This design comes from an exercise in tuning for small area, a short achievable clock period and few clock cycles on the open sky130 flow, not from production work. In this exercise RTL edits were held to simulation tests only and were not proved equivalent to the original. Some runs may be left out. An edit can pass the tests and still lose a function that they never use. Power figures rest on the tool's default switching activity, not on a simulated workload.

### flow/config.mk
export PLATFORM = sky130hd
export DESIGN_NAME = dma_client_axis_sink
export DESIGN_NICKNAME = dma_client_axis_sink
export VERILOG_FILES = /design/flow/design.v
export SDC_FILE = /design/flow/constraint.sdc
export NUM_CORES = 8
export LEC_CHECK = 0
export CAP_MARGIN = 20
export CORE_MARGIN = 2
export CORE_UTILIZATION = 40
export SLEW_MARGIN = 20
### flow/constraint.sdc
create_clock -name core_clock -period 6.0 [get_ports {clk}]
set_input_delay 1.2000 -clock core_clock [delete_from_list [all_inputs] [get_ports {clk}]]
set_output_delay 1.2000 -clock core_clock [all_outputs]
set_load 0.01 [all_outputs]
### flow/design.v
`resetall
`timescale 1ns / 1ps
`default_nettype none
module dma_client_axis_sink #
(
    parameter RAM_ADDR_WIDTH = 16,
    parameter SEG_COUNT = 2,
    parameter SEG_DATA_WIDTH = 64,
    parameter SEG_BE_WIDTH = SEG_DATA_WIDTH/8,
    parameter SEG_ADDR_WIDTH = RAM_ADDR_WIDTH-$clog2(SEG_COUNT*SEG_BE_WIDTH),
    parameter AXIS_DATA_WIDTH = SEG_DATA_WIDTH*SEG_COUNT/2,
    parameter AXIS_KEEP_ENABLE = (AXIS_DATA_WIDTH>8),
    parameter AXIS_KEEP_WIDTH = (AXIS_DATA_WIDTH/8),
    parameter AXIS_LAST_ENABLE = 1,
    parameter AXIS_ID_ENABLE = 0,
    parameter AXIS_ID_WIDTH = 8,
    parameter AXIS_DEST_ENABLE = 0,
    parameter AXIS_DEST_WIDTH = 8,
    parameter AXIS_USER_ENABLE = 1,
    parameter AXIS_USER_WIDTH = 1,
    parameter LEN_WIDTH = 16,
    parameter TAG_WIDTH = 8
)
(
    input  wire                                 clk,
    input  wire                                 rst,
    input  wire [RAM_ADDR_WIDTH-1:0]            s_axis_write_desc_ram_addr,
    input  wire [LEN_WIDTH-1:0]                 s_axis_write_desc_len,
    input  wire [TAG_WIDTH-1:0]                 s_axis_write_desc_tag,
    input  wire                                 s_axis_write_desc_valid,
    output wire                                 s_axis_write_desc_ready,
    output wire [LEN_WIDTH-1:0]                 m_axis_write_desc_status_len,
    output wire [TAG_WIDTH-1:0]                 m_axis_write_desc_status_tag,
    output wire [AXIS_ID_WIDTH-1:0]             m_axis_write_desc_status_id,
    output wire [AXIS_DEST_WIDTH-1:0]           m_axis_write_desc_status_dest,
    output wire [AXIS_USER_WIDTH-1:0]           m_axis_write_desc_status_user,
    output wire [3:0]                           m_axis_write_desc_status_error,
    output wire                                 m_axis_write_desc_status_valid,
    input  wire [AXIS_DATA_WIDTH-1:0]           s_axis_write_data_tdata,
    input  wire [AXIS_KEEP_WIDTH-1:0]           s_axis_write_data_tkeep,
    input  wire                                 s_axis_write_data_tvalid,
    output wire                                 s_axis_write_data_tready,
    input  wire                                 s_axis_write_data_tlast,
    input  wire [AXIS_ID_WIDTH-1:0]             s_axis_write_data_tid,
    input  wire [AXIS_DEST_WIDTH-1:0]           s_axis_write_data_tdest,
    input  wire [AXIS_USER_WIDTH-1:0]           s_axis_write_data_tuser,
    output wire [SEG_COUNT*SEG_BE_WIDTH-1:0]    ram_wr_cmd_be,
    output wire [SEG_COUNT*SEG_ADDR_WIDTH-1:0]  ram_wr_cmd_addr,
    output wire [SEG_COUNT*SEG_DATA_WIDTH-1:0]  ram_wr_cmd_data,
    output wire [SEG_COUNT-1:0]                 ram_wr_cmd_valid,
    input  wire [SEG_COUNT-1:0]                 ram_wr_cmd_ready,
    input  wire [SEG_COUNT-1:0]                 ram_wr_done,
    input  wire                                 enable,
    input  wire                                 abort
);
parameter RAM_WORD_WIDTH = SEG_BE_WIDTH;
parameter RAM_WORD_SIZE = SEG_DATA_WIDTH/RAM_WORD_WIDTH;
parameter AXIS_KEEP_WIDTH_INT = AXIS_KEEP_ENABLE ? AXIS_KEEP_WIDTH : 1;
parameter AXIS_WORD_WIDTH = AXIS_KEEP_WIDTH_INT;
parameter AXIS_WORD_SIZE = AXIS_DATA_WIDTH/AXIS_WORD_WIDTH;
parameter PART_COUNT = SEG_COUNT*SEG_BE_WIDTH / AXIS_KEEP_WIDTH_INT;
parameter PART_COUNT_WIDTH = PART_COUNT > 1 ? $clog2(PART_COUNT) : 1;
parameter PART_OFFSET_WIDTH = AXIS_KEEP_WIDTH_INT > 1 ? $clog2(AXIS_KEEP_WIDTH_INT) : 1;
parameter PARTS_PER_SEG = (SEG_BE_WIDTH + AXIS_KEEP_WIDTH_INT - 1) / AXIS_KEEP_WIDTH_INT;
parameter SEGS_PER_PART = (AXIS_KEEP_WIDTH_INT + SEG_BE_WIDTH - 1) / SEG_BE_WIDTH;
parameter OFFSET_WIDTH = AXIS_KEEP_WIDTH_INT > 1 ? $clog2(AXIS_KEEP_WIDTH_INT) : 1;
parameter OFFSET_MASK = AXIS_KEEP_WIDTH_INT > 1 ? {OFFSET_WIDTH{1'b1}} : 0;
parameter ADDR_MASK = {RAM_ADDR_WIDTH{1'b1}} << $clog2(AXIS_KEEP_WIDTH_INT);
parameter CYCLE_COUNT_WIDTH = LEN_WIDTH - $clog2(AXIS_KEEP_WIDTH_INT) + 1;
parameter STATUS_FIFO_ADDR_WIDTH = 5;
parameter OUTPUT_FIFO_ADDR_WIDTH = 5;
initial begin
    if (RAM_WORD_SIZE * SEG_BE_WIDTH != SEG_DATA_WIDTH) begin
        $error("Error: RAM data width not evenly divisble (instance %m)");
        $finish;
    end
    if (AXIS_WORD_SIZE * AXIS_KEEP_WIDTH_INT != AXIS_DATA_WIDTH) begin
        $error("Error: AXI stream data width not evenly divisble (instance %m)");
        $finish;
    end
    if (RAM_WORD_SIZE != AXIS_WORD_SIZE) begin
        $error("Error: word size mismatch (instance %m)");
        $finish;
    end
    if (2**$clog2(RAM_WORD_WIDTH) != RAM_WORD_WIDTH) begin
        $error("Error: RAM word width must be even power of two (instance %m)");
        $finish;
    end
    if (RAM_ADDR_WIDTH != SEG_ADDR_WIDTH+$clog2(SEG_COUNT)+$clog2(SEG_BE_WIDTH)) begin
        $error("Error: RAM_ADDR_WIDTH does not match RAM configuration (instance %m)");
        $finish;
    end
    if (AXIS_DATA_WIDTH > SEG_COUNT*SEG_DATA_WIDTH) begin
        $error("Error: AXI stream interface width must not be wider than RAM interface width (instance %m)");
        $finish;
    end
    if (AXIS_DATA_WIDTH*2**$clog2(PART_COUNT) != SEG_COUNT*SEG_DATA_WIDTH) begin
        $error("Error: AXI stream interface width must be a power of two fraction of RAM interface width (instance %m)");
        $finish;
    end
end
localparam [1:0]
    STATE_IDLE = 2'd0,
    STATE_WRITE = 2'd1,
    STATE_DROP_DATA = 2'd2;
reg [1:0] state_reg, state_next;
integer i;
reg [OFFSET_WIDTH:0] cycle_size;
reg [RAM_ADDR_WIDTH-1:0] addr_reg, addr_next;
reg [AXIS_KEEP_WIDTH_INT-1:0] keep_mask_reg, keep_mask_next;
reg [OFFSET_WIDTH-1:0] last_cycle_offset_reg, last_cycle_offset_next;
reg [LEN_WIDTH-1:0] length_reg, length_next;
reg [CYCLE_COUNT_WIDTH-1:0] cycle_count_reg, cycle_count_next;
reg last_cycle_reg, last_cycle_next;
reg [TAG_WIDTH-1:0] tag_reg, tag_next;
reg [STATUS_FIFO_ADDR_WIDTH+1-1:0] status_fifo_wr_ptr_reg;
reg [STATUS_FIFO_ADDR_WIDTH+1-1:0] status_fifo_rd_ptr_reg, status_fifo_rd_ptr_next;
reg [LEN_WIDTH-1:0] status_fifo_len[(2**STATUS_FIFO_ADDR_WIDTH)-1:0];
reg [TAG_WIDTH-1:0] status_fifo_tag[(2**STATUS_FIFO_ADDR_WIDTH)-1:0];
reg [AXIS_ID_WIDTH-1:0] status_fifo_id[(2**STATUS_FIFO_ADDR_WIDTH)-1:0];
reg [AXIS_DEST_WIDTH-1:0] status_fifo_dest[(2**STATUS_FIFO_ADDR_WIDTH)-1:0];
reg [AXIS_USER_WIDTH-1:0] status_fifo_user[(2**STATUS_FIFO_ADDR_WIDTH)-1:0];
reg [SEG_COUNT-1:0] status_fifo_mask[(2**STATUS_FIFO_ADDR_WIDTH)-1:0];
reg status_fifo_last[(2**STATUS_FIFO_ADDR_WIDTH)-1:0];
reg [LEN_WIDTH-1:0] status_fifo_wr_len;
reg [TAG_WIDTH-1:0] status_fifo_wr_tag;
reg [AXIS_ID_WIDTH-1:0] status_fifo_wr_id;
reg [AXIS_DEST_WIDTH-1:0] status_fifo_wr_dest;
reg [AXIS_USER_WIDTH-1:0] status_fifo_wr_user;
reg [SEG_COUNT-1:0] status_fifo_wr_mask;
reg status_fifo_wr_last;
reg status_fifo_we;
reg status_fifo_half_full_reg;
reg [STATUS_FIFO_ADDR_WIDTH+1-1:0] active_count_reg;
reg active_count_av_reg;
reg inc_active;
reg dec_active;
reg s_axis_write_desc_ready_reg, s_axis_write_desc_ready_next;
reg [LEN_WIDTH-1:0] m_axis_write_desc_status_len_reg, m_axis_write_desc_status_len_next;
reg [TAG_WIDTH-1:0] m_axis_write_desc_status_tag_reg, m_axis_write_desc_status_tag_next;
reg [AXIS_ID_WIDTH-1:0] m_axis_write_desc_status_id_reg, m_axis_write_desc_status_id_next;
reg [AXIS_DEST_WIDTH-1:0] m_axis_write_desc_status_dest_reg, m_axis_write_desc_status_dest_next;
reg [AXIS_USER_WIDTH-1:0] m_axis_write_desc_status_user_reg, m_axis_write_desc_status_user_next;
reg m_axis_write_desc_status_valid_reg, m_axis_write_desc_status_valid_next;
reg s_axis_write_data_tready_reg, s_axis_write_data_tready_next;
reg  [SEG_COUNT*SEG_BE_WIDTH-1:0]   ram_wr_cmd_be_int;
reg  [SEG_COUNT*SEG_ADDR_WIDTH-1:0] ram_wr_cmd_addr_int;
reg  [SEG_COUNT*SEG_DATA_WIDTH-1:0] ram_wr_cmd_data_int;
reg  [SEG_COUNT-1:0]                ram_wr_cmd_valid_int;
wire [SEG_COUNT-1:0]                ram_wr_cmd_ready_int;
reg [SEG_COUNT-1:0] ram_wr_cmd_mask;
wire [SEG_COUNT-1:0] out_done;
reg [SEG_COUNT-1:0] out_done_ack;
assign s_axis_write_desc_ready = s_axis_write_desc_ready_reg;
assign m_axis_write_desc_status_len = m_axis_write_desc_status_len_reg;
assign m_axis_write_desc_status_tag = m_axis_write_desc_status_tag_reg;
assign m_axis_write_desc_status_id = m_axis_write_desc_status_id_reg;
assign m_axis_write_desc_status_dest = m_axis_write_desc_status_dest_reg;
assign m_axis_write_desc_status_user = m_axis_write_desc_status_user_reg;
assign m_axis_write_desc_status_error = 4'd0;
assign m_axis_write_desc_status_valid = m_axis_write_desc_status_valid_reg;
assign s_axis_write_data_tready = s_axis_write_data_tready_reg;
always @* begin
    state_next = STATE_IDLE;
    s_axis_write_desc_ready_next = 1'b0;
    m_axis_write_desc_status_len_next = m_axis_write_desc_status_len_reg;
    m_axis_write_desc_status_tag_next = m_axis_write_desc_status_tag_reg;
    m_axis_write_desc_status_id_next = m_axis_write_desc_status_id_reg;
    m_axis_write_desc_status_dest_next = m_axis_write_desc_status_dest_reg;
    m_axis_write_desc_status_user_next = m_axis_write_desc_status_user_reg;
    m_axis_write_desc_status_valid_next = 1'b0;
    s_axis_write_data_tready_next = 1'b0;
    if (PART_COUNT > 1) begin
        ram_wr_cmd_be_int = (s_axis_write_data_tkeep & keep_mask_reg) << (addr_reg & ({PART_COUNT_WIDTH{1'b1}} << PART_OFFSET_WIDTH));
    end else begin
        ram_wr_cmd_be_int = s_axis_write_data_tkeep & keep_mask_reg;
    end
    ram_wr_cmd_addr_int = {PART_COUNT{addr_reg[RAM_ADDR_WIDTH-1:RAM_ADDR_WIDTH-SEG_ADDR_WIDTH]}};
    ram_wr_cmd_data_int = {PART_COUNT{s_axis_write_data_tdata}};
    ram_wr_cmd_valid_int = {SEG_COUNT{1'b0}};
    for (i = 0; i < SEG_COUNT; i = i + 1) begin
        ram_wr_cmd_mask[i] = ram_wr_cmd_be_int[i*SEG_BE_WIDTH +: SEG_BE_WIDTH] != 0;
    end
    cycle_size = AXIS_KEEP_WIDTH_INT;
    addr_next = addr_reg;
    keep_mask_next = keep_mask_reg;
    last_cycle_offset_next = last_cycle_offset_reg;
    length_next = length_reg;
    cycle_count_next = cycle_count_reg;
    last_cycle_next = last_cycle_reg;
    tag_next = tag_reg;
    status_fifo_rd_ptr_next = status_fifo_rd_ptr_reg;
    status_fifo_wr_len = 0;
    status_fifo_wr_tag = tag_reg;
    status_fifo_wr_id = s_axis_write_data_tid;
    status_fifo_wr_dest = s_axis_write_data_tdest;
    status_fifo_wr_user = s_axis_write_data_tuser;
    status_fifo_wr_mask = ram_wr_cmd_mask;
    status_fifo_wr_last = 1'b0;
    status_fifo_we = 1'b0;
    inc_active = 1'b0;
    dec_active = 1'b0;
    out_done_ack = {SEG_COUNT{1'b0}};
    case (state_reg)
        STATE_IDLE: begin
            s_axis_write_desc_ready_next = enable && active_count_av_reg;
            addr_next = s_axis_write_desc_ram_addr & ADDR_MASK;
            last_cycle_offset_next = s_axis_write_desc_len & OFFSET_MASK;
            tag_next = s_axis_write_desc_tag;
            length_next = 0;
            cycle_count_next = (s_axis_write_desc_len - 1) >> $clog2(AXIS_KEEP_WIDTH_INT);
            last_cycle_next = cycle_count_next == 0;
            if (cycle_count_next == 0 && last_cycle_offset_next != 0) begin
                keep_mask_next = {AXIS_KEEP_WIDTH_INT{1'b1}} >> (AXIS_KEEP_WIDTH_INT - last_cycle_offset_next);
            end else begin
                keep_mask_next = {AXIS_KEEP_WIDTH_INT{1'b1}};
            end
            if (s_axis_write_desc_ready && s_axis_write_desc_valid) begin
                s_axis_write_desc_ready_next = 1'b0;
                s_axis_write_data_tready_next = &ram_wr_cmd_ready_int && !status_fifo_half_full_reg;
                inc_active = 1'b1;
                state_next = STATE_WRITE;
            end else begin
                state_next = STATE_IDLE;
            end
        end
        STATE_WRITE: begin
            s_axis_write_data_tready_next = &ram_wr_cmd_ready_int && !status_fifo_half_full_reg;
            if (s_axis_write_data_tready && s_axis_write_data_tvalid) begin
                addr_next = addr_reg + AXIS_KEEP_WIDTH_INT;
                length_next = length_reg + AXIS_KEEP_WIDTH_INT;
                cycle_count_next = cycle_count_reg - 1;
                last_cycle_next = cycle_count_next == 0;
                if (cycle_count_next == 0 && last_cycle_offset_reg != 0) begin
                    keep_mask_next = {AXIS_KEEP_WIDTH_INT{1'b1}} >> (AXIS_KEEP_WIDTH_INT - last_cycle_offset_reg);
                end else begin
                    keep_mask_next = {AXIS_KEEP_WIDTH_INT{1'b1}};
                end
                if (PART_COUNT > 1) begin
                    ram_wr_cmd_be_int = (s_axis_write_data_tkeep & keep_mask_reg) << (addr_reg & ({PART_COUNT_WIDTH{1'b1}} << PART_OFFSET_WIDTH));
                end else begin
                    ram_wr_cmd_be_int = s_axis_write_data_tkeep & keep_mask_reg;
                end
                ram_wr_cmd_addr_int = {SEG_COUNT{addr_reg[RAM_ADDR_WIDTH-1:RAM_ADDR_WIDTH-SEG_ADDR_WIDTH]}};
                ram_wr_cmd_data_int = {PART_COUNT{s_axis_write_data_tdata}};
                ram_wr_cmd_valid_int = ram_wr_cmd_mask;
                status_fifo_wr_len = length_next;
                status_fifo_wr_tag = tag_reg;
                status_fifo_wr_id = s_axis_write_data_tid;
                status_fifo_wr_dest = s_axis_write_data_tdest;
                status_fifo_wr_user = s_axis_write_data_tuser;
                status_fifo_wr_mask = ram_wr_cmd_mask;
                status_fifo_wr_last = 1'b0;
                status_fifo_we = 1'b1;
                if (AXIS_LAST_ENABLE && s_axis_write_data_tlast) begin
                    if (AXIS_KEEP_ENABLE) begin
                        cycle_size = AXIS_KEEP_WIDTH_INT;
                        for (i = AXIS_KEEP_WIDTH_INT-1; i >= 0; i = i - 1) begin
                            if (~(s_axis_write_data_tkeep & keep_mask_reg) & (1 << i)) begin
                                cycle_size = i;
                            end
                        end
                    end else begin
                        cycle_size = AXIS_KEEP_WIDTH_INT;
                    end
                    if (last_cycle_reg && last_cycle_offset_reg > 0) begin
                        if (AXIS_KEEP_ENABLE && !(s_axis_write_data_tkeep & keep_mask_reg & ~({AXIS_KEEP_WIDTH_INT{1'b1}} >> (AXIS_KEEP_WIDTH_INT - last_cycle_offset_reg)))) begin
                            length_next = length_reg + cycle_size;
                        end else begin
                            length_next = length_reg + last_cycle_offset_reg;
                        end
                    end else begin
                        if (AXIS_KEEP_ENABLE) begin
                            length_next = length_reg + cycle_size;
                        end
                    end
                    status_fifo_wr_len = length_next;
                    status_fifo_wr_tag = tag_reg;
                    status_fifo_wr_id = s_axis_write_data_tid;
                    status_fifo_wr_dest = s_axis_write_data_tdest;
                    status_fifo_wr_user = s_axis_write_data_tuser;
                    status_fifo_wr_mask = ram_wr_cmd_mask;
                    status_fifo_wr_last = 1'b1;
                    status_fifo_we = 1'b1;
                    s_axis_write_data_tready_next = 1'b0;
                    s_axis_write_desc_ready_next = enable && active_count_av_reg;
                    state_next = STATE_IDLE;
                end else if (last_cycle_reg) begin
                    if (last_cycle_offset_reg > 0) begin
                        length_next = length_reg + last_cycle_offset_reg;
                    end
                    status_fifo_wr_len = length_next;
                    status_fifo_wr_tag = tag_reg;
                    status_fifo_wr_id = s_axis_write_data_tid;
                    status_fifo_wr_dest = s_axis_write_data_tdest;
                    status_fifo_wr_user = s_axis_write_data_tuser;
                    status_fifo_wr_mask = ram_wr_cmd_mask;
                    status_fifo_wr_last = 1'b1;
                    status_fifo_we = 1'b1;
                    if (AXIS_LAST_ENABLE) begin
                        s_axis_write_data_tready_next = 1'b1;
                        state_next = STATE_DROP_DATA;
                    end else begin
                        s_axis_write_data_tready_next = 1'b0;
                        s_axis_write_desc_ready_next = enable && active_count_av_reg;
                        state_next = STATE_IDLE;
                    end
                end else begin
                    state_next = STATE_WRITE;
                end
            end else begin
                state_next = STATE_WRITE;
            end
        end
        STATE_DROP_DATA: begin
            s_axis_write_data_tready_next = 1'b1;
            if (s_axis_write_data_tready && s_axis_write_data_tvalid) begin
                if (s_axis_write_data_tlast) begin
                    s_axis_write_data_tready_next = 1'b0;
                    s_axis_write_desc_ready_next = enable && active_count_av_reg;
                    state_next = STATE_IDLE;
                end else begin
                    state_next = STATE_DROP_DATA;
                end
            end else begin
                state_next = STATE_DROP_DATA;
            end
        end
    endcase
    m_axis_write_desc_status_len_next = status_fifo_len[status_fifo_rd_ptr_reg[STATUS_FIFO_ADDR_WIDTH-1:0]];
    m_axis_write_desc_status_tag_next = status_fifo_tag[status_fifo_rd_ptr_reg[STATUS_FIFO_ADDR_WIDTH-1:0]];
    m_axis_write_desc_status_id_next = status_fifo_id[status_fifo_rd_ptr_reg[STATUS_FIFO_ADDR_WIDTH-1:0]];
    m_axis_write_desc_status_dest_next = status_fifo_dest[status_fifo_rd_ptr_reg[STATUS_FIFO_ADDR_WIDTH-1:0]];
    m_axis_write_desc_status_user_next = status_fifo_user[status_fifo_rd_ptr_reg[STATUS_FIFO_ADDR_WIDTH-1:0]];
    m_axis_write_desc_status_valid_next = 1'b0;
    if (status_fifo_rd_ptr_reg != status_fifo_wr_ptr_reg) begin
        if ((status_fifo_mask[status_fifo_rd_ptr_reg[STATUS_FIFO_ADDR_WIDTH-1:0]] & ~out_done) == 0) begin
            status_fifo_rd_ptr_next = status_fifo_rd_ptr_reg + 1;
            out_done_ack = status_fifo_mask[status_fifo_rd_ptr_reg[STATUS_FIFO_ADDR_WIDTH-1:0]];
            if (status_fifo_last[status_fifo_rd_ptr_reg[STATUS_FIFO_ADDR_WIDTH-1:0]]) begin
                m_axis_write_desc_status_valid_next = 1'b1;
                dec_active = 1'b1;
            end
        end
    end
end
always @(posedge clk) begin
    state_reg <= state_next;
    s_axis_write_desc_ready_reg <= s_axis_write_desc_ready_next;
    m_axis_write_desc_status_len_reg <= m_axis_write_desc_status_len_next;
    m_axis_write_desc_status_tag_reg <= m_axis_write_desc_status_tag_next;
    m_axis_write_desc_status_id_reg <= m_axis_write_desc_status_id_next;
    m_axis_write_desc_status_dest_reg <= m_axis_write_desc_status_dest_next;
    m_axis_write_desc_status_user_reg <= m_axis_write_desc_status_user_next;
    m_axis_write_desc_status_valid_reg <= m_axis_write_desc_status_valid_next;
    s_axis_write_data_tready_reg <= s_axis_write_data_tready_next;
    addr_reg <= addr_next;
    keep_mask_reg <= keep_mask_next;
    last_cycle_offset_reg <= last_cycle_offset_next;
    length_reg <= length_next;
    cycle_count_reg <= cycle_count_next;
    last_cycle_reg <= last_cycle_next;
    tag_reg <= tag_next;
    if (status_fifo_we) begin
        status_fifo_len[status_fifo_wr_ptr_reg[STATUS_FIFO_ADDR_WIDTH-1:0]] <= status_fifo_wr_len;
        status_fifo_tag[status_fifo_wr_ptr_reg[STATUS_FIFO_ADDR_WIDTH-1:0]] <= status_fifo_wr_tag;
        status_fifo_id[status_fifo_wr_ptr_reg[STATUS_FIFO_ADDR_WIDTH-1:0]] <= status_fifo_wr_id;
        status_fifo_dest[status_fifo_wr_ptr_reg[STATUS_FIFO_ADDR_WIDTH-1:0]] <= status_fifo_wr_dest;
        status_fifo_user[status_fifo_wr_ptr_reg[STATUS_FIFO_ADDR_WIDTH-1:0]] <= status_fifo_wr_user;
        status_fifo_mask[status_fifo_wr_ptr_reg[STATUS_FIFO_ADDR_WIDTH-1:0]] <= status_fifo_wr_mask;
        status_fifo_last[status_fifo_wr_ptr_reg[STATUS_FIFO_ADDR_WIDTH-1:0]] <= status_fifo_wr_last;
        status_fifo_wr_ptr_reg <= status_fifo_wr_ptr_reg + 1;
    end
    status_fifo_rd_ptr_reg <= status_fifo_rd_ptr_next;
    status_fifo_half_full_reg <= $unsigned(status_fifo_wr_ptr_reg - status_fifo_rd_ptr_reg) >= 2**(STATUS_FIFO_ADDR_WIDTH-1);
    if (active_count_reg < 2**STATUS_FIFO_ADDR_WIDTH && inc_active && !dec_active) begin
        active_count_reg <= active_count_reg + 1;
        active_count_av_reg <= active_count_reg < (2**STATUS_FIFO_ADDR_WIDTH-1);
    end else if (active_count_reg > 0 && !inc_active && dec_active) begin
        active_count_reg <= active_count_reg - 1;
        active_count_av_reg <= 1'b1;
    end else begin
        active_count_av_reg <= active_count_reg < 2**STATUS_FIFO_ADDR_WIDTH;
    end
    if (rst) begin
        state_reg <= STATE_IDLE;
        s_axis_write_desc_ready_reg <= 1'b0;
        m_axis_write_desc_status_valid_reg <= 1'b0;
        s_axis_write_data_tready_reg <= 1'b0;
        status_fifo_wr_ptr_reg <= 0;
        status_fifo_rd_ptr_reg <= 0;
        active_count_reg <= 0;
        active_count_av_reg <= 1'b1;
    end
end
generate
genvar n;
for (n = 0; n < SEG_COUNT; n = n + 1) begin
    reg [SEG_BE_WIDTH-1:0]   ram_wr_cmd_be_reg;
    reg [SEG_ADDR_WIDTH-1:0] ram_wr_cmd_addr_reg;
    reg [SEG_DATA_WIDTH-1:0] ram_wr_cmd_data_reg;
    reg                      ram_wr_cmd_valid_reg;
    reg [OUTPUT_FIFO_ADDR_WIDTH+1-1:0] out_fifo_wr_ptr_reg;
    reg [OUTPUT_FIFO_ADDR_WIDTH+1-1:0] out_fifo_rd_ptr_reg;
    reg out_fifo_half_full_reg;
    wire out_fifo_full = out_fifo_wr_ptr_reg == (out_fifo_rd_ptr_reg ^ {1'b1, {OUTPUT_FIFO_ADDR_WIDTH{1'b0}}});
    wire out_fifo_empty = out_fifo_wr_ptr_reg == out_fifo_rd_ptr_reg;
    (* ram_style = "distributed", ramstyle = "no_rw_check, mlab" *)
    reg [SEG_BE_WIDTH-1:0]   out_fifo_wr_cmd_be[2**OUTPUT_FIFO_ADDR_WIDTH-1:0];
    (* ram_style = "distributed", ramstyle = "no_rw_check, mlab" *)
    reg [SEG_ADDR_WIDTH-1:0] out_fifo_wr_cmd_addr[2**OUTPUT_FIFO_ADDR_WIDTH-1:0];
    (* ram_style = "distributed", ramstyle = "no_rw_check, mlab" *)
    reg [SEG_DATA_WIDTH-1:0] out_fifo_wr_cmd_data[2**OUTPUT_FIFO_ADDR_WIDTH-1:0];
    reg [OUTPUT_FIFO_ADDR_WIDTH+1-1:0] done_count_reg;
    reg done_reg;
    assign ram_wr_cmd_ready_int[n +: 1] = !out_fifo_half_full_reg;
    assign ram_wr_cmd_be[n*SEG_BE_WIDTH +: SEG_BE_WIDTH] = ram_wr_cmd_be_reg;
    assign ram_wr_cmd_addr[n*SEG_ADDR_WIDTH +: SEG_ADDR_WIDTH] = ram_wr_cmd_addr_reg;
    assign ram_wr_cmd_data[n*SEG_DATA_WIDTH +: SEG_DATA_WIDTH] = ram_wr_cmd_data_reg;
    assign ram_wr_cmd_valid[n +: 1] = ram_wr_cmd_valid_reg;
    assign out_done[n] = done_reg;
    always @(posedge clk) begin
        ram_wr_cmd_valid_reg <= ram_wr_cmd_valid_reg && !ram_wr_cmd_ready[n +: 1];
        out_fifo_half_full_reg <= $unsigned(out_fifo_wr_ptr_reg - out_fifo_rd_ptr_reg) >= 2**(OUTPUT_FIFO_ADDR_WIDTH-1);
        if (!out_fifo_full && ram_wr_cmd_valid_int[n +: 1]) begin
            out_fifo_wr_cmd_be[out_fifo_wr_ptr_reg[OUTPUT_FIFO_ADDR_WIDTH-1:0]] <= ram_wr_cmd_be_int[n*SEG_BE_WIDTH +: SEG_BE_WIDTH];
            out_fifo_wr_cmd_addr[out_fifo_wr_ptr_reg[OUTPUT_FIFO_ADDR_WIDTH-1:0]] <= ram_wr_cmd_addr_int[n*SEG_ADDR_WIDTH +: SEG_ADDR_WIDTH];
            out_fifo_wr_cmd_data[out_fifo_wr_ptr_reg[OUTPUT_FIFO_ADDR_WIDTH-1:0]] <= ram_wr_cmd_data_int[n*SEG_DATA_WIDTH +: SEG_DATA_WIDTH];
            out_fifo_wr_ptr_reg <= out_fifo_wr_ptr_reg + 1;
        end
        if (!out_fifo_empty && (!ram_wr_cmd_valid_reg || ram_wr_cmd_ready[n +: 1])) begin
            ram_wr_cmd_be_reg <= out_fifo_wr_cmd_be[out_fifo_rd_ptr_reg[OUTPUT_FIFO_ADDR_WIDTH-1:0]];
            ram_wr_cmd_addr_reg <= out_fifo_wr_cmd_addr[out_fifo_rd_ptr_reg[OUTPUT_FIFO_ADDR_WIDTH-1:0]];
            ram_wr_cmd_data_reg <= out_fifo_wr_cmd_data[out_fifo_rd_ptr_reg[OUTPUT_FIFO_ADDR_WIDTH-1:0]];
            ram_wr_cmd_valid_reg <= 1'b1;
            out_fifo_rd_ptr_reg <= out_fifo_rd_ptr_reg + 1;
        end
        if (done_count_reg < 2**OUTPUT_FIFO_ADDR_WIDTH && ram_wr_done[n] && !out_done_ack[n]) begin
            done_count_reg <= done_count_reg + 1;
            done_reg <= 1;
        end else if (done_count_reg > 0 && !ram_wr_done[n] && out_done_ack[n]) begin
            done_count_reg <= done_count_reg - 1;
            done_reg <= done_count_reg > 1;
        end
        if (rst) begin
            out_fifo_wr_ptr_reg <= 0;
            out_fifo_rd_ptr_reg <= 0;
            ram_wr_cmd_valid_reg <= 1'b0;
            done_count_reg <= 0;
            done_reg <= 1'b0;
        end
    end
end
endgenerate
endmodule
`resetall
### flow/run.sh
#!/bin/bash
# synth_recipe.tcl (not shown) runs the flow's synth.tcl, then flattens the netlist and writes it again
# the make line also repeats each setting of config.mk as NAME=value (left out here)
make -C /OpenROAD-flow-scripts/flow DESIGN_CONFIG=/design/flow/config.mk WORK_HOME=/design/flow/orfs CLKGATE_MAP_FILE= SYNTH_SCRIPT=/design/flow/synth_recipe.tcl finish
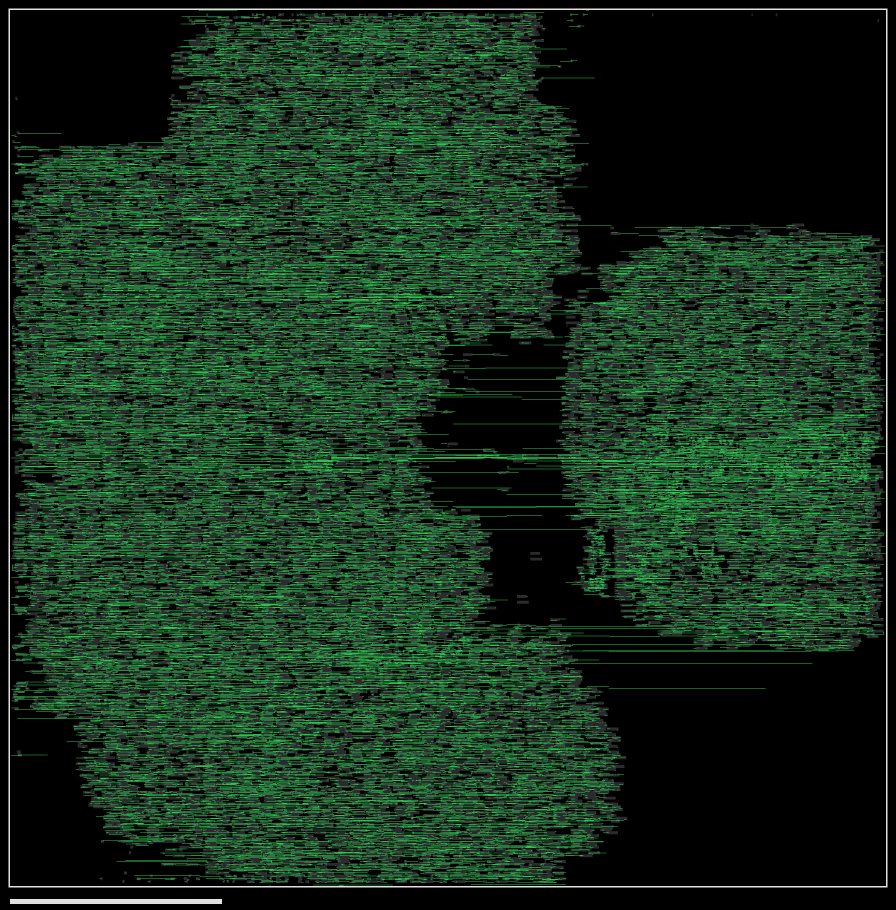
Run 1: met1 routing
Bar = 200 um.
nets with wire on the layer: 12,218
share of all routed wire: 41%
grt met1 use: 0.282
DR vias: 124,755
final wirelength: 696,000 um

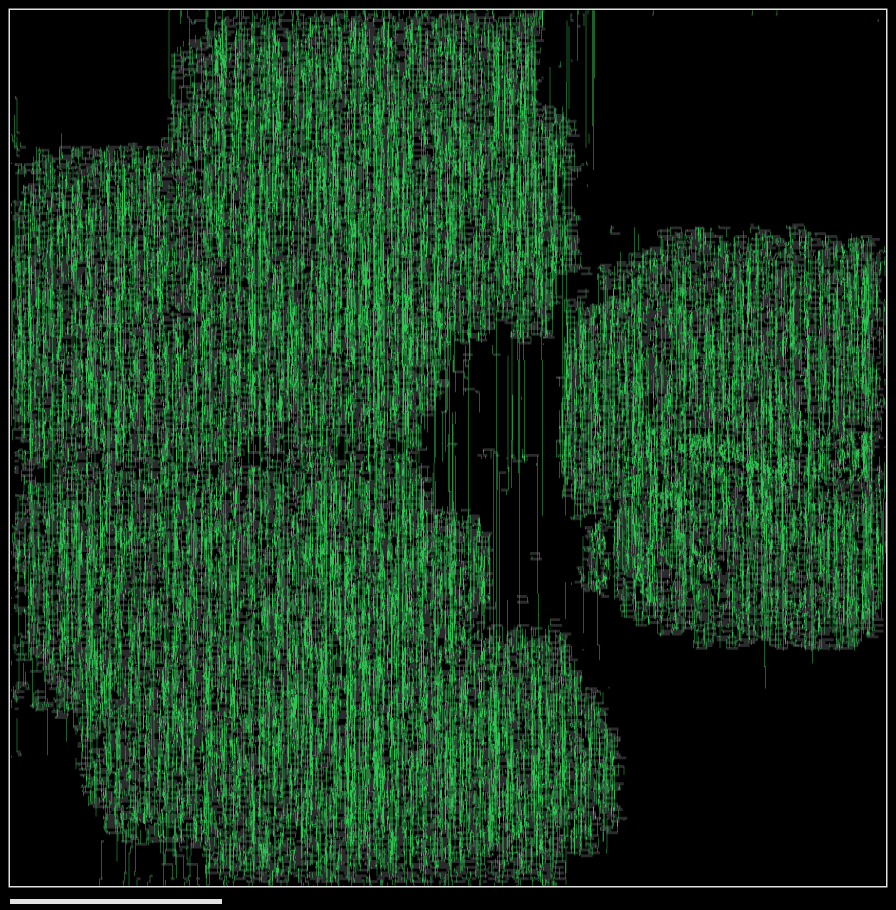
Run 1: the metal 2 layer
Bar = 200 um.
main direction: vertical
wire length on this layer: 344 mm
nets with wire on the layer: 11,265
longest straight run: 336 um
met2 GRT Util: 0.331

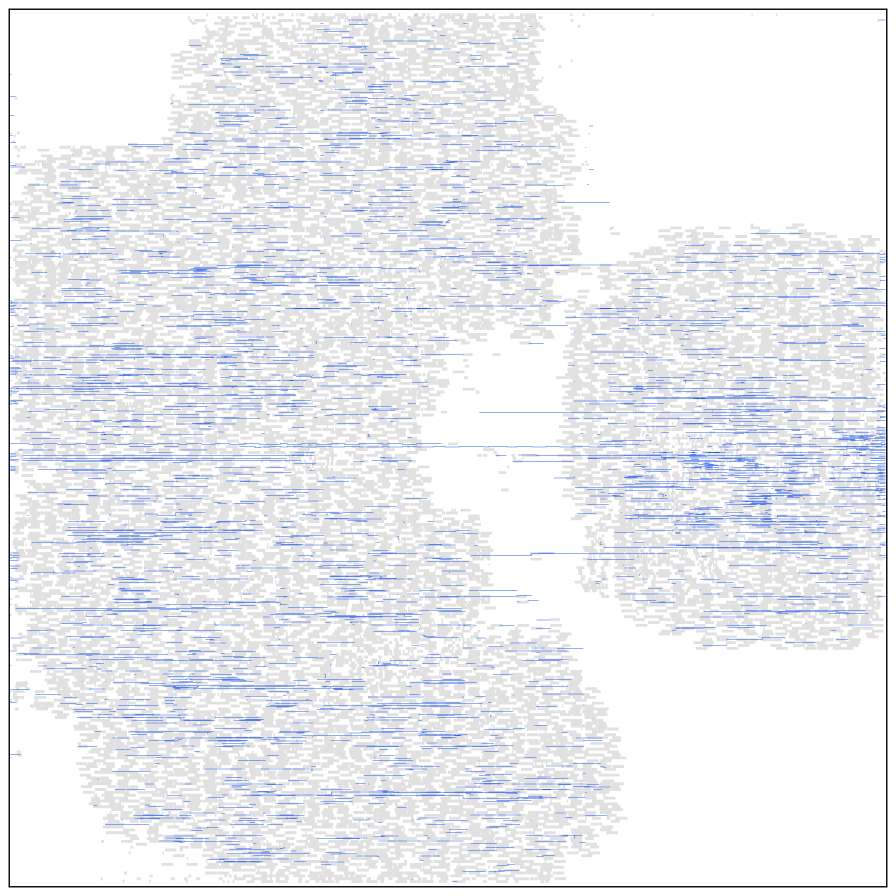
Run 1: met3 routing
wire length on this layer: 49.4 mm
main direction: horizontal
grt met3 use: 0.0319

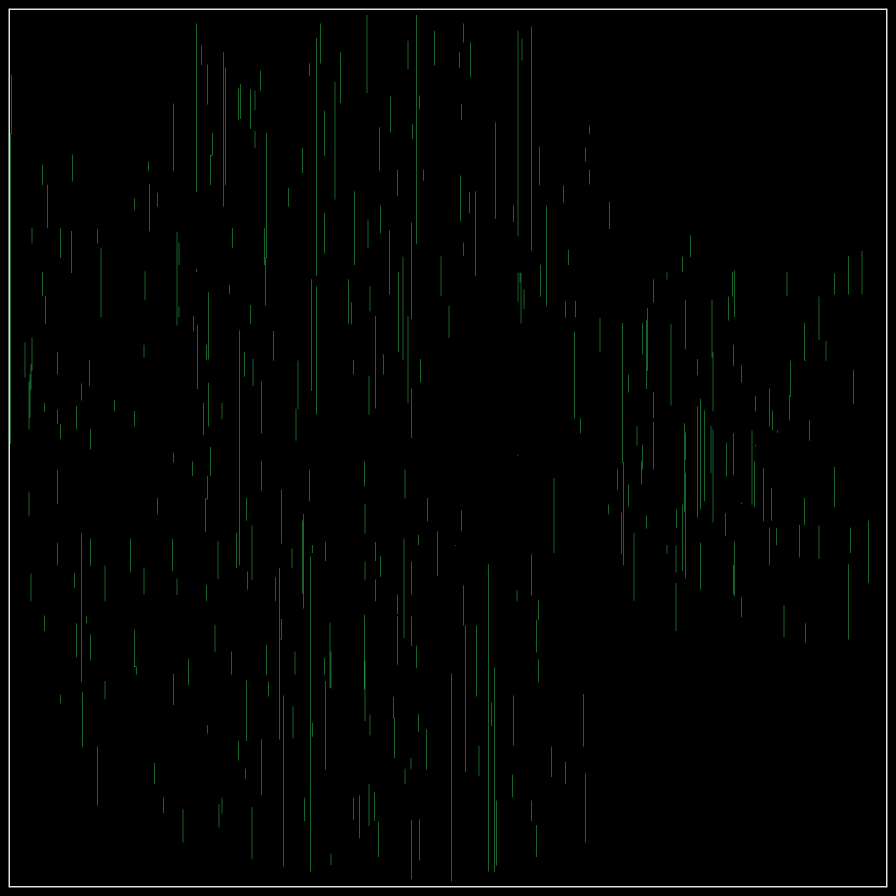
Run 1: met4 routing
share of all routed wire: 2.1%
longest straight run: 298 um
main direction: vertical
nets with wire on the layer: 163

==> results.txt, run 1 <==
- Status: finished clean
- Post-CTS resize count: 0
- Via density: 5.68
- Fin nets: 12,573
- Cell taking the most area after synthesis: edfxtp_1
- Seq group: about 55 mW
- CP bufs+invs: 1
- Sequential area share after synthesis: 0.785
- Die Ht: slightly above 800 um
- Post-synthesis cell area: 271,000 um^2
- Sequential power share: 0.532
- Initial DRT Pass Iterations: 6
- Power per cell area: roughly 330 nW/um^2
- Clock power share: 0.424
- Most common cell after layout, fill and taps aside: edfxtp_1
- Total GRT Usage: 0.200
- Synth top area cells: edfxtp_1 (78%), mux4_2 (17%), nand2_1 (0.99%)
- CP dominant cell by count: a21oi_1
- WP data arrival: roughly 5600 ps
- CP endpoint kind: register
- Xor and xnor fraction of the mapped netlist area: 0.00265
- Mux cell area share after synthesis: 0.177
- Post-route setup slack: between 1000 and 1500 ps
- DRT antenna net count: 0
- Post-CTS setup buffer count: 0
- CP startpoint kind: register
- Max_slew headroom: 0.222
- Most frequent cells in the layout: edfxtp_1 (7,015), mux4_2 (2,097), clkbuf_16 (728), nand2_1 (716), clkdlybuf4s50_1 (278)
- CTS H-Tree Depth: 6
- F_max: ~0.21 GHz
- Top Consumer: registers
- Slew @ Worst Pin: about 1200 ps
- Post-synthesis compound-gate area fraction: 0.00499
- Grt ovf: 0
- Post-route DRC: 0
- Clock transition at path regs: 60 ps
- Total negative slack: 0 ps
- Core footprint: approximately 680,000 um^2
- Ys flop type: edfxtp_1
- # hold bufs at CTS: 0
- CTS sink cnt: between 7,000 and 8,000
- Routability cong.: 0.796
- Sw frac: 0.214
- Worst path cell trace: buf_4 > mux4_1 > mux2_2 > a221o_1 > o211a_1 > a21oi_1 > o21ai_2 > ha_1 > a21o_1 > a21oi_1 > nor2b_1 > o21ai_0 > nand2b_1 > o41ai_1 > a31oi_1
- Setup violators final: 0
- Post-Synth Simple-Gate Area: 0.0182
- Clk pwr: 44.1 mW
Testbench counts for the RTL of run 1, summed over its fixed seeds: cycles 89,483.
run 1: final cells by class:
class,count,area (um^2),share of cell area
repair buffers,780,8620,0.0275
multi-input cells,3682,56600,0.181
flip-flops and latches,7128,213000,0.680
inverters,48,215,0.000687
clock inverters,418,4240,0.0135
clock buffers,920,19100,0.0610
diodes,30,75.1,0.000240
well taps,8968,11200,0.0358
run 1: worst paths after layout:
| kind | startpoint | endpoint | slack [ps] | cells past startpoint |
|---|---|---|---|---|
| min reg2reg | active_count_av_reg | s_axis_write_desc_ready_reg | 440 | 2 |
| max reg2reg | register | active_count_reg[5] | 1310 | 15 |
| min | active_count_av_reg | s_axis_write_desc_ready_reg | 440 | 2 |
| max | register | active_count_reg[5] | 1310 | 15 |
run 1: routing by layer:
layer | share of wire | global-route usage
met5 | 0.000091 | 0
met1 | 0.41 | 0.282
met2 | 0.49 | 0.331
met4 | 0.021 | 0.0424
met3 | 0.071 | 0.0319
run 1: through the flow:
stage	hold WS, ps	power (mW)	util
final	444	104	0.463
after global routing	455	107	0.463
after CTS	416	105	0.463
after detailed placement	438	61.2	0.429
after global placement	438	61.1	0.429
after floorplan	401	58.9	-
Run 1, cell placement:
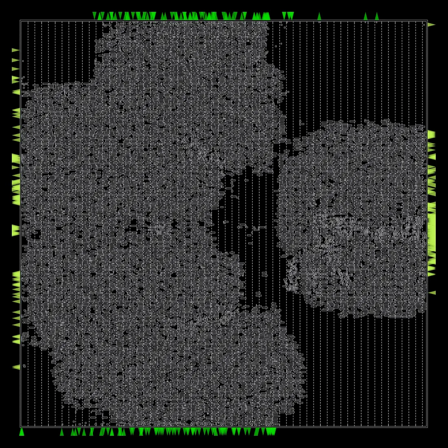

--- run 2 (changed files replaced; the others as in run 1) ---
==> flow/design.v <==
`resetall
`timescale 1ns / 1ps
`default_nettype none
module dma_client_axis_sink #
(
    parameter RAM_ADDR_WIDTH = 16,
    parameter SEG_COUNT = 2,
    parameter SEG_DATA_WIDTH = 64,
    parameter SEG_BE_WIDTH = SEG_DATA_WIDTH/8,
    parameter SEG_ADDR_WIDTH = RAM_ADDR_WIDTH-$clog2(SEG_COUNT*SEG_BE_WIDTH),
    parameter AXIS_DATA_WIDTH = SEG_DATA_WIDTH*SEG_COUNT/2,
    parameter AXIS_KEEP_ENABLE = (AXIS_DATA_WIDTH>8),
    parameter AXIS_KEEP_WIDTH = (AXIS_DATA_WIDTH/8),
    parameter AXIS_LAST_ENABLE = 1,
    parameter AXIS_ID_ENABLE = 0,
    parameter AXIS_ID_WIDTH = 8,
    parameter AXIS_DEST_ENABLE = 0,
    parameter AXIS_DEST_WIDTH = 8,
    parameter AXIS_USER_ENABLE = 1,
    parameter AXIS_USER_WIDTH = 1,
    parameter LEN_WIDTH = 16,
    parameter TAG_WIDTH = 8
)
(
    input  wire                                 clk,
    input  wire                                 rst,
    input  wire [RAM_ADDR_WIDTH-1:0]            s_axis_write_desc_ram_addr,
    input  wire [LEN_WIDTH-1:0]                 s_axis_write_desc_len,
    input  wire [TAG_WIDTH-1:0]                 s_axis_write_desc_tag,
    input  wire                                 s_axis_write_desc_valid,
    output wire                                 s_axis_write_desc_ready,
    output wire [LEN_WIDTH-1:0]                 m_axis_write_desc_status_len,
    output wire [TAG_WIDTH-1:0]                 m_axis_write_desc_status_tag,
    output wire [AXIS_ID_WIDTH-1:0]             m_axis_write_desc_status_id,
    output wire [AXIS_DEST_WIDTH-1:0]           m_axis_write_desc_status_dest,
    output wire [AXIS_USER_WIDTH-1:0]           m_axis_write_desc_status_user,
    output wire [3:0]                           m_axis_write_desc_status_error,
    output wire                                 m_axis_write_desc_status_valid,
    input  wire [AXIS_DATA_WIDTH-1:0]           s_axis_write_data_tdata,
    input  wire [AXIS_KEEP_WIDTH-1:0]           s_axis_write_data_tkeep,
    input  wire                                 s_axis_write_data_tvalid,
    output wire                                 s_axis_write_data_tready,
    input  wire                                 s_axis_write_data_tlast,
    input  wire [AXIS_ID_WIDTH-1:0]             s_axis_write_data_tid,
    input  wire [AXIS_DEST_WIDTH-1:0]           s_axis_write_data_tdest,
    input  wire [AXIS_USER_WIDTH-1:0]           s_axis_write_data_tuser,
    output wire [SEG_COUNT*SEG_BE_WIDTH-1:0]    ram_wr_cmd_be,
    output wire [SEG_COUNT*SEG_ADDR_WIDTH-1:0]  ram_wr_cmd_addr,
    output wire [SEG_COUNT*SEG_DATA_WIDTH-1:0]  ram_wr_cmd_data,
    output wire [SEG_COUNT-1:0]                 ram_wr_cmd_valid,
    input  wire [SEG_COUNT-1:0]                 ram_wr_cmd_ready,
    input  wire [SEG_COUNT-1:0]                 ram_wr_done,
    input  wire                                 enable,
    input  wire                                 abort
);
localparam OW = 4;
reg        active_reg;     
reg        drop_reg;       
reg        pend_reg;       
reg [12:0] addr_reg;       
reg [12:0] cnt_reg;        
reg [15:0] len_reg;        
reg [7:0]  tag_reg;
reg        lastf_reg;      
reg s_axis_write_desc_ready_reg;
reg s_axis_write_data_tready_reg;
reg [1:0]  ld_reg;         
reg [1:0]  wvalid_reg;
reg [63:0] wdata0_reg, wdata1_reg;
reg [7:0]  wbe0_reg, wbe1_reg;
reg [11:0] wrow0_reg, wrow1_reg;
reg [OW-1:0] out0_reg, out1_reg;
reg        hbusy_reg;
reg        sval_reg;
reg [OW-1:0] rem0_reg, rem1_reg;    
reg [15:0] hlen_reg;
reg [7:0]  htag_reg;
reg [7:0]  hid_reg;
reg [7:0]  hdest_reg;
reg        huser_reg;
assign s_axis_write_desc_ready = s_axis_write_desc_ready_reg;
assign s_axis_write_data_tready = s_axis_write_data_tready_reg;
assign m_axis_write_desc_status_len = hlen_reg;
assign m_axis_write_desc_status_tag = htag_reg;
assign m_axis_write_desc_status_id = hid_reg;
assign m_axis_write_desc_status_dest = hdest_reg;
assign m_axis_write_desc_status_user = huser_reg;
assign m_axis_write_desc_status_error = 4'd0;
assign m_axis_write_desc_status_valid = sval_reg;
assign ram_wr_cmd_be = {wbe1_reg, wbe0_reg};
assign ram_wr_cmd_addr = {wrow1_reg, wrow0_reg};
assign ram_wr_cmd_data = {wdata1_reg, wdata0_reg};
assign ram_wr_cmd_valid = wvalid_reg;
wire fire = s_axis_write_data_tvalid && s_axis_write_data_tready_reg && active_reg;
wire dfire = s_axis_write_data_tvalid && s_axis_write_data_tready_reg && drop_reg;
wire seg = addr_reg[0];
wire [7:0] lmask = lastf_reg ? (8'hff >> (3'd0 - len_reg[2:0])) : 8'hff;
wire [7:0] be = s_axis_write_data_tkeep & lmask;
reg [3:0] fz;
integer j;
always @* begin
    fz = 4'd8;
    for (j = 7; j >= 0; j = j - 1) begin
        if (!be[j]) fz = j;
    end
end
wire end_beat = fire && (lastf_reg || s_axis_write_data_tlast);
wire [12:0] cnt_inc = cnt_reg + 1'b1;
wire [15:0] wlen = !s_axis_write_data_tlast ? len_reg :
                   fz[3] ? {cnt_inc, 3'd0} : {cnt_reg, fz[2:0]};
wire [13:0] nbeats = len_reg[15:3] + (len_reg[2:0] != 3'd0);
wire lastf_next = ({1'b0, cnt_reg} + 14'd2) == nbeats;
reg active_n, drop_n, pend_n, hbusy_n, sval_n, seg_n;
reg [1:0] wvalid_n;
reg [OW-1:0] out0_n, out1_n;
wire move = pend_reg && (!hbusy_reg || sval_reg);
wire rem0_done = rem0_reg == 0 || (rem0_reg == 1 && ram_wr_done[0]);
wire rem1_done = rem1_reg == 0 || (rem1_reg == 1 && ram_wr_done[1]);
wire desc_take = s_axis_write_desc_ready_reg && s_axis_write_desc_valid;
always @* begin
    active_n = active_reg;
    drop_n = drop_reg;
    pend_n = pend_reg;
    seg_n = seg;
    if (desc_take) begin
        active_n = 1'b1;
        seg_n = s_axis_write_desc_ram_addr[3];
    end else if (fire) begin
        seg_n = !seg;
        if (end_beat) begin
            active_n = 1'b0;
            pend_n = 1'b1;
            drop_n = !s_axis_write_data_tlast;
        end
    end
    if (dfire && s_axis_write_data_tlast) begin
        drop_n = 1'b0;
    end
    if (move) begin
        pend_n = 1'b0;
    end
    hbusy_n = move || (hbusy_reg && !sval_reg);
    sval_n = hbusy_reg && !sval_reg && rem0_done && rem1_done;
    wvalid_n[0] = (fire && !seg) || (wvalid_reg[0] && !ram_wr_cmd_ready[0]);
    wvalid_n[1] = (fire && seg) || (wvalid_reg[1] && !ram_wr_cmd_ready[1]);
    out0_n = out0_reg + (fire && !seg) - ram_wr_done[0];
    out1_n = out1_reg + (fire && seg) - ram_wr_done[1];
end
wire out_ok = seg_n ? (out1_n != {OW{1'b1}}) : (out0_n != {OW{1'b1}});
wire tready_n = drop_n || (active_n && !wvalid_n[seg_n] && out_ok);
always @(posedge clk) begin
    active_reg <= active_n;
    drop_reg <= drop_n;
    pend_reg <= pend_n;
    hbusy_reg <= hbusy_n;
    sval_reg <= sval_n;
    wvalid_reg <= wvalid_n;
    out0_reg <= out0_n;
    out1_reg <= out1_n;
    s_axis_write_data_tready_reg <= tready_n;
    ld_reg[0] <= tready_n && active_n && !seg_n;
    ld_reg[1] <= tready_n && active_n && seg_n;
    s_axis_write_desc_ready_reg <= enable && !active_n && !drop_n && (!pend_n || !hbusy_n || sval_n);
    if (s_axis_write_desc_ready_reg) begin
        addr_reg <= s_axis_write_desc_ram_addr[15:3];
        len_reg <= s_axis_write_desc_len;
        tag_reg <= s_axis_write_desc_tag;
        cnt_reg <= 13'd0;
        lastf_reg <= s_axis_write_desc_len[15:4] == 0 && (!s_axis_write_desc_len[3] || s_axis_write_desc_len[2:0] == 0);
    end else if (fire) begin
        if (end_beat) begin
            len_reg <= wlen;
            {addr_reg, cnt_reg[3:0]} <= {s_axis_write_data_tuser, s_axis_write_data_tdest, s_axis_write_data_tid};
        end else begin
            addr_reg <= addr_reg + 1'b1;
            cnt_reg <= cnt_inc;
            lastf_reg <= lastf_next;
        end
    end
    if (move) begin
        hlen_reg <= len_reg;
        htag_reg <= tag_reg;
        {huser_reg, hdest_reg, hid_reg} <= {addr_reg, cnt_reg[3:0]};
        rem0_reg <= out0_n;
        rem1_reg <= out1_n;
    end else begin
        if (ram_wr_done[0] && rem0_reg != 0) rem0_reg <= rem0_reg - 1'b1;
        if (ram_wr_done[1] && rem1_reg != 0) rem1_reg <= rem1_reg - 1'b1;
    end
    if (ld_reg[0]) begin
        wdata0_reg <= s_axis_write_data_tdata;
        wbe0_reg <= be;
        wrow0_reg <= addr_reg[12:1];
    end
    if (ld_reg[1]) begin
        wdata1_reg <= s_axis_write_data_tdata;
        wbe1_reg <= be;
        wrow1_reg <= addr_reg[12:1];
    end
    if (rst) begin
        active_reg <= 1'b0;
        drop_reg <= 1'b0;
        pend_reg <= 1'b0;
        hbusy_reg <= 1'b0;
        sval_reg <= 1'b0;
        wvalid_reg <= 2'b00;
        out0_reg <= 0;
        out1_reg <= 0;
        s_axis_write_data_tready_reg <= 1'b0;
        ld_reg <= 2'b00;
        s_axis_write_desc_ready_reg <= 1'b0;
    end
end
endmodule
`resetall
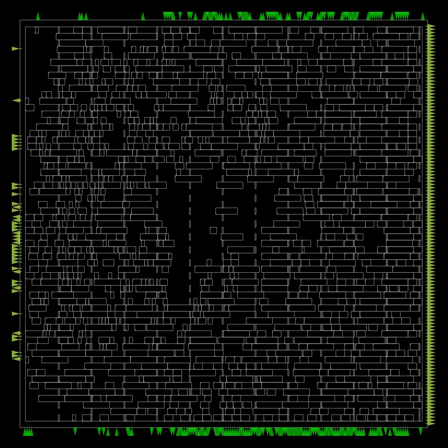
Run 2: cell placement
Rows: 61
Non-Filler Instances: 1,508
final core utilization: 0.584

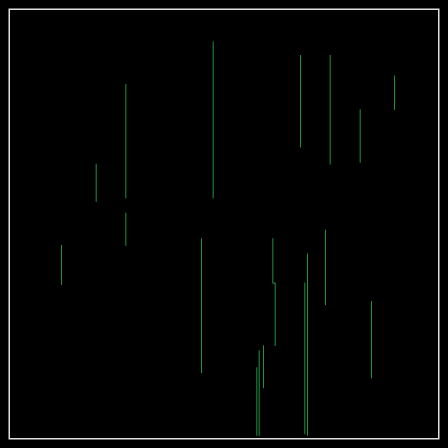
Run 2: met4 routing
final wirelength: 29,700 um
DR vias: 7,291

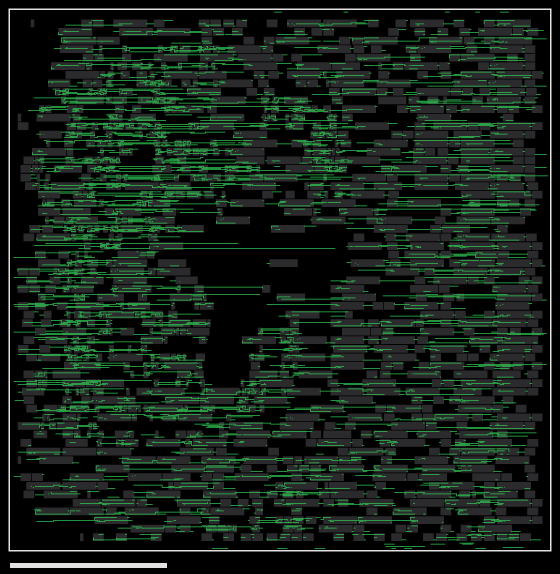
Run 2: met1 routing
Bar = 50 um.
grt met1 use: 0.234

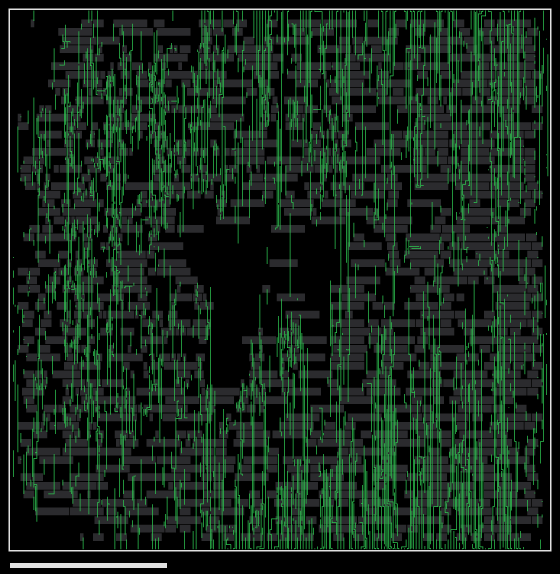
Run 2: the metal 2 layer
Bar = 50 um.
main direction: vertical
nets with wire on the layer: 1,077
met2 GRT Util: 0.345

==> run 2 against run 1 <==
  * Area after synthesis shrank 96%
  * Final area shrank 95%
  * Hold slack lost 27 ps
  * Fmax grew 34%
  * Die area shrank 96%
  * Total power shrank 96%
  * Largest power group unchanged
==> results.txt, run 2 <==
- Mux cell area share after synthesis: 0.00457 (was 0.177)
- Power per cell area: 289 nW/um^2 (was 333 nW/um^2)
- Sequential power share: 0.491 (was 0.532)
- Metal1 wirelength: 11,500 um (was 288,000 um)
- Post-synthesis compound-gate area fraction: 0.0627 (was 0.00499)
- Post-CTS resize count: 0 (unchanged)
- CTS H-Tree Depth: 1 (was 6)
- Most common cell after layout, fill and taps aside: clkdlybuf4s50_1 (was edfxtp_1)
- Final total power: 4.68 mW (was 104 mW)
- CP bufs+invs: 2 (was 1)
- Max_slew headroom: 0.298 (was 0.222)
- Sequential area share after synthesis: 0.739 (was 0.785)
- Cell taking the most area after synthesis: edfxtp_1 (unchanged)
- Total GRT Usage: 0.195 (was 0.200)
- Core footprint: 27,700 um^2 (was 676,000 um^2)
- CP endpoint kind: register (unchanged)
- Xor and xnor fraction of the mapped netlist area: 0.0513 (was 0.00265)
- Total negative slack: 0 ps (unchanged)
- Most frequent cells in the layout: clkdlybuf4s50_1 (349), edfxtp_1 (255), nand2_1 (52), nor2_1 (42), xnor2_1 (36) (was edfxtp_1 (7,015), mux4_2 (2,097), clkbuf_16 (728), nand2_1 (716), clkdlybuf4s50_1 (278))
- DRT antenna net count: 0 (unchanged)
- Worst path cell trace: clkdlybuf4s50_1 > nand3_1 > inv_2 > ha_1 > ha_1 > fa_1 > xnor2_1 > o311a_1 > o31ai_1 > nor2_1 (was buf_4 > mux4_1 > mux2_2 > a221o_1 > o211a_1 > a21oi_1 > o21ai_2 > ha_1 > a21o_1 > a21oi_1 > nor2b_1 > o21ai_0 > nand2b_1 > o41ai_1 > a31oi_1)
- Sw frac: 0.211 (was 0.214)
- Synth top area cells: edfxtp_1 (68%), dfxtp_1 (5.7%), xnor2_1 (2.8%) (was edfxtp_1 (78%), mux4_2 (17%), nand2_1 (0.99%))
- Routability cong.: 0.849 (was 0.796)
- WP data arrival: 3940 ps (was 5570 ps)
- CTS sink cnt: 287 (was 7,128)
- CP startpoint kind: input pin (was register)
- Clk pwr: 2.01 mW (was 44.1 mW)
- Top Consumer: registers (unchanged)
- Post-Synth Simple-Gate Area: 0.0901 (was 0.0182)
- Post-CTS setup buffer count: 0 (unchanged)
- Clock transition at path regs: 60 ps (about the same)
- Die Ht: 172 um (was 827 um)
- Seq group: 2.30 mW (was 55.4 mW)
- Status: finished clean (unchanged)
- Via density: 4.83 (was 5.68)
- Setup violators final: 0 (unchanged)
- Post-synthesis cell area: 11,200 um^2 (was 271,000 um^2)
Testbench counts for the RTL of run 2, summed over its fixed seeds: cycles 94,264.
## run 2: cell types whose count changed after synthesis, moves of 194 or more
| cell | change |
|---|---|
| edfxtp_1 | -6760 |
| mux4_2 | -2097 |
| buf_1 | -196 |
| clkbuf_1 | -342 |
| nand2_1 | -664 |
| nor2_1 | -194 |
## run 2: cells by family after synthesis
kind of cell    count (synthesis)
flops                         287
simple gates                  194
compound gates                114
xor+xnor                       61
buf+inv                        59
fa+ha+maj                      25
mux                             5
other cells                     1
## run 2: cell type report
cell class                      count  share of cell area
Tap cell                          378              0.0292
Clock inverter                     22              0.0183
Timing Repair Buffer              353               0.218
Clock buffer                       34              0.0486
Inverter                           30             0.00695
Sequential cell                   287               0.513
Multi-Input combinational cell    403               0.166
Antenna cell                        1            0.000155
## run 2: path summary, 6_finish.rpt
check                            from          end  slack, ps  cells past startpoint
max          s_axis_write_data_tvalid    ld_reg[0]       2500                     10
min                        tag_reg[6]  htag_reg[6]        420                      0
max reg2reg                len_reg[0]    lastf_reg       3110                     12
min reg2reg                tag_reg[6]  htag_reg[6]        420                      0
Run 2, met3 routing:
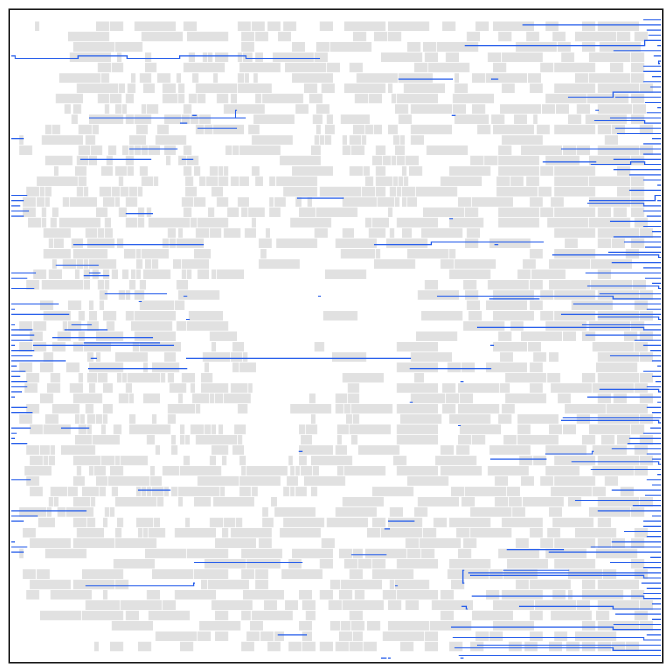

==> run 2 -> run 3 <==
--- a/flow/design.v
+++ b/flow/design.v
@@ -60,5 +60,6 @@
 reg [12:0] addr_reg;       
 reg [12:0] cnt_reg;        
-reg [15:0] len_reg;        
+reg [12:0] nb_reg;         
+reg [2:0]  lb_reg;         
 reg [7:0]  tag_reg;
 reg        lastf_reg;      
@@ -92,23 +93,42 @@
 assign ram_wr_cmd_data = {wdata1_reg, wdata0_reg};
 assign ram_wr_cmd_valid = wvalid_reg;
-wire fire = s_axis_write_data_tvalid && s_axis_write_data_tready_reg && active_reg;
+wire fire = s_axis_write_data_tvalid && (ld_reg[0] || ld_reg[1]);
 wire dfire = s_axis_write_data_tvalid && s_axis_write_data_tready_reg && drop_reg;
 wire seg = addr_reg[0];
-wire [7:0] lmask = lastf_reg ? (8'hff >> (3'd0 - len_reg[2:0])) : 8'hff;
-wire [7:0] be = s_axis_write_data_tkeep & lmask;
-reg [3:0] fz;
+reg [7:0] lmask;
 integer j;
 always @* begin
-    fz = 4'd8;
-    for (j = 7; j >= 0; j = j - 1) begin
-        if (!be[j]) fz = j;
+    for (j = 0; j < 8; j = j + 1) begin
+        lmask[j] = !lastf_reg || lb_reg == 3'd0 || j < lb_reg;
     end
 end
+wire [7:0] be = s_axis_write_data_tkeep & lmask;
+wire [3:0] fz;
+assign fz[3] = be[7];
+assign fz[2] = be[3] & !be[7];
+assign fz[1] = (be[1] & !be[3]) | (be[5] & !be[7]);
+assign fz[0] = (be[0] & !be[1]) | (be[2] & !be[3]) | (be[4] & !be[5]) | (be[6] & !be[7]);
+function [12:0] inc13;
+    input [12:0] x;
+    integer b;
+    begin
+        for (b = 0; b < 13; b = b + 1) begin
+            inc13[b] = x[b] ^ ((x & ((13'd1 << b) - 1)) == ((13'd1 << b) - 1));
+        end
+    end
+endfunction
+function [12:0] dec13;
+    input [12:0] x;
+    integer b;
+    begin
+        for (b = 0; b < 13; b = b + 1) begin
+            dec13[b] = x[b] ^ ((x & ((13'd1 << b) - 1)) == 13'd0);
+        end
+    end
+endfunction
 wire end_beat = fire && (lastf_reg || s_axis_write_data_tlast);
-wire [12:0] cnt_inc = cnt_reg + 1'b1;
-wire [15:0] wlen = !s_axis_write_data_tlast ? len_reg :
-                   fz[3] ? {cnt_inc, 3'd0} : {cnt_reg, fz[2:0]};
-wire [13:0] nbeats = len_reg[15:3] + (len_reg[2:0] != 3'd0);
-wire lastf_next = ({1'b0, cnt_reg} + 14'd2) == nbeats;
+wire [12:0] cnt_inc = inc13(cnt_reg);
+wire [15:0] wlen = fz[3] ? {cnt_inc, 3'd0} : {cnt_reg, fz[2:0]};
+wire lastf_next = (lb_reg == 3'd0) ? (nb_reg == 13'd2) : (nb_reg == 13'd1);
 reg active_n, drop_n, pend_n, hbusy_n, sval_n, seg_n;
 reg [1:0] wvalid_n;
@@ -147,5 +167,5 @@
     out1_n = out1_reg + (fire && seg) - ram_wr_done[1];
 end
-wire out_ok = seg_n ? (out1_n != {OW{1'b1}}) : (out0_n != {OW{1'b1}});
+wire out_ok = seg_n ? (out1_reg < {OW{1'b1}} - 1) : (out0_reg < {OW{1'b1}} - 1);
 wire tready_n = drop_n || (active_n && !wvalid_n[seg_n] && out_ok);
 always @(posedge clk) begin
@@ -164,5 +184,6 @@
     if (s_axis_write_desc_ready_reg) begin
         addr_reg <= s_axis_write_desc_ram_addr[15:3];
-        len_reg <= s_axis_write_desc_len;
+        nb_reg <= s_axis_write_desc_len[15:3];
+        lb_reg <= s_axis_write_desc_len[2:0];
         tag_reg <= s_axis_write_desc_tag;
         cnt_reg <= 13'd0;
@@ -170,18 +191,19 @@
     end else if (fire) begin
         if (end_beat) begin
-            len_reg <= wlen;
+            {nb_reg, lb_reg} <= wlen;
             {addr_reg, cnt_reg[3:0]} <= {s_axis_write_data_tuser, s_axis_write_data_tdest, s_axis_write_data_tid};
         end else begin
-            addr_reg <= addr_reg + 1'b1;
+            addr_reg <= inc13(addr_reg);
             cnt_reg <= cnt_inc;
+            nb_reg <= dec13(nb_reg);
             lastf_reg <= lastf_next;
         end
     end
     if (move) begin
-        hlen_reg <= len_reg;
+        hlen_reg <= {nb_reg, lb_reg};
         htag_reg <= tag_reg;
         {huser_reg, hdest_reg, hid_reg} <= {addr_reg, cnt_reg[3:0]};
-        rem0_reg <= out0_n;
-        rem1_reg <= out1_n;
+        rem0_reg <= out0_reg - ram_wr_done[0];
+        rem1_reg <= out1_reg - ram_wr_done[1];
     end else begin
         if (ram_wr_done[0] && rem0_reg != 0) rem0_reg <= rem0_reg - 1'b1;
==> flow/flow/run.sh (new file) <==
#!/bin/bash
set -euo pipefail
bash standard.sh "BUFFER_PORTS_ARGS=-buffer_cell sky130_fd_sc_hd__buf_1" finish > flow_make.log 2>&1
==> flow/standard.sh (new file) <==
#!/bin/bash
# synth_recipe.tcl (not shown) runs the flow's synth.tcl, then flattens the netlist and writes it again
# the make line also repeats each setting of config.mk as NAME=value (left out here)
make -C /OpenROAD-flow-scripts/flow DESIGN_CONFIG=/design/flow/config.mk WORK_HOME=/design/flow/orfs CLKGATE_MAP_FILE= SYNTH_SCRIPT=/design/flow/synth_recipe.tcl "${@:-finish}"
--- a/flow/config.mk
+++ b/flow/config.mk
@@ -9,3 +9,6 @@
 export CORE_MARGIN = 2
 export CORE_UTILIZATION = 40
+export CTS_CLUSTER_DIAMETER = 100
+export CTS_CLUSTER_SIZE = 30
+export SETUP_SLACK_MARGIN = 3.7
 export SLEW_MARGIN = 20
removed: flow/run.sh
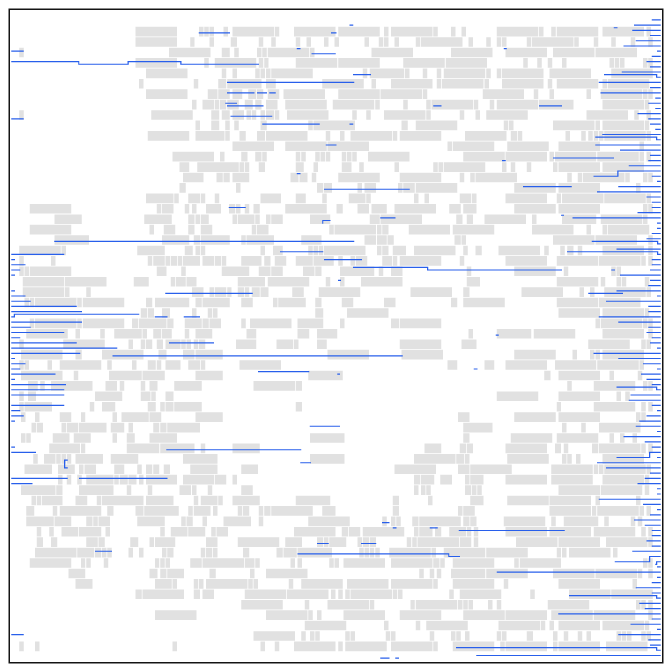
Run 3: met3 routing
DR vias: 6,922
grt met3 use: 0.0398
final wirelength: 26,700 um

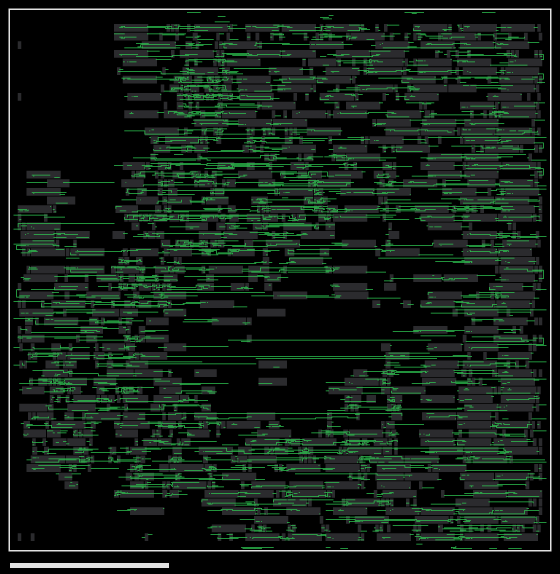
Run 3: met1 routing
Bar = 50 um.
share of all routed wire: 38%
wire length on this layer: 10,200 um
grt met1 use: 0.207

==> run 3 against run 2 <==
  * Global-route usage decreased by 1.7 points
  * Sequential power rose by 3%
  * Cell count shrank 5.8%
  * Sequential cell count unchanged
  * Clock power is 44% lower
  * Fmax is 55% higher
  * Largest cell class unchanged
  * Combinational power rose by 7.7%
  * Area after synthesis decreased by 1.6%
  * Utilization decreased by 8.9 points
  * Sequential share of layout area rose by 11 points
  * Register-to-register slack gained 740 ps
==> results.txt, run 3 <==
- Post-route setup slack: 3740 ps (was 2500 ps)
- Non-CTS buffers: 358 (was 353)
- CTS H-Tree Depth: 1 (unchanged)
- CP startpoint kind: register (was input pin)
- Total GRT Usage: 0.178 (was 0.195)
- Grt ovf: 0 (unchanged)
- Post-CTS resize count: 11 (was 0)
- Total negative slack: 0 ps (unchanged)
- # hold bufs at CTS: 0 (unchanged)
- R2R depth: 9 (was 12)
- Highest Signal Layer: met5 (was met4)
- Final core utilization: 0.495 (was 0.584)
- Fin nets: 1,247 (was 1,271)
- Slew @ Worst Pin: 817 ps (was 1050 ps)
- CP bufs+invs: 1 (was 2)
- Hold WS: 403 ps (was 417 ps)
- Clock power share: 0.290 (was 0.429)
- Initial DRT Pass Iterations: 4 (was 5)
- Largest cell class: registers (unchanged)
- Logic inverters: 42 (was 30)
- Status: finished clean (unchanged)
- Data buffer area share: 0.108 (was 0.218)
- Routability cong.: 0.797 (was 0.849)
- WP data arrival: 1060 ps (was 3940 ps)
- Clk pwr: 1.13 mW (was 2.01 mW)
- Footprint of the multi-input gates: 2580 um^2 (was 2690 um^2)
- Most common cell after layout, fill and taps aside: buf_1 (was clkdlybuf4s50_1)
- WL met3: 1910 um (was 2570 um)
- Metal1 wirelength: 10,200 um (was 11,500 um)
- Worst path cell trace: buf_4 (was clkdlybuf4s50_1 > nand3_1 > inv_2 > ha_1 > ha_1 > fa_1 > xnor2_1 > o311a_1 > o31ai_1 > nor2_1)
- Seq group: 2.36 mW (was 2.30 mW)
- Cell taking the most area after synthesis: edfxtp_1 (unchanged)
- Die Ht: 170 um (was 172 um)
- Sequential power share: 0.607 (was 0.491)
- Via density: 4.87 (was 4.83)
- Post-route DRC: 0 (unchanged)
- Setup violators final: 0 (unchanged)
- Reg2reg start: addr_reg[0] (was len_reg[0])
- Max_slew headroom: 0.455 (was 0.298)
- Top Consumer: registers (unchanged)
- Power per cell area: 291 nW/um^2 (was 289 nW/um^2)
- Post-CTS setup buffer count: 5 (was 0)
- Multi-input combinational cell count: 369 (was 403)
- Hold path depth: 0 (unchanged)
- DR WL met2: 13,900 um (was 15,100 um)
- CTS sink cnt: 287 (unchanged)
- Tapcells: 341 (was 378)
- Sequential cell area share: 0.621 (was 0.513)
- Clock-cell share: 0.0337 (was 0.0669)
- N_diodes: 2 (was 1)
Testbench counts for the RTL of run 3, summed over its fixed seeds: cycles 94,264.
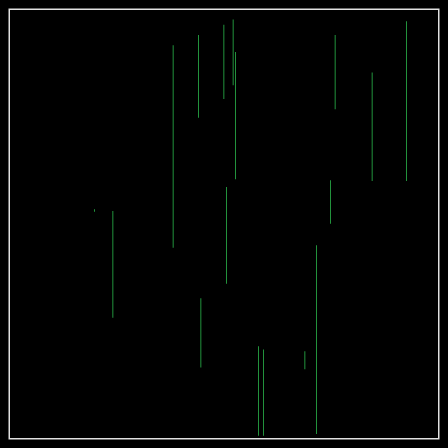
Run 3: met4 routing
wire length on this layer: 630 um
nets with wire on the layer: 13
main direction: vertical

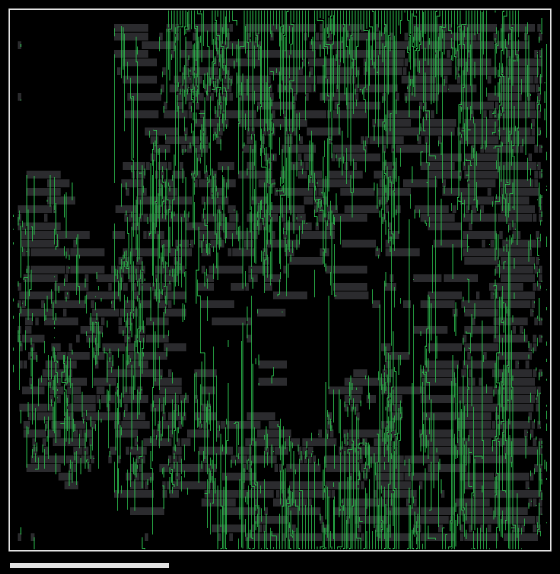
Run 3: the metal 2 layer
Bar = 50 um.
wire length on this layer: 13,900 um
share of all routed wire: 52%
main direction: vertical
longest straight run: 73.6 um

==> run 3: cell types whose count changed in the layout (fill, tap and decap cells not counted), sizes merged, moves of 11 or more <==
cell           delta
nor2             +19
xnor2            -12
a22oi            -13
inv              +12
buf             +343
o21ai            -18
a221oi           +11
clkdlybuf4s50   -349
==> run 3: stage by stage <==
stage               power [mW]  area, um^2  instances
finish                    3.90       13400       1420
global route              4.08       13400       1420
CTS                       3.95       13300       1418
detailed placement        2.81       12800       1392
global placement          2.80       12800       1392
floorplan                 2.67       11100        721
==> run 3: final timing paths <==
check / endpoint / slack (ps)
setup / recovery: m_axis_write_desc_status_len[6] / 3740
hold reg to reg: htag_reg[1] / 400
setup reg to reg: addr_reg[9] / 3850
hold / removal: htag_reg[1] / 400
==> run 3: logic make-up after synthesis <==
group                      count (synthesis)  share of synthesized area
AOI/OAI and AO/OA                         94                     0.0600
xor gates and xnor gates                  44                     0.0349
adders and majority gates                 35                     0.0410
buffers and inverters                     65                     0.0260
DFF                                      287                      0.751
muxes                                     10                    0.00906
other                                      1                   0.000339
and+or+nand+nor                          182                     0.0778

## separate check: timing with driven ports
The flow's constraints put no driver on any port. The routed layouts listed below were extracted and timed again, unchanged, in two steps. Step 1 sets driving cells, clkbuf_16 on the clock port and buf_2 on the other inputs (assumed; they add their load-dependent delay and slew). Step 2 adds t to the input delays and takes it off the output delays; t is the mean of the earliest and latest rising clock arrival at the registers after step 1. Input paths then give back, and output paths get back, about the clock's delay inside the block. a / b / c = ideal ports / drivers / drivers and shift; a / b = the first two.
| run | shift t [ns] | setup slack, ns | latest minus earliest clock arrival (ns) | pins driven straight from the clock port |
|---|---|---|---|---|
| run 1 | 1.217 | 1.309 / 1.309 / 0.481 | 0.148 / 0.147 | 1 |
| run 2 | 0.591 | 2.496 / 2.516 / 1.925 | 0.025 / 0.026 | 1 |
| run 3 | 0.542 | 3.738 / 3.689 / 3.237 | 0.027 / 0.028 | 1 |
After both steps every run listed still meets setup and hold. The setup slack of run 1, which loses most, moves by 0.000 ns with the drivers and by -0.828 ns with both steps.
